Source: an optimization exercise on an open RTL-to-GDS flow (aim: small area, a short achievable clock period and few clock cycles). Production flows keep margins and buffers that such runs may drop. The RTL was checked by simulation tests, not by an equivalence proof against the original design. Some runs may be left out. An edit can pass the tests and still lose a function that they never use. No activity file was given, so power comes from the tool's default toggle rates.

File: flow/run.sh
#!/bin/bash
# synth_recipe.tcl (not shown) runs the flow's synth.tcl, then flattens the netlist and writes it again
# the make line also repeats each setting of config.mk as NAME=value (left out here)
make -C /OpenROAD-flow-scripts/flow DESIGN_CONFIG=/design/flow/config.mk WORK_HOME=/design/flow/orfs CLKGATE_MAP_FILE= SYNTH_SCRIPT=/design/flow/synth_recipe.tcl finish
File: flow/config.mk
export PLATFORM = sky130hd
export DESIGN_NAME = riscv
export DESIGN_NICKNAME = riscv
export VERILOG_FILES = /design/flow/design.v
export SDC_FILE = /design/flow/constraint.sdc
export NUM_CORES = 4
export LEC_CHECK = 0
export CAP_MARGIN = 20
export CORE_MARGIN = 2
export CORE_UTILIZATION = 40
export PLACE_DENSITY = 0.6
export SLEW_MARGIN = 20
File: flow/constraint.sdc
create_clock -name core_clock -period 9.0 [get_ports {clk}]
set_input_delay 1.8000 -clock core_clock [delete_from_list [all_inputs] [get_ports {clk}]]
set_output_delay 1.8000 -clock core_clock [all_outputs]
set_load 0.01 [all_outputs]
File: flow/design.v
module risc_v_32_if(clk,clrn,inst_i,MUX_1,PCSrc,pc_write,pc,inst_o);
	input         clk, clrn;                                  
    input  [31:0] inst_i;                                     
	input  [31:0] MUX_1;									  
	input 		  PCSrc;									  
	input		  pc_write;									  
    output [31:0] pc;                                         
	output [31:0] inst_o;                                     
	reg   [31:0]  next_pc;                                    
    wire  [31:0]  pc_plus_4 = pc + 4;                         
	always @ (*) begin
		if (PCSrc)	next_pc = MUX_1;
		else 		next_pc = pc_plus_4;
	end
    reg  [31:0]    pc;
    always @ (posedge clk) begin
        if (!clrn) 				pc <= 0;
        else if (pc_write)      pc <= next_pc;
    end
	assign inst_o = inst_i;
endmodule
module ifidreg(clk,clrn,ifid_write,PCsrc,pc_i,inst_i,pc_o,inst_o);
    input             clk, clrn;                              
    input             ifid_write;                             
    input             PCsrc;                                  
    input      [31:0] pc_i;                                   
    input      [31:0] inst_i;                                 
    output reg [31:0] pc_o;                                   
    output reg [31:0] inst_o;                                 
    always @ (posedge clk) begin
        if (clrn && ifid_write && (!PCsrc)) begin
            pc_o   <= pc_i;
            inst_o <= inst_i;
        end
        else if (!ifid_write) ;
        else begin
            pc_o   <= 0;
            inst_o <= 0;
        end
    end
endmodule
module risc_v_32_id(inst,pc_i,pc_o,inst_decode,imm_out,rd1,rd2,wr);
    input  [31:0] inst;                                   
	input  [31:0] pc_i;									  
    output [31:0] pc_o;                                   
	output [36:0] inst_decode;							  
	output reg [31:0] imm_out;							  
	output [4:0]  rd1;									  
	output [4:0]  rd2;									  
	output [4:0]  wr;									  
    wire [6:0]    opcode = inst[6:0];   
    wire [2:0]    func3  = inst[14:12]; 
    wire [6:0]    func7  = inst[31:25]; 
    wire [4:0]    rd     = inst[11:7];  
    wire [4:0]    rs     = inst[19:15];  
    wire [4:0]    rt     = inst[24:20];  
    wire [4:0]    shamt  = inst[24:20];  
    wire          sign   = inst[31];
	assign rd1  = rs;
	assign rd2  = rt;
	assign wr   = rd;
	assign pc_o = pc_i;
    wire          i_auipc = (opcode == 7'b0010111);  
    wire          i_lui   = (opcode == 7'b0110111);  
    wire          i_jal   = (opcode == 7'b1101111);  
    wire          i_jalr  = (opcode == 7'b1100111) & (func3 == 3'b000);  
    wire          i_beq   = (opcode == 7'b1100011) & (func3 == 3'b000);  
    wire          i_bne   = (opcode == 7'b1100011) & (func3 == 3'b001);  
    wire          i_blt   = (opcode == 7'b1100011) & (func3 == 3'b100);  
    wire          i_bge   = (opcode == 7'b1100011) & (func3 == 3'b101);  
    wire          i_bltu  = (opcode == 7'b1100011) & (func3 == 3'b110);  
    wire          i_bgeu  = (opcode == 7'b1100011) & (func3 == 3'b111);  
    wire          i_lb    = (opcode == 7'b0000011) & (func3 == 3'b000);  
    wire          i_lh    = (opcode == 7'b0000011) & (func3 == 3'b001);  
    wire          i_lw    = (opcode == 7'b0000011) & (func3 == 3'b010);  
    wire          i_lbu   = (opcode == 7'b0000011) & (func3 == 3'b100);  
    wire          i_lhu   = (opcode == 7'b0000011) & (func3 == 3'b101);  
    wire          i_sb    = (opcode == 7'b0100011) & (func3 == 3'b000);  
    wire          i_sh    = (opcode == 7'b0100011) & (func3 == 3'b001);  
    wire          i_sw    = (opcode == 7'b0100011) & (func3 == 3'b010);  
    wire          i_addi  = (opcode == 7'b0010011) & (func3 == 3'b000);  
    wire          i_slti  = (opcode == 7'b0010011) & (func3 == 3'b010);  
    wire          i_sltiu = (opcode == 7'b0010011) & (func3 == 3'b011);  
    wire          i_xori  = (opcode == 7'b0010011) & (func3 == 3'b100);  
    wire          i_ori   = (opcode == 7'b0010011) & (func3 == 3'b110);  
    wire          i_andi  = (opcode == 7'b0010011) & (func3 == 3'b111);  
    wire          i_slli  = (opcode == 7'b0010011) & (func3 == 3'b001) & (func7 == 7'b0000000);  
    wire          i_srli  = (opcode == 7'b0010011) & (func3 == 3'b101) & (func7 == 7'b0000000);  
    wire          i_srai  = (opcode == 7'b0010011) & (func3 == 3'b101) & (func7 == 7'b0100000);  
    wire          i_add   = (opcode == 7'b0110011) & (func3 == 3'b000) & (func7 == 7'b0000000);  
    wire          i_sub   = (opcode == 7'b0110011) & (func3 == 3'b000) & (func7 == 7'b0100000);  
    wire          i_sll   = (opcode == 7'b0110011) & (func3 == 3'b001) & (func7 == 7'b0000000);  
    wire          i_slt   = (opcode == 7'b0110011) & (func3 == 3'b010) & (func7 == 7'b0000000);  
    wire          i_sltu  = (opcode == 7'b0110011) & (func3 == 3'b011) & (func7 == 7'b0000000);  
    wire          i_xor   = (opcode == 7'b0110011) & (func3 == 3'b100) & (func7 == 7'b0000000);  
    wire          i_srl   = (opcode == 7'b0110011) & (func3 == 3'b101) & (func7 == 7'b0000000);  
    wire          i_sra   = (opcode == 7'b0110011) & (func3 == 3'b101) & (func7 == 7'b0100000);  
    wire          i_or    = (opcode == 7'b0110011) & (func3 == 3'b110) & (func7 == 7'b0000000);  
    wire          i_and   = (opcode == 7'b0110011) & (func3 == 3'b111) & (func7 == 7'b0000000);  
	assign inst_decode = {i_and,i_or,i_sra,i_srl,i_xor,i_sltu,i_slt,i_sll,i_sub,i_add,i_srai,i_srli,i_slli,i_andi,i_ori,i_xori,i_sltiu,i_slti,i_addi,i_sw,i_sh,i_sb,i_lhu,i_lbu,i_lw,i_lh,i_lb,i_bgeu,i_bltu,i_bge,i_blt,i_bne,i_beq,i_jalr,i_jal,i_lui,i_auipc};
    wire   [31:0] broffset  = {{19{sign}},inst[31],inst[7],inst[30:25],inst[11:8],1'b0};    
    wire   [31:0] simm      = {{20{sign}},inst[31:20]};                                     
    wire   [31:0] jroffset  = {{20{sign}},inst[31:21],1'b0};                                
    wire   [31:0] stimm     = {{20{sign}},inst[31:25],inst[11:7]};                          
    wire   [31:0] uimm      = {inst[31:12],12'h0};                                          
    wire   [31:0] jaloffset = {{11{sign}},inst[31],inst[19:12],inst[20],inst[30:21],1'b0};  
    wire	[5:0] outselect = {i_beq|i_bne|i_blt|i_bge|i_bltu|i_bgeu, i_lw|i_lb|i_lh|i_lbu|i_lhu|i_addi|i_slti|i_sltiu|i_xori|i_ori|i_andi, i_jalr, i_sw|i_sh|i_sb, i_lui|i_auipc, i_jal}; 
	always @(*)
	case (outselect)
		6'b100000: imm_out = broffset;
		6'b010000: imm_out = simm;
		6'b001000: imm_out = simm;
		6'b000100: imm_out = stimm;
		6'b000010: imm_out = uimm;
		6'b000001: imm_out = jaloffset;
		default: imm_out = 32'h0;
	endcase
endmodule
module risc_v_32_regfile(clk,clrn,rd1,rd2,wr,wd,wreg,read_data1,read_data2);
    input         clk, clrn;                              
    input  [4:0]  rd1;                                    
    input  [4:0]  rd2;                                    
    input  [4:0]  wr;                                     
    input  [31:0] wd;                                     
    input         wreg;                                   
    output [31:0] read_data1;
    output [31:0] read_data2;
    reg  [31:0] regfile [1:31];
    wire [31:0]   read_data1 = (rd1==0) ? 0 : regfile[rd1];            
    wire [31:0]   read_data2 = (rd2==0) ? 0 : regfile[rd2];            
    always @ (negedge clk) begin
        if (wreg && (wr != 0)) begin
            regfile[wr] <= wd;                       
        end
    end
endmodule
module risc_v_32_hazard(memread,inst_decode,ifid_rs1,ifid_rs2,idex_rd,pc_write,ifid_write,MUX_out);
    input         memread;                           
    input  [36:0] inst_decode;                       
    input   [4:0] ifid_rs1;                          
    input   [4:0] ifid_rs2;                          
    input   [4:0] idex_rd;                           
    output        pc_write;                          
    output        ifid_write;                        
    output [36:0] MUX_out;                           
    wire          stall;
    reg    [36:0] MUX_out;
    assign stall = (memread && ((idex_rd == ifid_rs1) || (idex_rd == ifid_rs2)));
    assign   pc_write = ~stall;
    assign ifid_write = ~stall;
    always @ (stall, inst_decode) begin
        MUX_out = 0;
        case (~stall)
            1'b0:   MUX_out = 0;
            1'b1:   MUX_out = inst_decode;
        endcase
    end
endmodule
module idexreg(clk,clrn,PCsrc,inst_i,pc_i,inst_decode_i,imm_in,read_data1_i,read_data2_i,wr_i,rs1_i,rs2_i,inst_o,pc_o,inst_decode_o,imm_out,read_data1_o,read_data2_o,wr_o,rs1_o,rs2_o);
    input             clk, clrn;                              
    input             PCsrc;                                  
    input      [31:0] pc_i;                                   
    input      [31:0] inst_i;                                 
    input      [36:0] inst_decode_i;                          
    input      [31:0] imm_in;                                 
    input      [31:0] read_data1_i;                           
    input      [31:0] read_data2_i;                           
    input       [4:0] wr_i;                                   
    input       [4:0] rs1_i;                                  
    input       [4:0] rs2_i;                                  
    output reg [31:0] pc_o;                                   
    output reg [31:0] inst_o;                                 
    output reg [36:0] inst_decode_o;                          
    output reg [31:0] imm_out;                                
    output reg [31:0] read_data1_o;                           
    output reg [31:0] read_data2_o;                           
    output reg  [4:0] wr_o;                                   
    output reg  [4:0] rs1_o;                                  
    output reg  [4:0] rs2_o;                                  
    always @ (posedge clk) begin
        if (clrn && (!PCsrc)) begin
            pc_o          <= pc_i;
            inst_o        <= inst_i;
            inst_decode_o <= inst_decode_i;
            imm_out       <= imm_in;
            read_data1_o  <= read_data1_i;
            read_data2_o  <= read_data2_i;
            wr_o          <= wr_i;
            rs1_o         <= rs1_i;
            rs2_o         <= rs2_i;
        end
        else begin
            pc_o          <= 0;
            inst_o        <= 0;
            inst_decode_o <= 0;
            imm_out       <= 0;
            read_data1_o  <= 0;
            read_data2_o  <= 0;
            wr_o          <= 0;
            rs1_o         <= 0;
            rs2_o         <= 0;
        end
    end
endmodule
module risc_v_32_forward(a1,a2,a3,b1,b2,b3,idex_rs1,idex_rs2,exmem_wreg,exmem_rd,memwb_wreg,memwb_rd,a,b);
    input      [31:0] a1,a2,a3;                          
    input      [31:0] b1,b2,b3;                          
    input       [4:0] idex_rs1,idex_rs2;                 
    input             exmem_wreg,memwb_wreg;             
    input       [4:0] exmem_rd,memwb_rd;                 
    output reg [31:0] a,b;                               
    reg [1:0] forward_a;
    reg [1:0] forward_b;
    always @ (*) begin
        forward_a = 0;
        forward_b = 0;
        if (exmem_wreg && (exmem_rd != 0) && (exmem_rd == idex_rs1))                                                                forward_a = 2'b10;
        if (exmem_wreg && (exmem_rd != 0) && (exmem_rd == idex_rs2))                                                                forward_b = 2'b10;
        if (memwb_wreg && (memwb_rd != 0) && !(exmem_wreg && (exmem_rd != 0) && (exmem_rd == idex_rs1)) && (memwb_rd == idex_rs1))  forward_a = 2'b01;
        if (memwb_wreg && (memwb_rd != 0) && !(exmem_wreg && (exmem_rd != 0) && (exmem_rd == idex_rs2)) && (memwb_rd == idex_rs2))  forward_b = 2'b01;
    end
    always @ (*) begin
        a = a1;
        case (forward_a)
            2'b00:  a = a1;
            2'b01:  a = a2;
            2'b10:  a = a3;
        endcase
    end
    always @ (*) begin
        b = b1;
        case (forward_b)
            2'b00:  b = b1;
            2'b01:  b = b2;
            2'b10:  b = b3;
        endcase
    end
endmodule
module risc_v_32_ex(pc,a,b,inst,inst_decode,imm_in,m_addr,d_t_mem,wreg,wmem,rmem,i_load,alu_out,next_pc,PCSrc);
    input  [31:0] inst;                                       
    input  [31:0] pc;                                         
    input  [31:0] a;                                          
    input  [31:0] b;                                          
    input  [36:0] inst_decode;                                
    input  [31:0] imm_in;                                     
    output [31:0] m_addr;                                     
    output [31:0] d_t_mem;                                    
    output        wreg;                                       
    output        wmem;                                       
    output        rmem;                                       
    output        i_load;                                     
    output [31:0] alu_out;                                    
    output [31:0] next_pc;                                    
    output        PCSrc;                                      
    wire [6:0]    opcode = inst[6:0];   
    wire [2:0]    func3  = inst[14:12]; 
    wire [6:0]    func7  = inst[31:25]; 
    wire [4:0]    rd     = inst[11:7];  
    wire [4:0]    rs     = inst[19:15];  
    wire [4:0]    rt     = inst[24:20];  
    wire [4:0]    shamt  = inst[24:20];  
    wire          sign   = inst[31];
    wire          i_auipc = inst_decode[0] ;  
    wire          i_lui   = inst_decode[1] ;  
    wire          i_jal   = inst_decode[2] ;  
    wire          i_jalr  = inst_decode[3] ;  
    wire          i_beq   = inst_decode[4] ;  
    wire          i_bne   = inst_decode[5] ;  
    wire          i_blt   = inst_decode[6] ;  
    wire          i_bge   = inst_decode[7] ;  
    wire          i_bltu  = inst_decode[8] ;  
    wire          i_bgeu  = inst_decode[9] ;  
    wire          i_lb    = inst_decode[10];  
    wire          i_lh    = inst_decode[11];  
    wire          i_lw    = inst_decode[12];  
    wire          i_lbu   = inst_decode[13];  
    wire          i_lhu   = inst_decode[14];  
    wire          i_sb    = inst_decode[15];  
    wire          i_sh    = inst_decode[16];  
    wire          i_sw    = inst_decode[17];  
    wire          i_addi  = inst_decode[18];  
    wire          i_slti  = inst_decode[19];  
    wire          i_sltiu = inst_decode[20];  
    wire          i_xori  = inst_decode[21];  
    wire          i_ori   = inst_decode[22];  
    wire          i_andi  = inst_decode[23];  
    wire          i_slli  = inst_decode[24];  
    wire          i_srli  = inst_decode[25];  
    wire          i_srai  = inst_decode[26];  
    wire          i_add   = inst_decode[27];  
    wire          i_sub   = inst_decode[28];  
    wire          i_sll   = inst_decode[29];  
    wire          i_slt   = inst_decode[30];  
    wire          i_sltu  = inst_decode[31];  
    wire          i_xor   = inst_decode[32];  
    wire          i_srl   = inst_decode[33];  
    wire          i_sra   = inst_decode[34];  
    wire          i_or    = inst_decode[35];  
    wire          i_and   = inst_decode[36];  
    assign d_t_mem =  b;                                      
    assign i_load = i_lw | i_lb | i_lbu | i_lh | i_lhu;
    reg           wreg;                                       
    reg           wmem;                                       
    reg           rmem;                                       
    reg   [31:0]  alu_out;                                    
    reg   [31:0]  m_addr;                                     
    reg   [31:0]  next_pc;                                    
    reg           PCSrc;                                      
    wire  [31:0]  pc_plus_4 = pc + 4;                         
    always @(*) begin                                       
        alu_out = 0;                                        
        m_addr  = 0;                                        
        wreg    = 0;                                        
        wmem    = 0;                                        
        rmem    = 0;                                        
        PCSrc   = 0;                                        
        next_pc = 0;                                        
        case (1'b1)
            i_add: begin                                    
                alu_out = a + b;
                wreg    = 1; end
            i_sub: begin                                    
                alu_out = a - b;
                wreg    = 1; end
            i_and: begin                                    
                alu_out = a & b;
                wreg    = 1; end
            i_or: begin                                     
                alu_out = a | b;
                wreg    = 1; end
            i_xor: begin                                    
                alu_out = a ^ b;
                wreg    = 1; end
            i_sll: begin                                    
                alu_out = a << b[4:0];
                wreg    = 1; end
            i_srl: begin                                    
                alu_out = a >> b[4:0];
                wreg    = 1; end
            i_sra: begin                                    
                alu_out = $signed(a) >>> b[4:0];
                wreg    = 1; end
            i_slli: begin                                   
                alu_out = a << shamt;
                wreg    = 1; end
            i_srli: begin                                   
                alu_out = a >> shamt;
                wreg    = 1; end
            i_srai: begin                                   
                alu_out = $signed(a) >>> shamt;
                wreg    = 1; end
            i_slt: begin                                    
                if ($signed(a) < $signed(b)) 
                  alu_out = 1;
                wreg    = 1; end
            i_sltu: begin                                   
                if ({1'b0,a} < {1'b0,b}) 
                  alu_out = 1;
                wreg    = 1; end
            i_addi: begin                                   
                alu_out = a + imm_in;
                wreg    = 1; end
            i_andi: begin                                   
                alu_out = a & imm_in;
                wreg    = 1; end
            i_ori: begin                                    
                alu_out = a | imm_in;
                wreg    = 1; end
            i_xori: begin                                   
                alu_out = a ^ imm_in;
                wreg    = 1; end
            i_slti: begin                                   
                if ($signed(a) < $signed(imm_in)) 
                  alu_out = 1;
                wreg    = 1; end
            i_sltiu: begin                                  
                if ({1'b0,a} < {1'b0,imm_in}) 
                  alu_out = 1;
                wreg    = 1; end
            i_lw: begin                                     
                alu_out = a + imm_in;
                m_addr  = {alu_out[31:2],2'b00};            
                rmem    = 1;
                wreg    = 1; end
            i_lbu: begin                                    
                alu_out = a + imm_in;
                m_addr  = alu_out;
                rmem    = 1;
                wreg    = 1; end
            i_lb: begin                                     
                alu_out = a + imm_in;
                m_addr  = alu_out;
                rmem    = 1;
                wreg    = 1; end
            i_lhu: begin                                    
                alu_out = a + imm_in;
                m_addr  = {alu_out[31:1],1'b0};             
                rmem    = 1;
                wreg    = 1; end
            i_lh: begin                                     
                alu_out = a + imm_in;
                m_addr  = {alu_out[31:1],1'b0};             
                rmem    = 1;
                wreg    = 1; end
            i_sb: begin                                     
                alu_out = a + imm_in;
                m_addr  = alu_out;
                wmem    = 1; end
            i_sh: begin                                     
                alu_out = a + imm_in;
                m_addr  = {alu_out[31:1],1'b0};             
                wmem    = 1; end
            i_sw: begin                                     
                alu_out = a + imm_in;
                m_addr  = {alu_out[31:2],2'b00};            
                wmem    = 1; end
            i_beq: begin                                    
                if (a == b) begin
                  next_pc = pc + imm_in;
                  PCSrc   = 1; end end
            i_bne: begin                                    
                if (a != b) begin
                  next_pc = pc + imm_in;
                  PCSrc   = 1; end end
            i_blt: begin                                    
                if ($signed(a) < $signed(b)) begin
                  next_pc = pc + imm_in;
                  PCSrc   = 1; end end
            i_bge: begin                                    
                if ($signed(a) >= $signed(b)) begin
                  next_pc = pc + imm_in;
                  PCSrc   = 1; end end
            i_bltu: begin                                   
                if ({1'b0,a} < {1'b0,b}) begin
                  next_pc = pc + imm_in;
                  PCSrc   = 1; end end
            i_bgeu: begin                                   
                if ({1'b0,a} >= {1'b0,b}) begin
                  next_pc = pc + imm_in;
                  PCSrc   = 1; end end
            i_auipc: begin                                  
                alu_out = pc + imm_in;
                wreg    = 1; end
            i_lui: begin                                    
                alu_out = imm_in;
                wreg    = 1; end
            i_jal: begin                                    
                alu_out = pc_plus_4;
                wreg    = 1;
                next_pc = pc + imm_in;
                PCSrc   = 1; end
            i_jalr: begin                                   
                alu_out = pc_plus_4;
                wreg    = 1;
                next_pc = (a + imm_in) & 32'hffff_fffe;
                PCSrc   = 1; end
            default: ;
        endcase
    end
endmodule
module exmemreg(clk,clrn,inst_i,pc_i,next_pc_i,m_addr_i,d_t_mem_i,wreg_i,wr_i,wmem_i,rmem_i,i_load_i,alu_out_i,PCSrc_i,inst_decode_i,inst_o,pc_o,next_pc_o,m_addr_o,d_t_mem_o,wreg_o,wr_o,wmem_o,rmem_o,i_load_o,alu_out_o,PCSrc_o,inst_decode_o);
    input             clk, clrn;                              
    input      [31:0] pc_i;                                   
    input      [31:0] next_pc_i;                              
    input      [31:0] inst_i;                                 
    input      [31:0] m_addr_i;                               
    input      [31:0] d_t_mem_i;                              
    input             wreg_i;                                 
    input       [4:0] wr_i;                                   
    input             wmem_i;                                 
    input             rmem_i;                                 
    input             i_load_i;                               
    input      [31:0] alu_out_i;                              
    input             PCSrc_i;                                
    input      [36:0] inst_decode_i;                          
    output reg [31:0] next_pc_o;                              
    output reg [31:0] inst_o;                                 
    output reg [31:0] pc_o;                                   
    output reg [31:0] m_addr_o;                               
    output reg [31:0] d_t_mem_o;                              
    output reg        wreg_o;                                 
    output reg  [4:0] wr_o;                                   
    output reg        wmem_o;                                 
    output reg        rmem_o;                                 
    output reg        i_load_o;                               
    output reg [31:0] alu_out_o;                              
    output reg        PCSrc_o;                                
    output reg [36:0] inst_decode_o;                          
    always @ (posedge clk) begin
        if (clrn) begin
            next_pc_o     <= next_pc_i;
            inst_o        <= inst_i;
            pc_o          <= pc_i;
            m_addr_o      <= m_addr_i;
            d_t_mem_o     <= d_t_mem_i;
            wreg_o        <= wreg_i;
            wr_o          <= wr_i;
            wmem_o        <= wmem_i;
            rmem_o        <= rmem_i;
            i_load_o      <= i_load_i;
            alu_out_o     <= alu_out_i;
            PCSrc_o       <= PCSrc_i;
            inst_decode_o <= inst_decode_i;
        end
        else begin
            next_pc_o     <= 0;
            inst_o        <= 0;
            pc_o          <= 0;
            m_addr_o      <= 0;
            d_t_mem_o     <= 0;
            wreg_o        <= 0;
            wr_o          <= 0;
            wmem_o        <= 0;
            rmem_o        <= 0;
            i_load_o      <= 0;
            alu_out_o     <= 0;
            PCSrc_o       <= 0;
            inst_decode_o <= 0;
        end
    end
endmodule
module risc_v_32_mem(m_addr,d_f_mem,inst_decode,mem_out);
	input  [31:0] m_addr;                                     
    input  [31:0] d_f_mem;                                    
    input  [36:0] inst_decode;								  
	output reg [31:0] mem_out;                                
    wire          i_lb    = inst_decode[10];  
    wire          i_lh    = inst_decode[11];  
    wire          i_lw    = inst_decode[12];  
    wire          i_lbu   = inst_decode[13];  
    wire          i_lhu   = inst_decode[14];  
	always @(*) begin                                       
        mem_out = 0;                                        
        case (1'b1)
            i_lw: begin                                     
                mem_out = d_f_mem;end
            i_lbu: begin                                    
                case(m_addr[1:0])
                  2'b00: mem_out = {24'h0,d_f_mem[ 7: 0]};
                  2'b01: mem_out = {24'h0,d_f_mem[15: 8]};
                  2'b10: mem_out = {24'h0,d_f_mem[23:16]};
                  2'b11: mem_out = {24'h0,d_f_mem[31:24]};
                endcase end
            i_lb: begin                                     
                case(m_addr[1:0])
                  2'b00: mem_out = {{24{d_f_mem[ 7]}},d_f_mem[ 7: 0]};
                  2'b01: mem_out = {{24{d_f_mem[15]}},d_f_mem[15: 8]};
                  2'b10: mem_out = {{24{d_f_mem[23]}},d_f_mem[23:16]};
                  2'b11: mem_out = {{24{d_f_mem[31]}},d_f_mem[31:24]};
                endcase end
            i_lhu: begin                                    
                case(m_addr[1])
                  1'b0: mem_out = {16'h0,d_f_mem[15: 0]};
                  1'b1: mem_out = {16'h0,d_f_mem[31:16]};
                endcase end
            i_lh: begin                                     
                case(m_addr[1])
                  1'b0: mem_out = {{16{d_f_mem[15]}},d_f_mem[15: 0]};
                  1'b1: mem_out = {{16{d_f_mem[31]}},d_f_mem[31:16]};
                endcase end
            default: ;
        endcase
    end
endmodule
module memwbreg(clk,clrn,pc_i,inst_i,mem_out_i,alu_out_i,wreg_i,wr_i,memtoreg_i,pc_o,inst_o,mem_out_o,alu_out_o,wreg_o,wr_o,memtoreg_o);
    input             clk, clrn;                              
    input      [31:0] pc_i;                                   
    input      [31:0] inst_i;                                 
    input      [31:0] mem_out_i;                              
    input      [31:0] alu_out_i;                              
    input             wreg_i;                                 
    input       [4:0] wr_i;                                   
    input             memtoreg_i;                             
    output reg [31:0] pc_o;                                   
    output reg [31:0] inst_o;                                 
    output reg [31:0] mem_out_o;                              
    output reg [31:0] alu_out_o;                              
    output reg        wreg_o;                                 
    output reg  [4:0] wr_o;                                   
    output reg        memtoreg_o;                             
    always @ (posedge clk) begin
        if (clrn) begin
            pc_o       <= pc_i;
            inst_o     <= inst_i;
            mem_out_o  <= mem_out_i;
            alu_out_o  <= alu_out_i;
            wreg_o     <= wreg_i;
            wr_o       <= wr_i;
            memtoreg_o <= memtoreg_i;
        end
        else begin
            pc_o       <= 0;
            inst_o     <= 0;
            mem_out_o  <= 0;
            alu_out_o  <= 0;
            wreg_o     <= 0;
            wr_o       <= 0;
            memtoreg_o <= 0;
        end
    end
endmodule
module risc_v_32_wb(mem_out,alu_out,MemtoReg,data_2_rf);
    input      [31:0] mem_out;                                    
	input      [31:0] alu_out;									  
	input 	          MemtoReg;									  
    output 	   [31:0] data_2_rf;								  
    wire   [31:0] data_2_rf = MemtoReg ? mem_out : alu_out;
endmodule
module riscv(
    input wire               clk,
    input wire               rst,         
    input wire[31:0]         inst_i,
    output wire[31:0]        inst_addr_o,
    output wire              inst_ce_o,  
    input wire[31:0]         data_i,       
    output wire              data_we_o,
    output wire              data_ce_o,
    output wire[31:0]        data_addr_o,
    output wire[31:0]        data_o,       
    output wire[3:0]         data_be_o     
);
wire clrn = !rst;
wire        PCSrc1,PCSrc2;                            
wire [31:0] pc1;                                      
wire [31:0] pc2;                                      
wire [31:0] pc3;                                      
wire [31:0] pc4;                                      
wire [31:0] pc5;                                      
wire [31:0] inst1;                                    
wire [31:0] inst2;                                    
wire [31:0] inst3;                                    
wire [31:0] inst4;                                    
wire [31:0] inst5;                                    
wire [31:0] pc_o;                                     
wire [36:0] inst_decode1;                             
wire [36:0] inst_decode2;                             
wire [36:0] inst_decode3;                             
wire [31:0] imm1;                                     
wire [31:0] imm2;                                     
wire [4:0]  rd11,rd12;                                
wire [4:0]  rd21,rd22;                                
wire [4:0]  wr1;                                      
wire [4:0]  wr2,wr3,wr4;                              
wire        i_load1,i_load2,i_load3;                  
wire        wreg1,wreg2,wreg3;                        
wire [31:0] read_data11,read_data12;
wire [31:0] read_data21,read_data22;
wire [31:0] m_addr1,m_addr2;                          
wire [31:0] d_t_mem_i,d_t_mem_o;                      
wire        wmem1,wmem2;                              
wire        rmem1,rmem2;                              
wire [31:0] data_2_rf;                                
wire [31:0] alu_out1,alu_out2,alu_out3;               
wire [31:0] mem_out1,mem_out2;                        
wire [31:0] next_pc1,next_pc2;                        
wire        pc_write;                                 
wire        ifid_write;                               
wire [36:0] MUX_out;                                  
wire [31:0] a,b;                                      
assign data_ce_o = rmem2 | wmem2;
assign data_we_o = wmem2;
assign data_addr_o = m_addr2;
wire        st_b = inst_decode3[15];
wire        st_h = inst_decode3[16];
assign data_be_o = st_b ? (4'b0001 << m_addr2[1:0]) :
                   st_h ? (m_addr2[1] ? 4'b1100 : 4'b0011) : 4'b1111;
assign data_o = st_b ? {4{d_t_mem_o[7:0]}} :
                st_h ? {2{d_t_mem_o[15:0]}} : d_t_mem_o;
assign inst_addr_o = pc1;
assign inst_ce_o = 1;
risc_v_32_if IF(clk,clrn,inst_i,next_pc1,PCSrc1,pc_write,pc1,inst1);
ifidreg ifid(clk,clrn,ifid_write,PCSrc1,pc1,inst1,pc2,inst2);
risc_v_32_id ID(inst2,pc2,pc_o,inst_decode1,imm1,rd11,rd21,wr1);
risc_v_32_regfile regfile(clk,clrn,rd11,rd21,wr4,data_2_rf,wreg3,read_data11,read_data21);
risc_v_32_hazard hazard(rmem1,inst_decode1,rd11,rd21,wr2,pc_write,ifid_write,MUX_out);
idexreg idex(clk,clrn,PCSrc1,inst2,pc2,MUX_out,imm1,read_data11,read_data21,wr1,rd11,rd21,inst3,pc3,inst_decode2,imm2,read_data12,read_data22,wr2,rd12,rd22);
risc_v_32_forward forward(read_data12,data_2_rf,alu_out2,read_data22,data_2_rf,alu_out2,rd12,rd22,wreg2,wr3,wreg3,wr4,a,b);
risc_v_32_ex EX(pc3,a,b,inst3,inst_decode2,imm2,m_addr1,d_t_mem_i,wreg1,wmem1,rmem1,i_load1,alu_out1,next_pc1,PCSrc1);
exmemreg exmem(clk,clrn,inst3,pc3,next_pc1,m_addr1,d_t_mem_i,wreg1,wr2,wmem1,rmem1,i_load1,alu_out1,PCSrc1,inst_decode2,inst4,pc4,next_pc2,m_addr2,d_t_mem_o,wreg2,wr3,wmem2,rmem2,i_load2,alu_out2,PCSrc2,inst_decode3);
risc_v_32_mem MEM(m_addr2,data_i,inst_decode3,mem_out1);
memwbreg memwb(clk,clrn,pc4,inst4,mem_out1,alu_out2,wreg2,wr3,i_load2,pc5,inst5,mem_out2,alu_out3,wreg3,wr4,i_load3);
risc_v_32_wb WB(mem_out2,alu_out3,i_load3,data_2_rf);
endmodule
### Hierarchy map of the flops, run 1

Scale bar: 100 um. Other sequential cells in the stronger gray, the rest of the logic in the fainter gray.
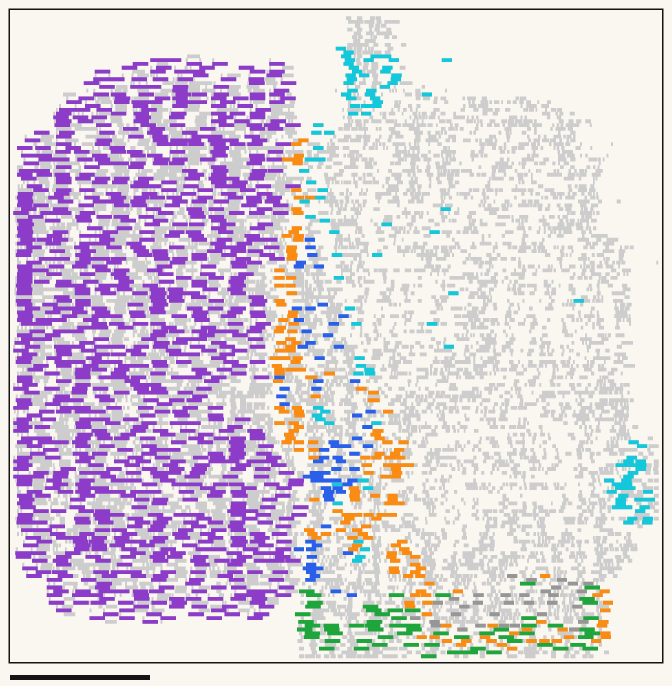
- blue: `memwb` (sequential cells 71)
- orange: `idex` (sequential cells 180)
- green: `ifid` (sequential cells 64)
- cyan: `exmem` (sequential cells 112)
- purple: `regfile` (sequential cells 992)

### M1 wires, run 1

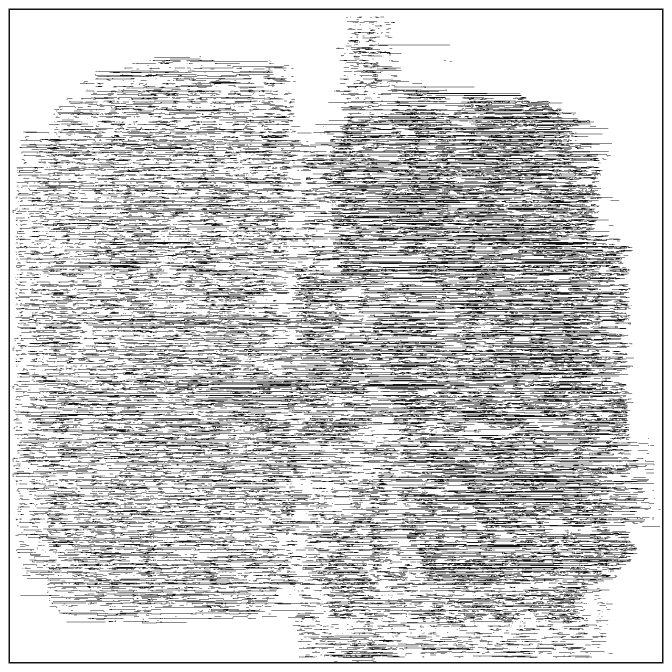
- share of all routed wire: 37%
- wire length on this layer: 137 mm
- longest straight run: 129 um
- nets with wire on the layer: 8211
- main direction: horizontal

### Wires at chosen ports, followed through buffers, run 1

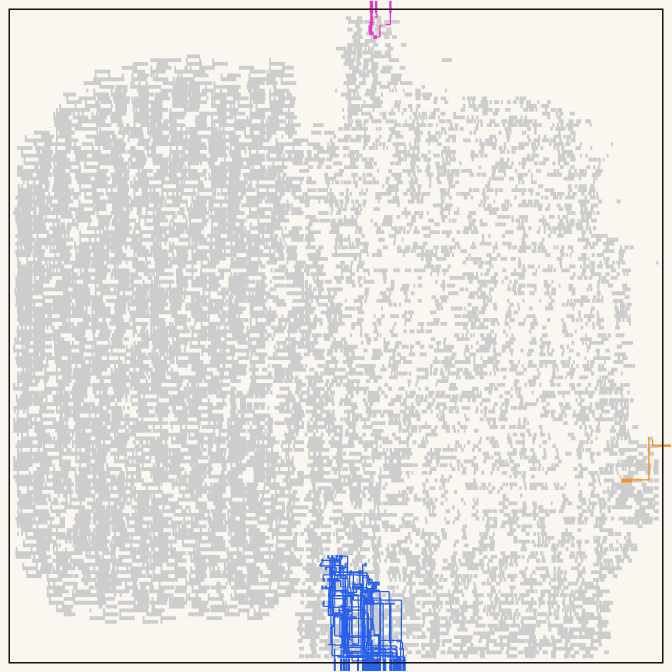
- orange: `data_we_o` (bits 1; direction output; edge right; end cells 1; buffers 1; wire 52.9 um)
- magenta: `data_be_o` (bits 4; direction output; edge top; end cells 4; buffers 4; wire 78.6 um)
- blue: `data_i` (bits 32; direction input; edge bottom; end cells 55; buffers 32; wire 2900 um)

### Placement density heat map, run 1

Scale bar: 100 um. The die is cut into 23 by 23 equal tiles; dark purple is low, yellow is high, 0 to 100% covered.
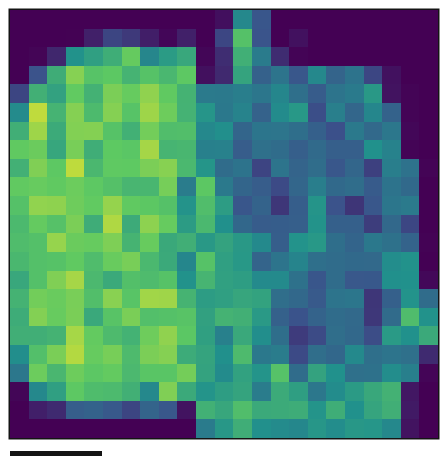
- fullest tile: 90%
- tiles over 75% full: 14%
- densest ninth of the die: middle left
- nearly empty tiles: 15%

==> summary.txt, run 1 <==
## Worst setup path
- 20 — cells on worst reg2reg path
- register — nature of the critical path startpoint
- register — crit end category
- 0.39 ns — internal reg-to-reg setup slack
- memwb.wr_o[3] — launch point of the worst path
- memwb.wr_o[3] — launch point of the worst reg-to-reg path
- reg -> reg — critical path start-end classification
- 31 — largest fanout of any net on the critical path
- 9.37 ns — endpoint arrival time on the critical path
- IF.pc[22] — endpoint of the most critical register-to-register path
- 9.76 ns — Critical Path RT

## Synth
- 11 — total number of yosys warnings
- 11.5 um2 — mean cell area of the mapped netlist
- 0.468 — fraction of the yosys area taken by sequential cells
- edfxtp_1 — most instantiated library cell after synthesis
- 0 — async set-reset flop share out of synthesis
- 96 — number of distinct library cells after synthesis
- 0.375 — area share of the largest cell type after synthesis
- edfxtp_1 (1056), nor2_1 (733), a21oi_1 (613), mux4_2 (538), clkbuf_1 (434) — synth cell count leaders
- edfxtp_1 (37%), mux4_2 (14%), dfxtp_1 (9.3%) — cells taking the most area after synthesis
- 1451 — synthesis-stage register bit count
- 1056 — number of enable-type register cells in the synthesized netlist
- 7658 — net count of the mapped netlist
- 7362 — number of cells produced by synthesis
- edfxtp_1 — cell taking the most area after synthesis
- 84700 um2 — cell area after synthesis
- edfxtp_1 — Top FF cell, synth

## GRT
- 130 — largest net degree at the start of global routing
- 22 — initial antenna violation count
- 516000 um — wire length of the first global-routing pass
- 0.332 — Global Route Usage Sum
- 0 — GR Overflow Total
- 72100 — number of global-route vias before repair

## Timing
- 0 — Slew Viols, Final
- 0.956 — ratio of final minimum period to clock period
- 0 — final hold viol count
- 116 MHz — Max Clock Freq
- false — setup repair after global routing missed its margin
- 1.37 ns — pin slew with the least headroom to its limit
- 8.61 ns — min Tclk post-route
- 0.0648 — worst-case headroom to the max-slew limit
- 0.0909 ns — Layout Skew
- 0 ns — Post-Route Setup TNS
- 0 — final count of negative-setup-slack endpoints

## Drt
- 14 — number of detailed-routing iterations run before antenna repair
- 0 — total DRC errors in the routed layout
- 32.5 um — per-cell routed wire length
- 72400 — Via Count
- 10100 — violation count after the first detailed-routing iteration
- 6.40 — number of vias per cell
- 367000 um — Total Wirelength
- 0 — ANT nets after route

## Place
- 90200 um2 — post-place instance area
- 1.06 — GP Congestion
- 10000 — Cell Count Post-Placement
- 167 — number of input and output port buffers inserted
- 252000 um — final HPWL from detailed placement

## Flow run
- 0 — max cap viols

## Power and ir drop
- 0.300 — Sw Ratio
- 0.00528 W — net switching power
- 35.7 nW — Leakage Power
- 0.490 — clock share of power
- 0.411 — fraction of power consumed by sequential logic
- 0.205 mV — maximum vdd drop
- 0.099 — combinational share of power
- 177 nW/um2 — Pwr per Cell Area
- 0.0123 W — Cell Int Power

## Status
- finished clean — result of the run

## Finish
- 8658 — nets@finish
- 19100 — filler instances
- 17.4% — post-synthesis to final-layout area growth
- 11300 — non-filler instance count after layout
- 99400 um2 — total non-filler cell area in the finished layout
- 0.153 — share of layout cells above drive strength 1

## Floorplan
- 464 um — width of the die
- 0.403 — initial standard-cell utilization of the core
- 464 um — DIE HEIGHT
- 215000 um2 — area of the die
- 210000 um2 — CORE AREA
- 169 — number of top-level design ports
- 168 — std cell rows

## Clock tree
- 160 — number of buffers inserted during clock tree synthesis
- 0.88 ns — clock latency reported for the late side of the worst-skew pair
- 0 — count of cells resized by post-cts repair
- 0.06 ns — clock-pin slew on the worst setup and hold paths
- 0 — Post-CTS Setup Repair Bufs
- 1451 — TritonCTS sink count
- 4 — level count of the clock H-tree
- built — CTS tree
- 0 — Hold-fix buffers, CTS
- 3 — maximum clock path buffer count
- clkbuf_16 — root cell of the clock tree

## Hold path
- 1 — Hold Crit Depth
- idex.pc_o[17] — worst hold path endpoint
- reg -> reg — Hold Path Class
- ifid.pc_o[17] — Hold Startpoint

Testbench counts for the RTL of run 1, summed over its fixed seeds: cycles 152,565.
[run 1: power groups by stage]
stage | registers (W) | logic [W] | clock network, W
global route | 0.00721 | 0.00181 | 0.00939
CTS | 0.00722 | 0.00169 | 0.00880
finish | 0.00722 | 0.00174 | 0.00862
detailed placement | 0.00732 | 0.00168 | 0.000652
global placement | 0.00732 | 0.00169 | 0.000652
floorplan | 0.00729 | 0.00106 | 0.000652
[run 1: cells in the final DEF (no fill, tap or decap), types with 70 or more instances in the layout]
cell             count
mux4_2             538
a21oi_1            613
edfxtp_1          1056
nor2_1             698
clkdlybuf4s50_1    166
ha_1               226
a211oi_1           108
nand3_1             96
nor3_1             177
and2_1             132
nand2_1            362
mux2_2              70
inv_1             1194
dfxtp_1            387
o22ai_1             73
o21ai_0            364
mux2i_1            359
xnor2_1            110
clkbuf_16          163
buf_4              226
nor2b_1             86
[run 1: registers in the layout (all words and copies together) (netlist names), 2 cells and up]
name / flops
regfile.regfile: 992
idex.inst_decode_o: 37
IF.pc: 32
exmem.alu_out_o: 32
exmem.d_t_mem_o: 32
exmem.m_addr_o: 32
idex.imm_out: 32
idex.pc_o: 32
idex.read_data1_o: 32
idex.read_data2_o: 32
ifid.inst_o: 32
ifid.pc_o: 32
memwb.alu_out_o: 32
memwb.mem_out_o: 32
exmem.inst_decode_o: 7
exmem.wr_o: 5
idex.rs2_o: 5
memwb.wr_o: 5
idex.rs1_o: 4
idex.wr_o: 4
idex.inst_o: 2
[run 1: per-layer routing]
metal / up-vias / wire length [um] / track usage
met3: 1111 / 37000 / 0.0886
li1: 30500 / - / -
met2: 4779 / 167000 / 0.506
met4: 10 / 26900 / 0.236
met5: - / 79 / 0
met1: 36000 / 137000 / 0.408
[run 1: cell families after synthesis]
group / synth area share
xor gates and xnor gates: 0.0163
adders and majority gates: 0.0343
and+or+nand+nor: 0.105
AOI/OAI and AO/OA: 0.145
DFF: 0.468
buffers and inverters: 0.0363
other: 0.0000443
muxes: 0.195
[run 1: metrics by stage]
stage / utilization / hold WS (ns) / setup slack (ns) / total power [W]
2_1_floorplan: - / 0.414 / 1.75 / 0.00900
3_3_place_gp: 0.429 / 0.423 / 0.696 / 0.00966
3_5_place_dp: 0.430 / 0.426 / 0.649 / 0.00965
4_1_cts: 0.473 / 0.435 / 0.632 / 0.0177
5_1_grt: 0.473 / 0.455 / 0.0471 / 0.0184
6_report: 0.473 / 0.431 / 0.393 / 0.0176
[run 1: worst max path at each step]
stage / to / depth (start not counted)
after floorplan: regfile.regfile[10][0] / 3
after global placement: IF.pc[22] / 20
after detailed placement: IF.pc[22] / 20
after CTS: IF.pc[22] / 20
after global routing: IF.pc[22] / 20
final: IF.pc[22] / 20
[run 1: worst max-delay path, cell delays in order (launching register included)]
cell	delay, ns
dfxtp_1	0.50
or3_1	0.45
o21ai_1	0.14
or4_1	0.73
and2_1	0.24
buf_4	0.26
a222oi_1	1.01
ha_1	0.54
nand2_1	0.22
nor4_1	0.21
inv_1	0.15
nor4_1	0.74
nand3_1	0.72
a2111oi_0	0.70
a221oi_1	0.14
buf_4	0.23
o211ai_1	0.85
a221oi_1	0.22
nor2_1	0.20
o21ai_0	0.11
a21oi_1	0.14
[run 1: layout make-up]
type | instances | area [um2] | share of cell area
sequential | 1451 | 39600 | 0.399
tap | 2805 | 3510 | 0.0353
multi-input combinational | 5120 | 42400 | 0.426
timing repair buffer | 416 | 3830 | 0.0385
inverter | 221 | 831 | 0.00836
clock buffer | 177 | 4180 | 0.0421
clock inverter | 1101 | 5000 | 0.0503
antenna | 17 | 42.5 | 0.000428
==> run 2: a larger rewrite; changed files in full <==
==> flow/design.v <==
module riscv(
    input wire               clk,
    input wire               rst,         
    input wire[31:0]         inst_i,
    output wire[31:0]        inst_addr_o,
    output wire              inst_ce_o,
    input wire[31:0]         data_i,
    output wire              data_we_o,
    output wire              data_ce_o,
    output wire[31:0]        data_addr_o,
    output wire[31:0]        data_o,
    output wire[3:0]         data_be_o
);
reg  [31:0] x_pc;                        
reg  [31:0] x_a;                         
reg  [31:0] x_b;                         
reg  [31:0] x_c;                         
reg  [4:0]  x_rd;
reg         x_we;                        
reg         x_ld, x_st, x_br, x_jal, x_jalr;
reg  [2:0]  x_f3;
reg         x_s_add, x_s_sub, x_s_slt, x_s_sltu, x_s_xor, x_s_or, x_s_and;
reg         x_s_sll, x_s_srl, x_s_sra, x_s_lui, x_s_auipc, x_s_link;
reg  [31:0] rf [1:31];
wire [31:0] sum  = x_a + x_b;
wire [32:0] dif  = {1'b0, x_a} - {1'b0, x_b};
wire        eq   = (x_a == x_b);
wire        lt_u = dif[32];
wire        lt_s = (x_a[31] ^ x_b[31]) ? x_a[31] : dif[31];
wire [31:0] tgt  = x_pc + x_c;
wire [31:0] pc4  = x_pc + 32'd4;
wire        bc   = x_f3[2] ? (x_f3[1] ? lt_u : lt_s) : eq;
wire        take = x_jal | (x_br & (bc ^ x_f3[0]));
assign inst_addr_o = x_jalr ? {sum[31:1], 1'b0} : take ? tgt : pc4;
assign inst_ce_o   = 1'b1;
wire [31:0] a_rev;
genvar gi;
generate for (gi = 0; gi < 32; gi = gi + 1) begin : g_rev
    assign a_rev[gi] = x_a[31-gi];
end endgenerate
wire [31:0] sh_in  = x_s_sll ? a_rev : x_a;
wire [32:0] sh_ext = {x_s_sra & x_a[31], sh_in};
wire [32:0] sh_r   = $signed(sh_ext) >>> x_b[4:0];
wire [31:0] sh_rev;
generate for (gi = 0; gi < 32; gi = gi + 1) begin : g_rev2
    assign sh_rev[gi] = sh_r[31-gi];
end endgenerate
wire [31:0] alu =
      ({32{x_s_add}}   & sum)
    | ({32{x_s_sub}}   & dif[31:0])
    | ({32{x_s_slt}}   & {31'b0, lt_s})
    | ({32{x_s_sltu}}  & {31'b0, lt_u})
    | ({32{x_s_xor}}   & (x_a ^ x_b))
    | ({32{x_s_or}}    & (x_a | x_b))
    | ({32{x_s_and}}   & (x_a & x_b))
    | ({32{x_s_sll}}   & sh_rev)
    | ({32{x_s_srl}}   & sh_r[31:0])
    | ({32{x_s_lui}}   & x_b)
    | ({32{x_s_auipc}} & tgt)
    | ({32{x_s_link}}  & pc4);
wire [1:0]  ba = sum[1:0];
assign data_addr_o = sum;
assign data_ce_o   = x_ld | x_st;
assign data_we_o   = x_st;
assign data_be_o   = (x_f3[1:0] == 2'b00) ? (4'b0001 << ba) :
                     (x_f3[1:0] == 2'b01) ? (ba[1] ? 4'b1100 : 4'b0011) : 4'b1111;
assign data_o      = (x_f3[1:0] == 2'b00) ? {4{x_c[7:0]}} :
                     (x_f3[1:0] == 2'b01) ? {2{x_c[15:0]}} : x_c;
wire [7:0]  ld_b = ba[1] ? (ba[0] ? data_i[31:24] : data_i[23:16])
                         : (ba[0] ? data_i[15:8]  : data_i[7:0]);
wire [15:0] ld_h = ba[1] ? data_i[31:16] : data_i[15:0];
wire [31:0] ld   = (x_f3[1:0] == 2'b00) ? {{24{ld_b[7] & ~x_f3[2]}}, ld_b} :
                   (x_f3[1:0] == 2'b01) ? {{16{ld_h[15] & ~x_f3[2]}}, ld_h} : data_i;
wire [31:0] wb = x_ld ? ld : alu;
always @ (posedge clk) begin
    if (x_we) rf[x_rd] <= wb;
end
wire [6:0]  op  = inst_i[6:0];
wire [2:0]  f3  = inst_i[14:12];
wire [6:0]  f7  = inst_i[31:25];
wire [4:0]  rd  = inst_i[11:7];
wire [4:0]  rs1 = inst_i[19:15];
wire [4:0]  rs2 = inst_i[24:20];
wire op_lui   = (op == 7'b0110111);
wire op_auipc = (op == 7'b0010111);
wire op_jal   = (op == 7'b1101111);
wire op_jalr  = (op == 7'b1100111) & (f3 == 3'b000);
wire op_br    = (op == 7'b1100011) & (f3[2:1] != 2'b01);
wire op_ld    = (op == 7'b0000011) & (f3 != 3'b011) & (f3[2:1] != 2'b11);
wire op_st    = (op == 7'b0100011) & ~f3[2] & (f3[1:0] != 2'b11);
wire f7z      = (f7 == 7'b0000000);
wire f7s      = (f7 == 7'b0100000);
wire op_imm   = (op == 7'b0010011) & ((f3 == 3'b001) ? f7z : (f3 == 3'b101) ? (f7z | f7s) : 1'b1);
wire op_reg   = (op == 7'b0110011) & (f7z | (f7s & ((f3 == 3'b000) | (f3 == 3'b101))));
wire wr_rd    = (op_lui | op_auipc | op_jal | op_jalr | op_ld | op_imm | op_reg) & (rd != 5'd0);
wire [31:0] imm_i = {{20{inst_i[31]}}, inst_i[31:20]};
wire [31:0] imm_s = {{20{inst_i[31]}}, inst_i[31:25], inst_i[11:7]};
wire [31:0] imm_b = {{19{inst_i[31]}}, inst_i[31], inst_i[7], inst_i[30:25], inst_i[11:8], 1'b0};
wire [31:0] imm_u = {inst_i[31:12], 12'h0};
wire [31:0] imm_j = {{11{inst_i[31]}}, inst_i[31], inst_i[19:12], inst_i[20], inst_i[30:21], 1'b0};
wire [31:0] r1 = (rs1 == 5'd0) ? 32'd0 : rf[rs1];
wire [31:0] r2 = (rs2 == 5'd0) ? 32'd0 : rf[rs2];
wire [31:0] v1 = (x_we && (x_rd == rs1)) ? wb : r1;
wire [31:0] v2 = (x_we && (x_rd == rs2)) ? wb : r2;
wire [31:0] b_imm = op_st ? imm_s : op_lui ? imm_u : imm_i;
wire [31:0] c_imm = op_br ? imm_b : op_jal ? imm_j : imm_u;
wire rsub = op_reg & f7s;                
always @ (posedge clk) begin
    x_a  <= v1;
    x_b  <= (op_reg | op_br) ? v2 : b_imm;
    x_c  <= op_st ? v2 : c_imm;
    x_rd <= rd;
    x_f3 <= f3;
    if (rst) begin
        x_pc      <= 32'hffff_fffc;      
        x_we      <= 1'b0;
        x_ld      <= 1'b0;
        x_st      <= 1'b0;
        x_br      <= 1'b0;
        x_jal     <= 1'b0;
        x_jalr    <= 1'b0;
        x_s_add   <= 1'b0;
        x_s_sub   <= 1'b0;
        x_s_slt   <= 1'b0;
        x_s_sltu  <= 1'b0;
        x_s_xor   <= 1'b0;
        x_s_or    <= 1'b0;
        x_s_and   <= 1'b0;
        x_s_sll   <= 1'b0;
        x_s_srl   <= 1'b0;
        x_s_sra   <= 1'b0;
        x_s_lui   <= 1'b0;
        x_s_auipc <= 1'b0;
        x_s_link  <= 1'b0;
    end else begin
        x_pc      <= inst_addr_o;
        x_we      <= wr_rd;
        x_ld      <= op_ld;
        x_st      <= op_st;
        x_br      <= op_br;
        x_jal     <= op_jal;
        x_jalr    <= op_jalr;
        x_s_add   <= (op_imm & (f3 == 3'b000)) | (op_reg & (f3 == 3'b000) & ~rsub);
        x_s_sub   <= (op_reg & (f3 == 3'b000) & rsub);
        x_s_slt   <= (op_imm | op_reg) & (f3 == 3'b010);
        x_s_sltu  <= (op_imm | op_reg) & (f3 == 3'b011);
        x_s_xor   <= (op_imm | op_reg) & (f3 == 3'b100);
        x_s_or    <= (op_imm | op_reg) & (f3 == 3'b110);
        x_s_and   <= (op_imm | op_reg) & (f3 == 3'b111);
        x_s_sll   <= (op_imm | op_reg) & (f3 == 3'b001);
        x_s_srl   <= (op_imm | op_reg) & (f3 == 3'b101);
        x_s_sra   <= (op_imm | op_reg) & (f3 == 3'b101) & f7s;
        x_s_lui   <= op_lui;
        x_s_auipc <= op_auipc;
        x_s_link  <= op_jal | op_jalr;
    end
end
endmodule
### M1 wires, run 2

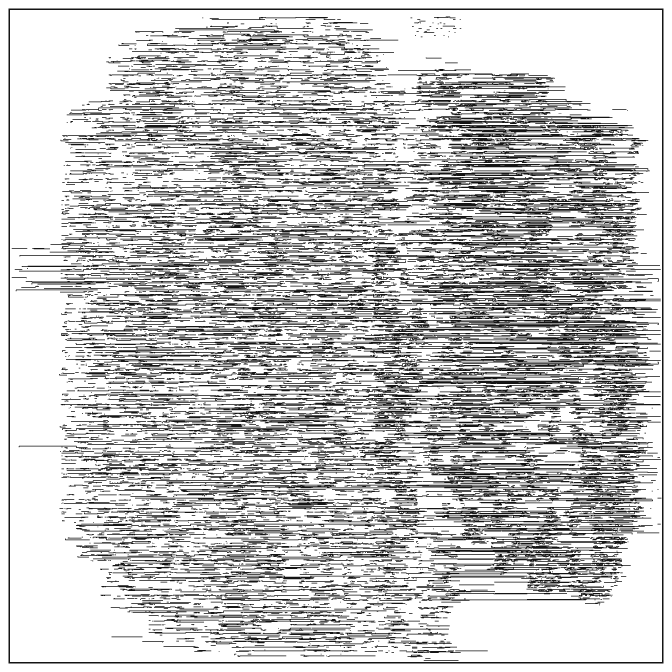
Via Count: 47600
Total Wirelength: 268000 um

### Placement density heat map, run 2

Scale bar: 100 um. The die is cut into 20 by 20 equal tiles; dark purple is low, yellow is high, 0 to 100% covered.
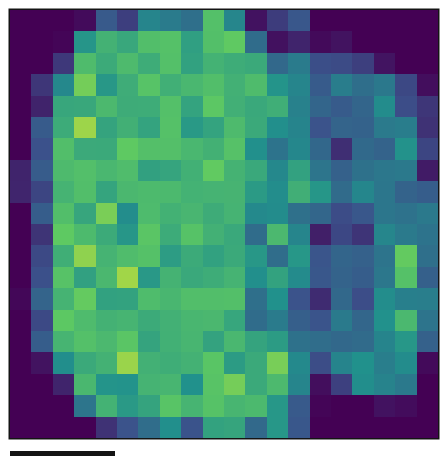
- tiles over 75% full: 3.3%
- emptiest ninth of the die: upper right
- mean over tiles: 43%
- nearly empty tiles: 13%
- fullest tile: 86%

### Wires at chosen ports, followed through buffers, run 2

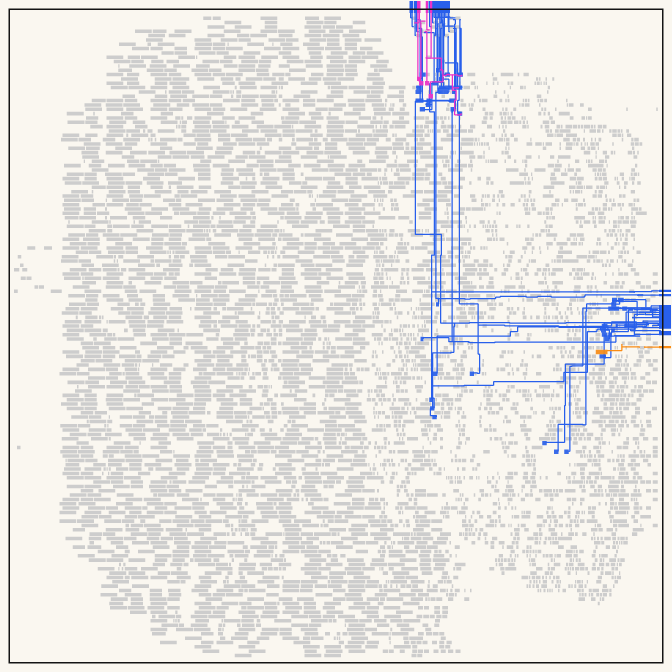
number of input and output port buffers inserted: 167
number of top-level design ports: 169

### The clock network, run 2

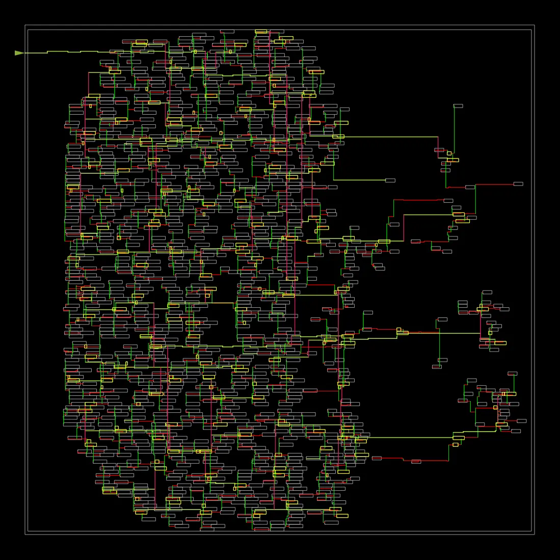
clock network power: 0.00522 W
Clock Buffer Count: 135
Layout Skew: 0.0414 ns
TritonCTS sink count: 1147
seq_cells: 1147

==> summary.txt, run 2 <==
## Status
- finished clean — result of the run

## Clock tree
- 0 — Post-CTS Setup Repair Bufs, unchanged
- 0.07 ns — clock-pin slew on the worst setup and hold paths, about the same
- built — CTS tree
- 3 — level count of the clock H-tree, -1
- 3 — maximum clock path buffer count, unchanged
- 0 — Hold-fix buffers, CTS, unchanged

## Power and ir drop
- 0.239 — combinational share of power, +0.140
- 199 nW/um2 — Pwr per Cell Area, +12%
- 25.1 nW — Leakage Power, -30%
- 0.00463 W — net switching power, -12%
- 0.0101 W — Cell Int Power, -18%
- 0.314 — Sw Ratio, +0.0143

## Timing
- false — setup repair after global routing missed its margin
- 0.275 ns — post-route worst setup slack, -0.119 ns
- 115 MHz — Max Clock Freq, -1.4%
- 0 — Slew Viols, Final, unchanged
- 0 ns — Post-Route Setup TNS, unchanged
- 0.130 — worst-case headroom to the max-slew limit, +0.0649
- 0 — final hold viol count, unchanged
- 0.710 ns — hold_ws, +0.278 ns

## Hold path
- reg -> reg — Hold Path Class
- x_pc[0] — Hold Startpoint
- x_pc[0] — worst hold path endpoint
- 2 — Hold Crit Depth, +1

## Drt
- 0 — total DRC errors in the routed layout, unchanged
- 6.69 — number of vias per cell, +4.4%
- 37.7 um — per-cell routed wire length, +16%
- 7092 — violation count after the first detailed-routing iteration, -30%
- 8 — number of detailed-routing iterations run before antenna repair, -6

## Worst setup path
- 2.39 ns — internal reg-to-reg setup slack, +2.00 ns
- 21 — cells on worst reg2reg path, +5.0%
- 6.93 ns — endpoint arrival time on the critical path, -2.44 ns
- rf[20][31] — endpoint of the most critical register-to-register path
- 35 — largest fanout of any net on the critical path, +13%
- reg -> out — critical path start-end classification

## Floorplan
- 148 — std cell rows, -12%
- 409 um — width of the die, -12%
- 163000 um2 — CORE AREA, -22%
- 167000 um2 — area of the die, -22%

## Synth
- edfxtp_1 (45%), mux4_2 (20%), dfxtp_1 (4.7%) — cells taking the most area after synthesis
- 65600 um2 — cell area after synthesis, -22%
- 992 — number of enable-type register cells in the synthesized netlist, -6.1%
- 0.501 — fraction of the yosys area taken by sequential cells, +0.0332
- 0 — async set-reset flop share out of synthesis, unchanged
- edfxtp_1 — Top FF cell, synth
- edfxtp_1 — most instantiated library cell after synthesis
- edfxtp_1 (992), mux4_2 (592), nor2_1 (318), nand2_1 (266), a21oi_1 (264) — synth cell count leaders
- 1147 — synthesis-stage register bit count, -21%
- 101 — number of distinct library cells after synthesis, +5.2%

## GRT
- 129 — largest net degree at the start of global routing, -0.77%
- 46200 — number of global-route vias before repair, -36%
- 23 — initial antenna violation count, +4.5%
- 370000 um — wire length of the first global-routing pass, -28%
- 0 — GR Overflow Total, unchanged

## Finish
- 13.0% — post-synthesis to final-layout area growth
- 0.228 — share of layout cells above drive strength 1, +0.0744
- edfxtp_1 — leading cell type in the layout, fill and taps excluded
- edfxtp_1 (992), mux4_2 (592), nor2_1 (283) — commonest cells after routing, fill and taps aside
- 0.456 — fraction of the core area covered by cells at the end of the flow, -0.0177
- 5033 — nets@finish, -42%

## Place
- 1.06 — GP Congestion, -0.40%

Testbench counts for the RTL of run 2, summed over its fixed seeds: cycles 115,031.
run 2: changes by cell type in the layout (fill, tap and decap cells not counted), sizes merged, moves of 64 or more:
cell and delta:
nor3 -139, buf -87, o21ai -209, nor2b -64, and2 -106, mux2i -131
inv -1103, a21oi -349, ha -98, nand2 -96, nor2 -415, dfxtp -240
edfxtp -64
run 2: what timing repair did:
item | 4_1_cts | 5_1_grt
gates resized for setup | 0 | 1
endpoints found under the hold margin | 0 | 0
setup endpoints to repair | 0 | 8
run 2: logic make-up after synthesis:
group,share of synthesized area
DFF,0.501
AOI/OAI and AO/OA,0.105
and+or+nand+nor,0.0682
muxes,0.252
buffers and inverters,0.0331
adders and majority gates,0.0256
xor gates and xnor gates,0.0144
other,0.0000571
run 2: worst max-delay path, stage by stage (launching register included):
cell             delay, ns
dfxtp_1               0.65
inv_1                 0.20
ha_1                  0.52
inv_1                 0.21
a211oi_1              0.38
a311oi_1              0.32
nor2_1                0.37
o21ai_0               0.15
buf_4                 0.19
a31o_2                0.24
a21oi_1               0.16
o21bai_1              0.10
fa_1                  0.43
xor2_1                0.17
nor3_1                0.06
o21ai_0               0.29
o2111ai_4             0.30
buf_6                 0.31
mux2i_1               0.15
o21ai_0               0.34
clkdlybuf4s50_1       0.62
run 2: area by class of cell:
cell class | count | area, um2
inverters | 148 | 556
well taps | 2175 | 2720
repair buffers | 320 | 2960
clock inverters | 86 | 1010
diodes | 6 | 15.0
fillers | 14200 | 88600
flip-flops and latches | 1147 | 32900
multi-input cells | 3100 | 30900
clock buffers | 135 | 3090
run 2: power groups by stage:
| stage | clock (W) | combinational, W | sequential (W) |
|---|---|---|---|
| after CTS | 0.00525 | 0.00343 | 0.00598 |
| after detailed placement | 0 | 0.00341 | 0.00609 |
| after floorplan | 0 | 0.00198 | 0.00601 |
| after global routing | 0.00548 | 0.00365 | 0.00599 |
| final | 0.00522 | 0.00353 | 0.00599 |
| after global placement | 0 | 0.00344 | 0.00609 |
run 2: how the worst max path moves through the flow:
| stage | startpoint | endpoint | slack [ns] | cells after the start |
|---|---|---|---|---|
| 2_1_floorplan | x_b[3] | inst_addr_o[26] | 2.25 | 24 |
| 3_3_place_gp | x_a[5] | inst_addr_o[12] | 1.25 | 20 |
| 3_5_place_dp | x_a[5] | inst_addr_o[12] | 1.17 | 20 |
| 4_1_cts | x_a[5] | inst_addr_o[12] | 0.35 | 20 |
| 5_1_grt | x_a[5] | inst_addr_o[25] | 0.08 | 20 |
| 6_report | x_a[5] | inst_addr_o[5] | 0.27 | 20 |
run 2: metal layers:
layer / global-route usage / up-vias / wire length (um) / part of all wire
met5: 0 / - / 161 / 0.00060
li1: - / 19400 / - / -
met4: 0.191 / 18 / 19500 / 0.073
met2: 0.502 / 2973 / 125000 / 0.47
met1: 0.398 / 24500 / 99400 / 0.37
met3: 0.0593 / 687 / 24300 / 0.091
run 2: per-stage QoR:
step	cell area, um2	power [W]	std cells
2_1_floorplan	65600	0.00799	4775
3_3_place_gp	70000	0.00953	6889
3_5_place_dp	70000	0.00951	6890
4_1_cts	74100	0.0147	7111
5_1_grt	74200	0.0151	7111
6_report	74200	0.0147	7117
## Run 3: files that changed since run 2, shown whole
==> flow/design.v <==
module add8_cs(a, b, s0, s1, c0, c1);
    input  [7:0] a, b;
    output [7:0] s0, s1;
    output       c0, c1;
    wire [7:0] p, g, g1, p1, g2, p2, g3, p3;
    add_pg   #(8)    u_pg(a, b, p, g);
    add_lvl  #(8, 1) u_l1(g,  p,  g1, p1);
    add_lvl  #(8, 2) u_l2(g1, p1, g2, p2);
    add_lvl  #(8, 4) u_l3(g2, p2, g3, p3);
    add_sum  #(8)    u_s(p, g3, p3, s0, s1, c0, c1);
endmodule
module add_pg(a, b, p, g);
    parameter W = 8;
    input  [W-1:0] a, b;
    output [W-1:0] p, g;
    assign p = a ^ b;
    assign g = a & b;
endmodule
module add_lvl(gi, pi, go, po);
    parameter W = 8;
    parameter D = 1;
    input  [W-1:0] gi, pi;
    output [W-1:0] go, po;
    genvar i;
    generate for (i = 0; i < W; i = i + 1) begin : g_b
        if (i >= D) begin : g_c
            assign go[i] = gi[i] | (pi[i] & gi[i-D]);
            assign po[i] = pi[i] & pi[i-D];
        end else begin : g_p
            assign go[i] = gi[i];
            assign po[i] = pi[i];
        end
    end endgenerate
endmodule
module add_sum(p, G, P, s0, s1, c0, c1);
    parameter W = 8;
    input  [W-1:0] p, G, P;
    output [W-1:0] s0, s1;
    output         c0, c1;
    assign s0 = p ^ {G[W-2:0], 1'b0};
    assign s1 = p ^ ({G[W-2:0], 1'b0} | {P[W-2:0], 1'b1});
    assign c0 = G[W-1];
    assign c1 = G[W-1] | P[W-1];
endmodule
module cmp16(a, b, lt, eq);
    input  [15:0] a, b;
    output        lt, eq;
    wire [15:0] g0, p0;
    wire [7:0]  g1, p1;
    wire [3:0]  g2, p2;
    wire [1:0]  g3, p3;
    cmp_pg  #(16) u_pg(a, b, g0, p0);
    cmp_lvl #(8)  u_l1(g0, p0, g1, p1);
    cmp_lvl #(4)  u_l2(g1, p1, g2, p2);
    cmp_lvl #(2)  u_l3(g2, p2, g3, p3);
    cmp_lvl #(1)  u_l4(g3, p3, lt, eq);
endmodule
module cmp_pg(a, b, g, p);
    parameter W = 16;
    input  [W-1:0] a, b;
    output [W-1:0] g, p;
    assign g = ~a & b;
    assign p = ~(a ^ b);
endmodule
module cmp_lvl(gi, pi, go, po);
    parameter N = 8;
    input  [2*N-1:0] gi, pi;
    output [N-1:0]   go, po;
    genvar i;
    generate for (i = 0; i < N; i = i + 1) begin : g_n
        assign go[i] = gi[2*i+1] | (pi[2*i+1] & gi[2*i]);
        assign po[i] = pi[2*i+1] & pi[2*i];
    end endgenerate
endmodule
module riscv(
    input wire               clk,
    input wire               rst,         
    input wire[31:0]         inst_i,
    output wire[31:0]        inst_addr_o,
    output wire              inst_ce_o,
    input wire[31:0]         data_i,
    output wire              data_we_o,
    output wire              data_ce_o,
    output wire[31:0]        data_addr_o,
    output wire[31:0]        data_o,
    output wire[3:0]         data_be_o
);
genvar gi;
reg  [31:2] x_pc4;                       
reg  [31:2] x_tgt;                       
reg  [31:0] x_s0;                        
reg  [31:0] x_s1;                        
reg  [2:0]  x_c0, x_c1;                  
reg         x_ci;                        
reg         x_lth, x_eqh, x_ltl, x_eql;  
reg         x_jal, x_beq, x_bne, x_blt, x_bge;
reg  [31:0] x_a;                         
reg  [31:0] x_b;                         
reg  [4:0]  x_sh;                        
reg  [4:0]  x_rd;
reg         x_we;                        
reg         x_ld, x_st, x_jalr;
reg  [2:0]  x_f3;
reg         x_s_add, x_s_slt, x_s_xor, x_s_or, x_s_and;
reg         x_s_sll, x_s_srl, x_s_sra, x_s_auipc, x_s_link;
wire [32*32-1:0] rf_q;
assign rf_q[31:0] = 32'd0;
wire        cy1 = x_c0[0] | (x_c1[0] & x_ci);
wire        cy2 = x_c0[1] | (x_c1[1] & cy1);
wire        cy3 = x_c0[2] | (x_c1[2] & cy2);
wire [31:0] sum = {cy3 ? x_s1[31:24] : x_s0[31:24],
                   cy2 ? x_s1[23:16] : x_s0[23:16],
                   cy1 ? x_s1[15:8]  : x_s0[15:8],
                   x_ci ? x_s1[7:0] : x_s0[7:0]};
wire        lt   = x_lth | (x_eqh & x_ltl);
wire        eq   = x_eqh & x_eql;
wire        take = x_jal | (x_beq & eq) | (x_bne & ~eq) | (x_blt & lt) | (x_bge & ~lt);
assign inst_addr_o = x_jalr ? {sum[31:1], 1'b0} : {(take ? x_tgt : x_pc4), 2'b00};
assign inst_ce_o   = 1'b1;
wire [31:0] a_rev;
generate for (gi = 0; gi < 32; gi = gi + 1) begin : g_rev
    assign a_rev[gi] = x_a[31-gi];
end endgenerate
wire [31:0] sh_in  = x_s_sll ? a_rev : x_a;
wire [32:0] sh_ext = {x_s_sra & x_a[31], sh_in};
wire [32:0] sh_r   = $signed(sh_ext) >>> x_sh;
wire [31:0] sh_rev;
generate for (gi = 0; gi < 32; gi = gi + 1) begin : g_rev2
    assign sh_rev[gi] = sh_r[31-gi];
end endgenerate
wire [31:0] alu =
      ({32{x_s_add}}   & sum)
    | ({32{x_s_slt}}   & {31'b0, lt})
    | ({32{x_s_xor}}   & (x_a ^ x_b))
    | ({32{x_s_or}}    & (x_a | x_b))
    | ({32{x_s_and}}   & (x_a & x_b))
    | ({32{x_s_sll}}   & sh_rev)
    | ({32{x_s_srl}}   & sh_r[31:0])
    | ({32{x_s_auipc}} & {x_tgt, 2'b00})
    | ({32{x_s_link}}  & {x_pc4, 2'b00});
wire [1:0]  ba = sum[1:0];
assign data_addr_o = sum;
assign data_ce_o   = x_ld | x_st;
assign data_we_o   = x_st;
assign data_be_o   = (x_f3[1:0] == 2'b00) ? (4'b0001 << ba) :
                     (x_f3[1:0] == 2'b01) ? (ba[1] ? 4'b1100 : 4'b0011) : 4'b1111;
assign data_o      = (x_f3[1:0] == 2'b00) ? {4{x_b[7:0]}} :
                     (x_f3[1:0] == 2'b01) ? {2{x_b[15:0]}} : x_b;
wire [7:0]  ld_b = ba[1] ? (ba[0] ? data_i[31:24] : data_i[23:16])
                         : (ba[0] ? data_i[15:8]  : data_i[7:0]);
wire [15:0] ld_h = ba[1] ? data_i[31:16] : data_i[15:0];
wire [31:0] ld   = (x_f3[1:0] == 2'b00) ? {{24{ld_b[7] & ~x_f3[2]}}, ld_b} :
                   (x_f3[1:0] == 2'b01) ? {{16{ld_h[15] & ~x_f3[2]}}, ld_h} : data_i;
wire [31:0] wb = x_ld ? ld : alu;
generate for (gi = 1; gi < 32; gi = gi + 1) begin : g_rf
    reg [31:0] q;
    always @ (posedge clk) begin
        if (x_we && (x_rd == gi)) q <= wb;
    end
    assign rf_q[gi*32 +: 32] = q;
end endgenerate
wire [6:0]  op  = inst_i[6:0];
wire [2:0]  f3  = inst_i[14:12];
wire [6:0]  f7  = inst_i[31:25];
wire [4:0]  rd  = inst_i[11:7];
wire [4:0]  rs1 = inst_i[19:15];
wire [4:0]  rs2 = inst_i[24:20];
wire op_lui   = (op == 7'b0110111);
wire op_auipc = (op == 7'b0010111);
wire op_jal   = (op == 7'b1101111);
wire op_jalr  = (op == 7'b1100111) & (f3 == 3'b000);
wire op_br    = (op == 7'b1100011) & (f3[2:1] != 2'b01);
wire op_ld    = (op == 7'b0000011) & (f3 != 3'b011) & (f3[2:1] != 2'b11);
wire op_st    = (op == 7'b0100011) & ~f3[2] & (f3[1:0] != 2'b11);
wire f7z      = (f7 == 7'b0000000);
wire f7s      = (f7 == 7'b0100000);
wire op_imm   = (op == 7'b0010011) & ((f3 == 3'b001) ? f7z : (f3 == 3'b101) ? (f7z | f7s) : 1'b1);
wire op_reg   = (op == 7'b0110011) & (f7z | (f7s & ((f3 == 3'b000) | (f3 == 3'b101))));
wire op_alu   = op_imm | op_reg;
wire wr_rd    = (op_lui | op_auipc | op_jal | op_jalr | op_ld | op_alu) & (rd != 5'd0);
wire [31:0] imm_i = {{20{inst_i[31]}}, inst_i[31:20]};
wire [31:0] imm_s = {{20{inst_i[31]}}, inst_i[31:25], inst_i[11:7]};
wire [31:0] imm_b = {{19{inst_i[31]}}, inst_i[31], inst_i[7], inst_i[30:25], inst_i[11:8], 1'b0};
wire [31:0] imm_u = {inst_i[31:12], 12'h0};
wire [31:0] imm_j = {{11{inst_i[31]}}, inst_i[31], inst_i[19:12], inst_i[20], inst_i[30:21], 1'b0};
reg  [31:0] r1, r2;
integer k;
always @ (*) begin
    r1 = 32'd0;
    r2 = 32'd0;
    for (k = 1; k < 32; k = k + 1) begin
        r1 = r1 | ({32{rs1 == k}} & rf_q[k*32 +: 32]);
        r2 = r2 | ({32{rs2 == k}} & rf_q[k*32 +: 32]);
    end
end
wire [31:0] v1 = (x_we && (x_rd == rs1)) ? wb : r1;
wire [31:0] v2 = (x_we && (x_rd == rs2)) ? wb : r2;
wire is_sub   = op_reg & f7s & (f3 == 3'b000);
wire [31:0] sa = op_lui ? 32'd0 : v1;
wire [31:0] sb = is_sub ? ~v2 : op_reg ? v2 : op_st ? imm_s : op_lui ? imm_u : imm_i;
wire [31:0] bs0, bs1;
wire [3:0]  bc0, bc1;
generate for (gi = 0; gi < 4; gi = gi + 1) begin : g_add
    add8_cs u_add(sa[gi*8 +: 8], sb[gi*8 +: 8], bs0[gi*8 +: 8], bs1[gi*8 +: 8], bc0[gi], bc1[gi]);
end endgenerate
wire is_slt   = op_alu & (f3[2:1] == 2'b01);           
wire cmp_s    = is_slt ? ~f3[0] : ~f3[1];
wire [31:0] cb = (op_reg | op_br) ? v2 : imm_i;
wire [15:0] ah = {v1[31] ^ cmp_s, v1[30:16]};
wire [15:0] bh = {cb[31] ^ cmp_s, cb[30:16]};
wire eqh, lth, eql, ltl;
cmp16 u_cmph(ah, bh, lth, eqh);
cmp16 u_cmpl(v1[15:0], cb[15:0], ltl, eql);
wire [31:2] pc_f = inst_addr_o[31:2];
wire [31:0] c_imm = op_br ? imm_b : op_jal ? imm_j : imm_u;
wire [31:0] b_imm = imm_i;
always @ (posedge clk) begin
    x_s0   <= bs0;
    x_s1   <= bs1;
    x_c0   <= bc0[2:0];
    x_c1   <= bc1[2:0];
    x_ci   <= is_sub;
    x_tgt  <= pc_f + c_imm[31:2];
    x_eqh  <= eqh;
    x_lth  <= lth;
    x_ltl  <= ltl;
    x_eql  <= eql;
    x_a    <= v1;
    x_b    <= (op_reg | op_st) ? v2 : b_imm;
    x_sh   <= (op_reg ? v2[4:0] : b_imm[4:0]) & {5{op_alu & (f3[1:0] == 2'b01)}};
    x_rd   <= rd;
    x_f3   <= f3;
    if (rst) begin
        x_pc4     <= 30'd0;              
        x_jal     <= 1'b0;
        x_beq     <= 1'b0;
        x_bne     <= 1'b0;
        x_blt     <= 1'b0;
        x_bge     <= 1'b0;
        x_we      <= 1'b0;
        x_ld      <= 1'b0;
        x_st      <= 1'b0;
        x_jalr    <= 1'b0;
        x_s_add   <= 1'b0;
        x_s_slt   <= 1'b0;
        x_s_xor   <= 1'b0;
        x_s_or    <= 1'b0;
        x_s_and   <= 1'b0;
        x_s_sll   <= 1'b0;
        x_s_srl   <= 1'b0;
        x_s_sra   <= 1'b0;
        x_s_auipc <= 1'b0;
        x_s_link  <= 1'b0;
    end else begin
        x_pc4     <= pc_f + 30'd1;
        x_jal     <= op_jal;
        x_beq     <= op_br & (f3 == 3'b000);
        x_bne     <= op_br & (f3 == 3'b001);
        x_blt     <= op_br & f3[2] & ~f3[0];
        x_bge     <= op_br & f3[2] &  f3[0];
        x_we      <= wr_rd;
        x_ld      <= op_ld;
        x_st      <= op_st;
        x_jalr    <= op_jalr;
        x_s_add   <= (op_alu & (f3 == 3'b000)) | op_lui;
        x_s_slt   <= is_slt;
        x_s_xor   <= op_alu & (f3 == 3'b100);
        x_s_or    <= op_alu & (f3 == 3'b110);
        x_s_and   <= op_alu & (f3 == 3'b111);
        x_s_sll   <= op_alu & (f3 == 3'b001);
        x_s_srl   <= op_alu & (f3 == 3'b101);
        x_s_sra   <= op_alu & (f3 == 3'b101) & f7s;
        x_s_auipc <= op_auipc;
        x_s_link  <= op_jal | op_jalr;
    end
end
endmodule
==> flow/config.mk <==
export PLATFORM = sky130hd
export DESIGN_NAME = riscv
export DESIGN_NICKNAME = riscv
export VERILOG_FILES = /design/flow/design.v
export SDC_FILE = /design/flow/constraint.sdc
export NUM_CORES = 4
export LEC_CHECK = 0
export CAP_MARGIN = 20
export CORE_MARGIN = 2
export CORE_UTILIZATION = 35
export PLACE_DENSITY = 0.55
export SETUP_SLACK_MARGIN = 5
export SLEW_MARGIN = 20
export SYNTH_HIERARCHICAL = 1
export TNS_END_PERCENT = 0
### Wires at chosen ports, followed through buffers, run 3

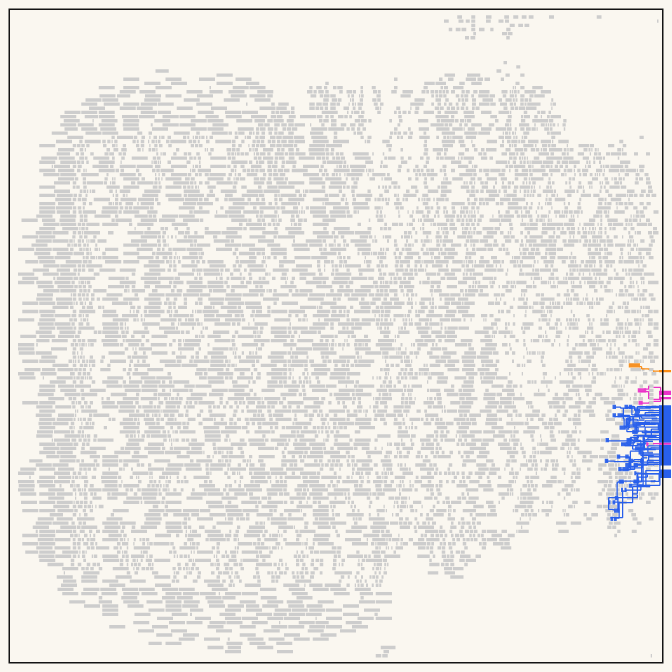
- orange: `data_we_o` (bits 1; direction output; edge right; end cells 1; buffers 1; wire 13.1 um)
- magenta: `data_be_o` (bits 4; direction output; edge right; end cells 4; buffers 4; wire 52.0 um)
- blue: `data_i` (bits 32; direction input; edge right; end cells 52; buffers 32; wire 1270 um)

### M1 wires, run 3

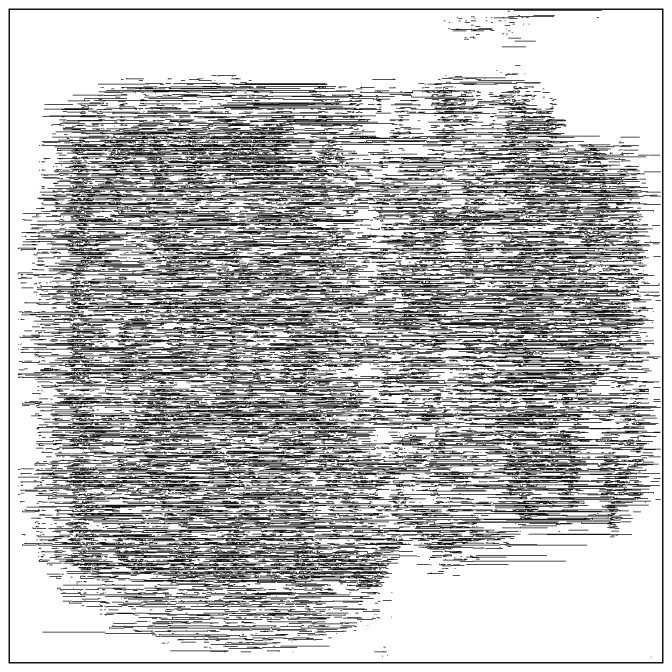
- nets with wire on the layer: 5868
- wire length on this layer: 122 mm
- share of all routed wire: 32%
- main direction: horizontal
- longest straight run: 138 um

### Placement density heat map, run 3

Scale bar: 100 um. The die is cut into 21 by 21 equal tiles; dark purple is low, yellow is high, 0 to 100% covered.
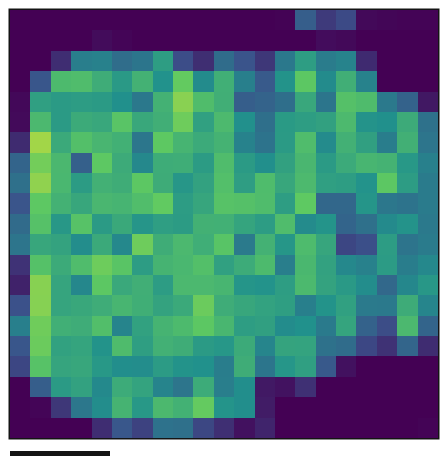
- fullest tile: 86%
- emptiest ninth of the die: lower right
- tiles over 75% full: 3.4%
- nearly empty tiles: 18%

### The clock network, run 3

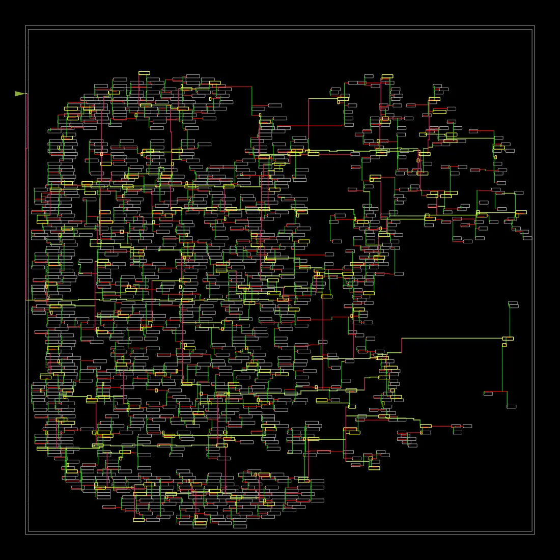
clock network power: 0.00578 W
clock latency reported for the late side of the worst-skew pair: 0.82 ns
TritonCTS sink count: 1223
Layout Skew: 0.0552 ns

==> summary.txt, run 3 <==
## Flow run
- 0 — max cap viols

## Clock tree
- 134 — number of buffers inserted during clock tree synthesis
- clkbuf_16 — root cell of the clock tree
- built — CTS tree
- 4 — level count of the clock H-tree, +1
- 3 — maximum clock path buffer count, unchanged
- 0.06 ns — clock-pin slew on the worst setup and hold paths, about the same

## Place
- 166 — number of input and output port buffers inserted, -0.60%
- 1.01 — GP Congestion, -4.4%
- 217000 um — final HPWL from detailed placement
- 7819 — Cell Count Post-Placement, +13%

## Drt
- 60800 — Via Count, +28%
- 0 — total DRC errors in the routed layout, unchanged
- 13400 — violation count after the first detailed-routing iteration, +89%
- 44.1 um — per-cell routed wire length, +17%
- 0 — ANT nets after route
- 7.13 — number of vias per cell, +6.7%
- 376000 um — Total Wirelength, +40%
- 11 — number of detailed-routing iterations run before antenna repair, +3

## GRT
- 56900 — number of global-route vias before repair, +23%
- 57 — largest net degree at the start of global routing, -56%
- 35 — initial antenna violation count, +52%
- 0.400 — Global Route Usage Sum
- 496000 um — wire length of the first global-routing pass, +34%
- 0 — GR Overflow Total, unchanged

## Floorplan
- 169 — number of top-level design ports, unchanged
- 155 — std cell rows, +4.7%
- 428 um — DIE HEIGHT
- 178000 um2 — CORE AREA, +9.6%
- 428 um — width of the die, +4.5%
- 0.352 — initial standard-cell utilization of the core
- 183000 um2 — area of the die, +9.2%

## Timing
- true — setup repair after global routing missed its margin
- 0 ns — Post-Route Setup TNS, unchanged
- 0 — Slew Viols, Final, unchanged
- 0.549 — ratio of final minimum period to clock period
- 0 — final hold viol count, unchanged
- 1.25 ns — pin slew with the least headroom to its limit
- 4.94 ns — min Tclk post-route
- 202 MHz — Max Clock Freq, +77%
- 0 — final count of negative-setup-slack endpoints
- 0.165 — worst-case headroom to the max-slew limit, +0.0355

## Finish
- edfxtp_1 — leading cell type in the layout, fill and taps excluded
- 0.450 — fraction of the core area covered by cells at the end of the flow, -0.00575
- 6272 — nets@finish, +25%
- 992 — number of flip-flops under the largest register name
- 8526 — non-filler instance count after layout, +20%
- g_rf.q — register with the most flip-flops
- 27.8% — post-synthesis to final-layout area growth
- 16300 — filler instances, +15%
- edfxtp_1 (992), a22oi_1 (851), buf_4 (478) — commonest cells after routing, fill and taps aside
- 0.257 — share of layout cells above drive strength 1, +0.0294

## Worst setup path
- a21o_1 — cell mode on critical path
- 0.45 ns — CP max stage delay, -0.20 ns
- in -> reg — critical path start-end classification
- register — crit end category
- 9.72 ns — Critical Path RT
- or3_4 — critical-path cell with the highest stage delay
- buf_4 -> or3_4 -> nor2_4 -> buf_6 -> a22oi_1 -> nand4_1 -> nor2_1 -> nand2_1 -> nor2_1 -> nor2_2 -> and2_1 -> ha_1 -> a21o_1 -> a21o_1 -> a21o_1 -> nor2_2 -> xnor2_1 — CP Cell Sequence
- 5.67 ns — endpoint arrival time on the critical path, -1.26 ns
- input port — nature of the critical path startpoint
- 15 — largest fanout of any net on the critical path, -57%

## Synth
- 5520 — number of cells produced by synthesis
- 7 — total number of yosys warnings
- 62800 um2 — cell area after synthesis, -4.3%
- 11.4 um2 — mean cell area of the mapped netlist
- 5745 — net count of the mapped netlist

## Power and ir drop
- 0.0147 W — Pwr Total, -0.59%
- 29.8 nW — Leakage Power, +19%
- 0.149 mV — maximum vdd drop
- 183 nW/um2 — Pwr per Cell Area, -8.1%

## Status
- finished clean — result of the run

## Hold path
- reg -> reg — Hold Path Class

Testbench counts for the RTL of run 3, summed over its fixed seeds: cycles 115,031.
run 3: cell count changes in the layout (fill, tap and decap cells not counted), moves of 73 or more:
cell,change
nand3_1,+115
and2_1,+94
mux4_2,-532
nor2_1,-81
buf_12,+80
a21oi_1,-171
nand2_1,+157
a22oi_1,+823
mux2i_1,-188
buf_4,+331
a21o_1,+89
dfxtp_1,+73
run 3: worst paths after layout:
path	start	end	slack [ns]	cells past startpoint
worst max-delay path	inst_i[16]	x_s1[7]	4.06	17
worst min register to register	x_pc4[11]	x_pc4[11]	0.78	4
worst min-delay path	x_pc4[11]	x_pc4[11]	0.78	4
worst max register to register	x_a[19]	x_eqh	4.10	13
run 3: layout make-up:
type	instances	area (um2)	share of cell area
diodes	18	45.0	0.000561
clock buffers	159	3530	0.0440
clock inverters	83	956	0.0119
inverters	145	568	0.00708
multi-input cells	3725	29400	0.367
flip-flops and latches	1223	34400	0.429
well taps	2355	2950	0.0367
repair buffers	818	8370	0.104
run 3: power breakdown:
part           internal (W)  leakage, nW  switching [W]  total [W]
Combinational      0.000969         16.7        0.00152    0.00248
Sequential          0.00620         11.0       0.000188    0.00639
Clock               0.00327         2.18        0.00251    0.00578
run 3: worst max-delay path, delay by kind of cell:
kind	cells	cell delay, ns
xor+xnor	1	0.12
buf+inv	2	0.59
simple gates	9	2.07
fa+ha+maj	1	0.27
compound gates	4	0.77
run 3: repair_timing:
item | 4_1_cts | 5_1_grt
resized for setup | 840 | 42
hold endpoints to repair | 0 | 0
endpoints found under the setup margin | 973 | 200
hold buffers | 0 | 0
buffers inserted | 391 | 13
cloned | 43 | 0
pin swaps | 209 | 25
run 3: stage by stage:
step | hold slack [ns] | cell area [um2] | setup WS (ns)
after floorplan | 0.660 | 63000 | 3.92
after global placement | 0.749 | 68000 | 0.807
after detailed placement | 0.764 | 68000 | 1.01
after CTS | 0.777 | 79900 | 4.30
after global routing | 0.828 | 80200 | 4.08
final | 0.782 | 80300 | 4.06
run 3: layer usage:
metal / wire, um / GRT usage
met2: 148000 / 0.555
met1: 122000 / 0.451
met4: 41200 / 0.334
met5: 277 / 0.00130
met3: 64800 / 0.211
==> run 4, diff against run 3 <==
--- a/flow/config.mk
+++ b/flow/config.mk
@@ -5,6 +5,7 @@
 export SDC_FILE = /design/flow/constraint.sdc
 export NUM_CORES = 4
 export LEC_CHECK = 0
+export ABC_AREA = 1
 export CAP_MARGIN = 20
 export CORE_MARGIN = 2
 export CORE_UTILIZATION = 35
### Placement density heat map, run 4

Scale bar: 100 um. The die is cut into 22 by 22 equal tiles; dark purple is low, yellow is high, 0 to 100% covered.
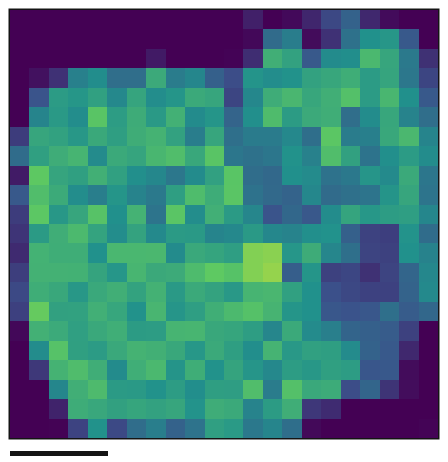
initial standard-cell utilization of the core: 0.353
fraction of the core area covered by cells at the end of the flow: 0.444
CORE AREA: 186000 um2

### M1 wires, run 4

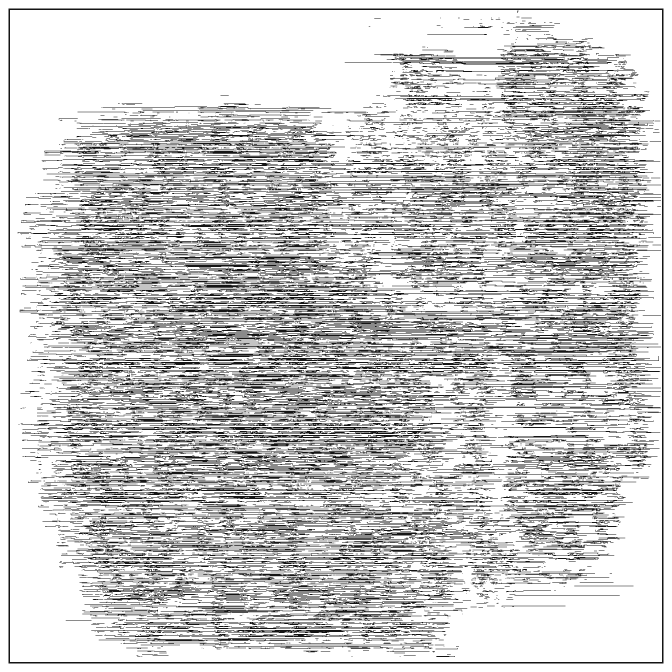
- wire length on this layer: 133 mm
- longest straight run: 108 um
- main direction: horizontal
- nets with wire on the layer: 7921
- share of all routed wire: 34%

### Wires at chosen ports, followed through buffers, run 4

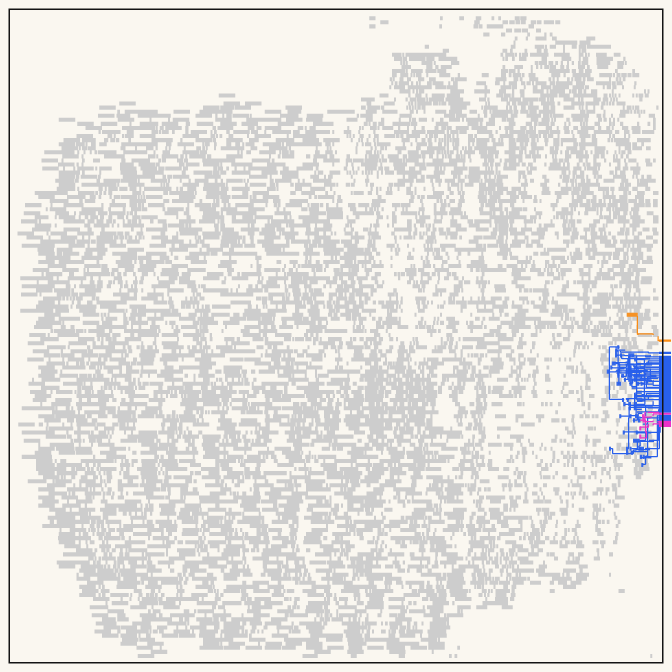
- blue: `data_i` (bits 32; direction input; edge right; end cells 60; buffers 32; wire 1400 um)
- magenta: `data_be_o` (bits 4; direction output; edge right; end cells 4; buffers 4; wire 79.2 um)
- orange: `data_we_o` (bits 1; direction output; edge right; end cells 1; buffers 1; wire 29.0 um)

### The clock network, run 4

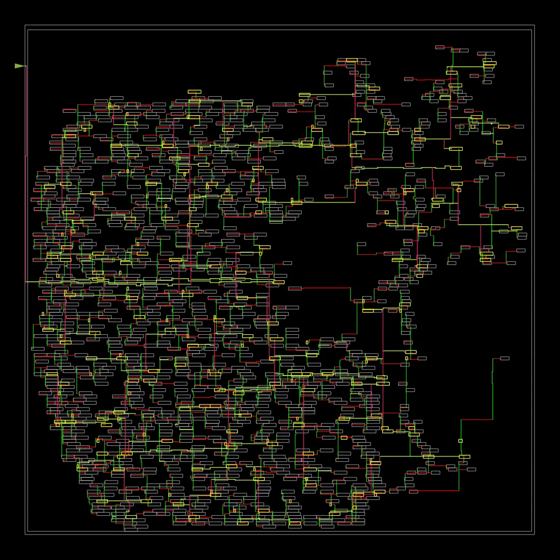
Clock Buffer Count: 182
Layout Skew: 0.0536 ns
seq_cells: 1223
clock network power: 0.00583 W
number of buffers inserted during clock tree synthesis: 142

==> summary.txt, run 4 <==
## Power and ir drop
- 0.149 mV — maximum vdd drop, about the same
- 34.0 nW — Leakage Power, +14%
- 196 nW/um2 — Pwr per Cell Area, +7.5%
- 0.0162 W — Pwr Total, +10%

## Clock tree
- 3 — maximum clock path buffer count, unchanged
- 0.85 ns — clock latency reported for the late side of the worst-skew pair, +0.03 ns
- built — CTS tree
- 0.07 ns — clock-pin slew on the worst setup and hold paths, about the same
- 0 — Hold-fix buffers, CTS, unchanged
- 4 — level count of the clock H-tree, unchanged
- clkbuf_16 — root cell of the clock tree
- 1223 — TritonCTS sink count, unchanged

## Timing
- 220 MHz — Max Clock Freq, +8.8%
- 0 — final count of negative-setup-slack endpoints, unchanged
- 0 ns — Post-Route Setup TNS, unchanged
- 0 — Slew Viols, Final, unchanged
- true — setup repair after global routing missed its margin
- 1.17 ns — pin slew with the least headroom to its limit, -0.0810 ns
- 0.217 — worst-case headroom to the max-slew limit, +0.0522
- 0.505 — ratio of final minimum period to clock period, -0.0443
- 4.54 ns — min Tclk post-route, -0.399 ns
- 0 — final hold viol count, unchanged

## Drt
- 67000 — Via Count, +10%
- 11900 — violation count after the first detailed-routing iteration, -11%
- 6.25 — number of vias per cell, -12%
- 0 — ANT nets after route, unchanged
- 0 — total DRC errors in the routed layout, unchanged
- 390000 um — Total Wirelength, +3.7%
- 36.4 um — per-cell routed wire length, -18%
- 10 — number of detailed-routing iterations run before antenna repair, -1

## Worst setup path
- input port — nature of the critical path startpoint
- 9.69 ns — Critical Path RT, -0.03 ns
- simple AND/OR/NAND/NOR gates — gate family responsible for the most delay along the worst path
- nand4_1 — critical-path cell with the highest stage delay
- 9 — largest fanout of any net on the critical path, -6
- 0.41 ns — CP max stage delay, -0.04 ns
- 7 — total buffers and inverters traversed by the critical path, +5
- 5.23 ns — endpoint arrival time on the critical path, -0.44 ns
- in -> reg — critical path start-end classification
- nand2_1 — cell mode on critical path
- register — crit end category

## Finish
- 10700 — non-filler instance count after layout, +26%
- 18000 — filler instances, +11%
- 82500 um2 — total non-filler cell area in the finished layout, +2.8%
- 992 — number of flip-flops under the largest register name, unchanged
- 0.181 — share of layout cells above drive strength 1, -0.0758
- 25.9% — post-synthesis to final-layout area growth
- g_rf.q — register with the most flip-flops
- nand2_1 — leading cell type in the layout, fill and taps excluded
- 34400 um2 — area occupied by registers, about the same
- 8314 — nets@finish, +33%
- 28200 um2 — total area of multi-input combinational cells, -4.2%
- nand2_1 (1889), edfxtp_1 (992), inv_1 (983) — commonest cells after routing, fill and taps aside

## Synth
- 65500 um2 — cell area after synthesis, +4.3%
- 7803 — net count of the mapped netlist, +36%
- 8.65 um2 — mean cell area of the mapped netlist, -24%
- 7 — total number of yosys warnings, unchanged
- 7578 — number of cells produced by synthesis, +37%

## Place
- 10100 — Cell Count Post-Placement, +29%
- 70500 um2 — post-place instance area, +3.6%
- 166 — number of input and output port buffers inserted, unchanged
- 1.02 — GP Congestion, +1.0%
- 250000 um — final HPWL from detailed placement, +16%

## Status
- finished clean — result of the run

## GRT
- 36 — initial antenna violation count, +2.9%
- 0.390 — Global Route Usage Sum, -0.00997
- 509000 um — wire length of the first global-routing pass, +2.7%
- 60300 — number of global-route vias before repair, +5.9%
- 65 — largest net degree at the start of global routing, +14%
- 0 — GR Overflow Total, unchanged

## Hold path
- reg -> reg — Hold Path Class

## Floorplan
- 158 — std cell rows, +1.9%
- 191000 um2 — area of the die, +4.3%
- 437 um — width of the die, +2.1%
- 169 — number of top-level design ports, unchanged
- 437 um — DIE HEIGHT, +2.1%

## Flow run
- 0 — max cap viols, unchanged

[run 4: layout make-up]
class,count,share of cell area
Sequential cell,1223,0.417
Multi-Input combinational cell,4879,0.342
Timing Repair Buffer,717,0.0883
Inverter,1113,0.0572
Clock buffer,182,0.0469
Tap cell,2480,0.0376
Clock inverter,65,0.00831
Antenna cell,50,0.00152
Timing Repair inverter,13,0.000986
[run 4: layer usage]
metal / track usage / up-vias / wire length [um]
met5: 0.0174 / - / 506
met4: 0.303 / 26 / 38600
met3: 0.169 / 1848 / 60300
met2: 0.556 / 6281 / 158000
met1: 0.458 / 32000 / 133000
li1: - / 26900 / -
[run 4: power breakdown]
part / internal [W] / switching [W] / total [W]
Sequential: 0.00632 / 0.000314 / 0.00663
Clock: 0.00326 / 0.00258 / 0.00583
Combinational: 0.00135 / 0.00237 / 0.00372
Total: 0.0109 / 0.00526 / 0.0162
[run 4: worst min-delay path, cell delays in order, from the launching register on]
cell,delay (ns)
dfxtp_1,0.31
nand2_1,0.07
nand2_1,0.05
nand2_1,0.12
a31oi_1,0.10
[run 4: final timing paths]
check	from	to	slack [ns]	cells after the start
worst min-delay path	x_tgt[8]	x_pc4[8]	0.69	4
worst min register to register	x_tgt[8]	x_pc4[8]	0.69	4
worst max-delay path	inst_i[18]	x_s1[31]	4.46	25
worst max register to register	x_ci	x_s1[30]	4.70	28
[run 4: stage by stage]
| step | setup WS (ns) | hold slack [ns] |
|---|---|---|
| global route | 4.44 | 0.709 |
| CTS | 4.50 | 0.677 |
| global placement | 1.56 | 0.601 |
| detailed placement | 1.56 | 0.609 |
| floorplan | 4.65 | 0.556 |
| finish | 4.46 | 0.687 |
[run 4: what timing repair did]
item / 4_1_cts / 5_1_grt
resized for setup: 868 / 449
setup endpoints to repair: 573 / 530
pin swaps: 102 / 106
buffers inserted: 201 / 124
gates cloned: 15 / 12
==> run 5, diff against run 4 <==
--- a/flow/config.mk
+++ b/flow/config.mk
@@ -9,6 +9,8 @@
 export CAP_MARGIN = 20
 export CORE_MARGIN = 2
 export CORE_UTILIZATION = 35
+export CTS_CLUSTER_DIAMETER = 60
+export CTS_CLUSTER_SIZE = 20
 export PLACE_DENSITY = 0.55
 export SETUP_SLACK_MARGIN = 5
 export SLEW_MARGIN = 20
### Wires at chosen ports, followed through buffers, run 5

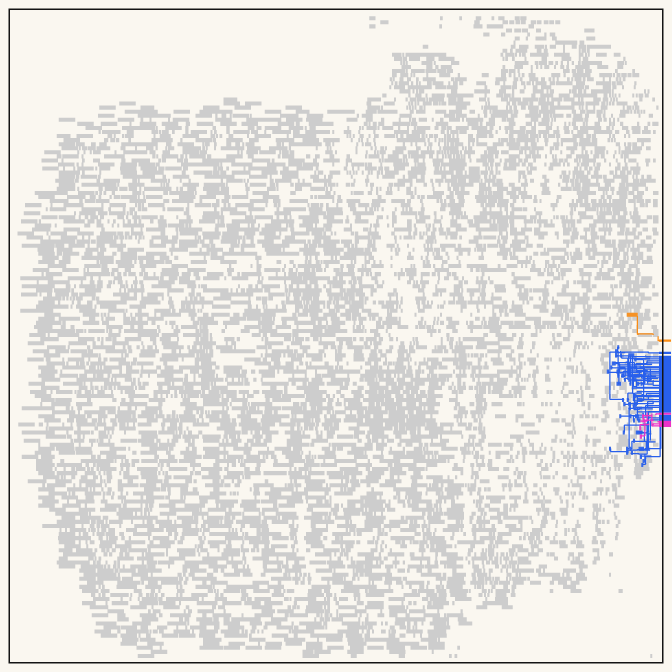
number of input and output port buffers inserted: 166

### Placement density heat map, run 5

Scale bar: 100 um. The die is cut into 22 by 22 equal tiles; dark purple is low, yellow is high, 0 to 100% covered.
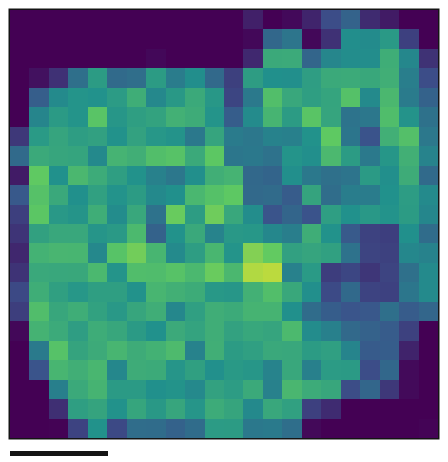
- tiles over 75% full: 1.9%
- fullest tile: 90%
- mean over tiles: 42%
- nearly empty tiles: 14%

### The clock network, run 5

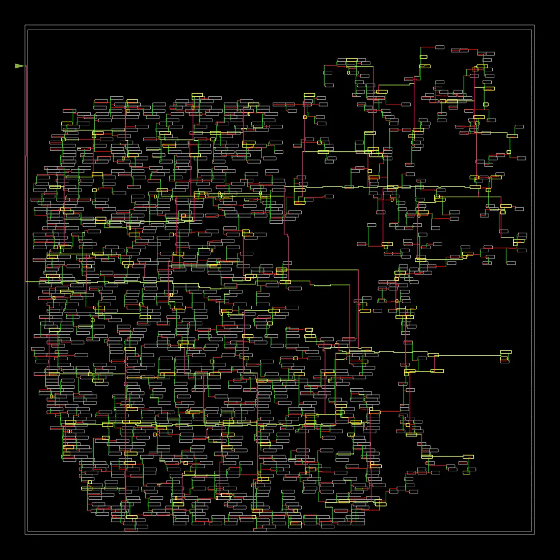
Clock Buffer Count: 122
Layout Skew: 0.134 ns

### M1 wires, run 5

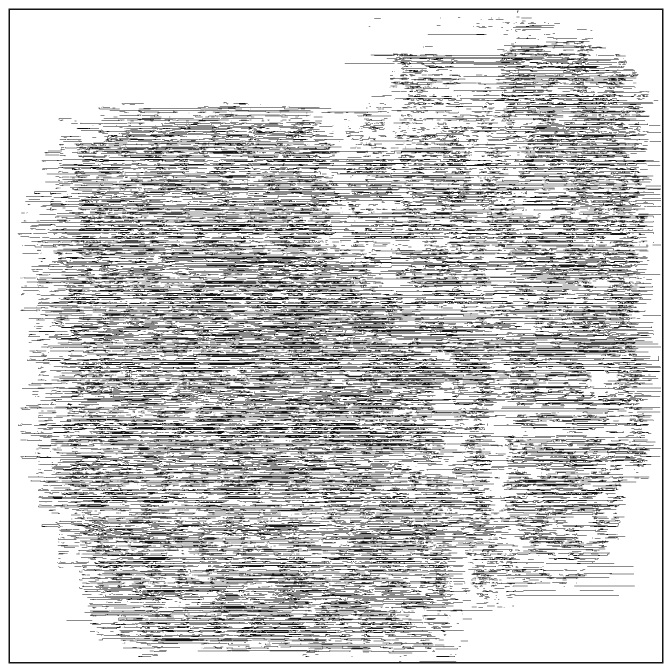
- nets with wire on the layer: 7894
- main direction: horizontal
- longest straight run: 118 um
- share of all routed wire: 34%
- wire length on this layer: 133 mm

==> summary.txt, run 5 <==
## Power and ir drop
- 189 nW/um2 — Pwr per Cell Area, -3.5%
- 0.339 — Sw Ratio, +0.0135
- 0.239 — combinational share of power, +0.009
- 0.0103 W — Cell Int Power, -5.4%
- 0.338 — clock share of power, -0.022
- 0.0156 W — Pwr Total, -3.5%
- 34.0 nW — Leakage Power, about the same
- 0.00529 W — net switching power, +0.53%
- 0.173 mV — maximum vdd drop, +16%
- 0.424 — fraction of power consumed by sequential logic, +0.014

## Drt
- 0 — ANT nets after route, unchanged
- 6.26 — number of vias per cell, about the same
- 0 — total DRC errors in the routed layout, unchanged
- 391000 um — Total Wirelength, +0.13%
- 36.5 um — per-cell routed wire length, +0.26%
- 9 — number of detailed-routing iterations run before antenna repair, -1
- 11900 — violation count after the first detailed-routing iteration, -0.084%
- 67000 — Via Count, -0.060%

## Clock tree
- clkbuf_16 — root cell of the clock tree
- 0.87 ns — clock latency reported for the late side of the worst-skew pair, +0.02 ns
- 1223 — TritonCTS sink count, unchanged
- 111 — number of buffers inserted during clock tree synthesis, -22%
- 3 — maximum clock path buffer count, unchanged
- built — CTS tree
- 0.06 ns — clock-pin slew on the worst setup and hold paths, about the same
- 0 — Hold-fix buffers, CTS, unchanged
- 3 — level count of the clock H-tree, -1

## Place
- 250000 um — final HPWL from detailed placement, unchanged
- 1.56 ns — pre-CTS setup slack, unchanged
- 1.02 — GP Congestion, unchanged
- 70500 um2 — post-place instance area, unchanged

## Timing
- true — setup repair after global routing missed its margin
- 4.47 ns — min Tclk post-route, -0.0777 ns
- 0 — Slew Viols, Final, unchanged
- 0.496 — ratio of final minimum period to clock period, -0.00863
- 0 ns — Post-Route Setup TNS, unchanged
- 0 — final count of negative-setup-slack endpoints, unchanged
- 1.22 ns — pin slew with the least headroom to its limit, +0.0503 ns
- 4.53 ns — post-route worst setup slack, +0.0777 ns
- 224 MHz — Max Clock Freq, +1.7%
- 0.184 — worst-case headroom to the max-slew limit, -0.0336
- 0 — final hold viol count, unchanged

## Worst setup path
- input port — nature of the critical path startpoint
- nand4_1 — critical-path cell with the highest stage delay
- 9.69 ns — Critical Path RT, about the same
- register — crit end category
- 0.38 ns — CP max stage delay, -0.03 ns
- 5.16 ns — endpoint arrival time on the critical path, -0.07 ns
- 16 — largest fanout of any net on the critical path, +7
- nand2_1 — cell mode on critical path
- in -> reg — critical path start-end classification

## Finish
- 82500 um2 — total non-filler cell area in the finished layout, about the same
- 25.9% — post-synthesis to final-layout area growth, about the same
- 0.444 — fraction of the core area covered by cells at the end of the flow, about the same
- 34400 um2 — area occupied by registers, unchanged
- nand2_1 (1872), edfxtp_1 (992), inv_1 (988) — commonest cells after routing, fill and taps aside
- nand2_1 — leading cell type in the layout, fill and taps excluded
- 18000 — filler instances, -0.41%
- 8323 — nets@finish, +0.11%
- 992 — number of flip-flops under the largest register name, unchanged
- 0.192 — share of layout cells above drive strength 1, +0.0103
- 28400 um2 — total area of multi-input combinational cells, +0.55%
- g_rf.q — register with the most flip-flops

## Floorplan
- 191000 um2 — area of the die, unchanged
- 437 um — DIE HEIGHT, unchanged
- 169 — number of top-level design ports, unchanged
- 0.353 — initial standard-cell utilization of the core, unchanged
- 186000 um2 — CORE AREA, unchanged
- 158 — std cell rows, unchanged
- 437 um — width of the die, unchanged

## Hold path
- reg -> reg — Hold Path Class

## GRT
- 36 — initial antenna violation count, unchanged
- 0 — GR Overflow Total, unchanged
- 65 — largest net degree at the start of global routing, unchanged
- 511000 um — wire length of the first global-routing pass, +0.30%
- 60200 — number of global-route vias before repair, -0.25%
- 0.391 — Global Route Usage Sum, +0.000795

## Flow run
- 0 — max cap viols, unchanged

## Status
- finished clean — result of the run

## Synth
- 65500 um2 — cell area after synthesis, unchanged
- 7803 — net count of the mapped netlist, unchanged
- 7578 — number of cells produced by synthesis, unchanged
- 7 — total number of yosys warnings, unchanged
- 8.65 um2 — mean cell area of the mapped netlist, unchanged

-- run 5: timing repair --
| action | 4_1_cts | 5_1_grt |
|---|---|---|
| cloned | 17 | 8 |
| buffers inserted | 243 | 124 |
| setup endpoints to repair | 536 | 301 |
| pin swaps | 131 | 127 |
| endpoints found under the hold margin | 0 | 0 |
| gates resized for setup | 996 | 366 |
-- run 5: final timing paths --
path | from | end | slack, ns | cells past startpoint
hold reg to reg | x_tgt[8] | x_pc4[8] | 0.68 | 4
setup / recovery | inst_i[19] | x_s1[31] | 4.53 | 23
setup reg to reg | x_a[14] | x_eql | 4.66 | 19
hold / removal | x_tgt[8] | x_pc4[8] | 0.68 | 4
-- run 5: worst max-delay path: cells and delay by family --
| kind | cells | cell delay [ns] |
|---|---|---|
| adder cells (fa/ha/maj) | 1 | 0.28 |
| AND/OR/NAND/NOR | 13 | 1.63 |
| AO/OA/AOI/OAI | 3 | 0.37 |
| buffers and inverters | 6 | 1.01 |
-- run 5: area by class of cell --
| type | instances | area share |
|---|---|---|
| diodes | 33 | 0.00100 |
| clock buffers | 122 | 0.0353 |
| clock inverters | 88 | 0.0125 |
| inverters | 1113 | 0.0577 |
| multi-input cells | 4878 | 0.344 |
| flip-flops and latches | 1223 | 0.417 |
| well taps | 2480 | 0.0376 |
| repair buffers | 760 | 0.0940 |
| repair inverters | 11 | 0.000774 |
-- run 5: stage by stage --
| step | cells | hold WS, ns |
|---|---|---|
| after floorplan | 7578 | 0.556 |
| final | 10700 | 0.680 |
| after global routing | 10700 | 0.706 |
| after detailed placement | 10100 | 0.609 |
| after global placement | 10100 | 0.601 |
| after CTS | 10500 | 0.670 |
-- run 5: power by group through the flow --
stage	Clock (W)	Combinational (W)	Sequential [W]
after floorplan	0	0.00159	0.00653
after global placement	0	0.00285	0.00671
after detailed placement	0	0.00286	0.00671
after CTS	0.00524	0.00345	0.00660
after global routing	0.00544	0.00391	0.00661
final	0.00528	0.00373	0.00662
-- run 5: metal layers --
| metal | vias up | GRT usage | routed length [um] |
|---|---|---|---|
| met3 | 1830 | 0.162 | 59600 |
| met5 | - | 0.0101 | 583 |
| met2 | 6221 | 0.556 | 157000 |
| met1 | 32000 | 0.463 | 133000 |
| li1 | 26900 | - | - |
| met4 | 41 | 0.308 | 40600 |

## static timing again, ports no longer ideal
How much do the figures lean on ideal ports? The routed layouts below were timed once more, with nothing changed but the port constraints.
Step 1 sets driving cells, clkbuf_16 on the clock port and buf_2 on the other inputs (assumed; they add their load-dependent delay and slew).
Step 2 also shifts input and output timing later by t, the mid clock arrival at the registers, as if the neighbouring blocks saw the same clock.
Slacks: no drivers / after step 1 / after step 2; pairs: no drivers / after step 1.
| run | t, ns | setup slack, ns | worst data-port slew with drivers (ns) |
|---|---|---|---|
| run 2 | 0.839 | 0.275 / 0.183 / 1.022 | 0.10 |
| run 3 | 0.882 | 4.058 / 4.102 / 3.220 | 0.08 |
| run 4 | 0.909 | 4.456 / 4.385 / 3.597 | 0.21 |
| run 5 | 0.889 | 4.534 / 4.536 / 3.671 | 0.17 |
After both steps every run listed still meets setup and hold. The setup slack of run 5, which loses most, moves by +0.002 ns with the drivers and by -0.863 ns with both steps.
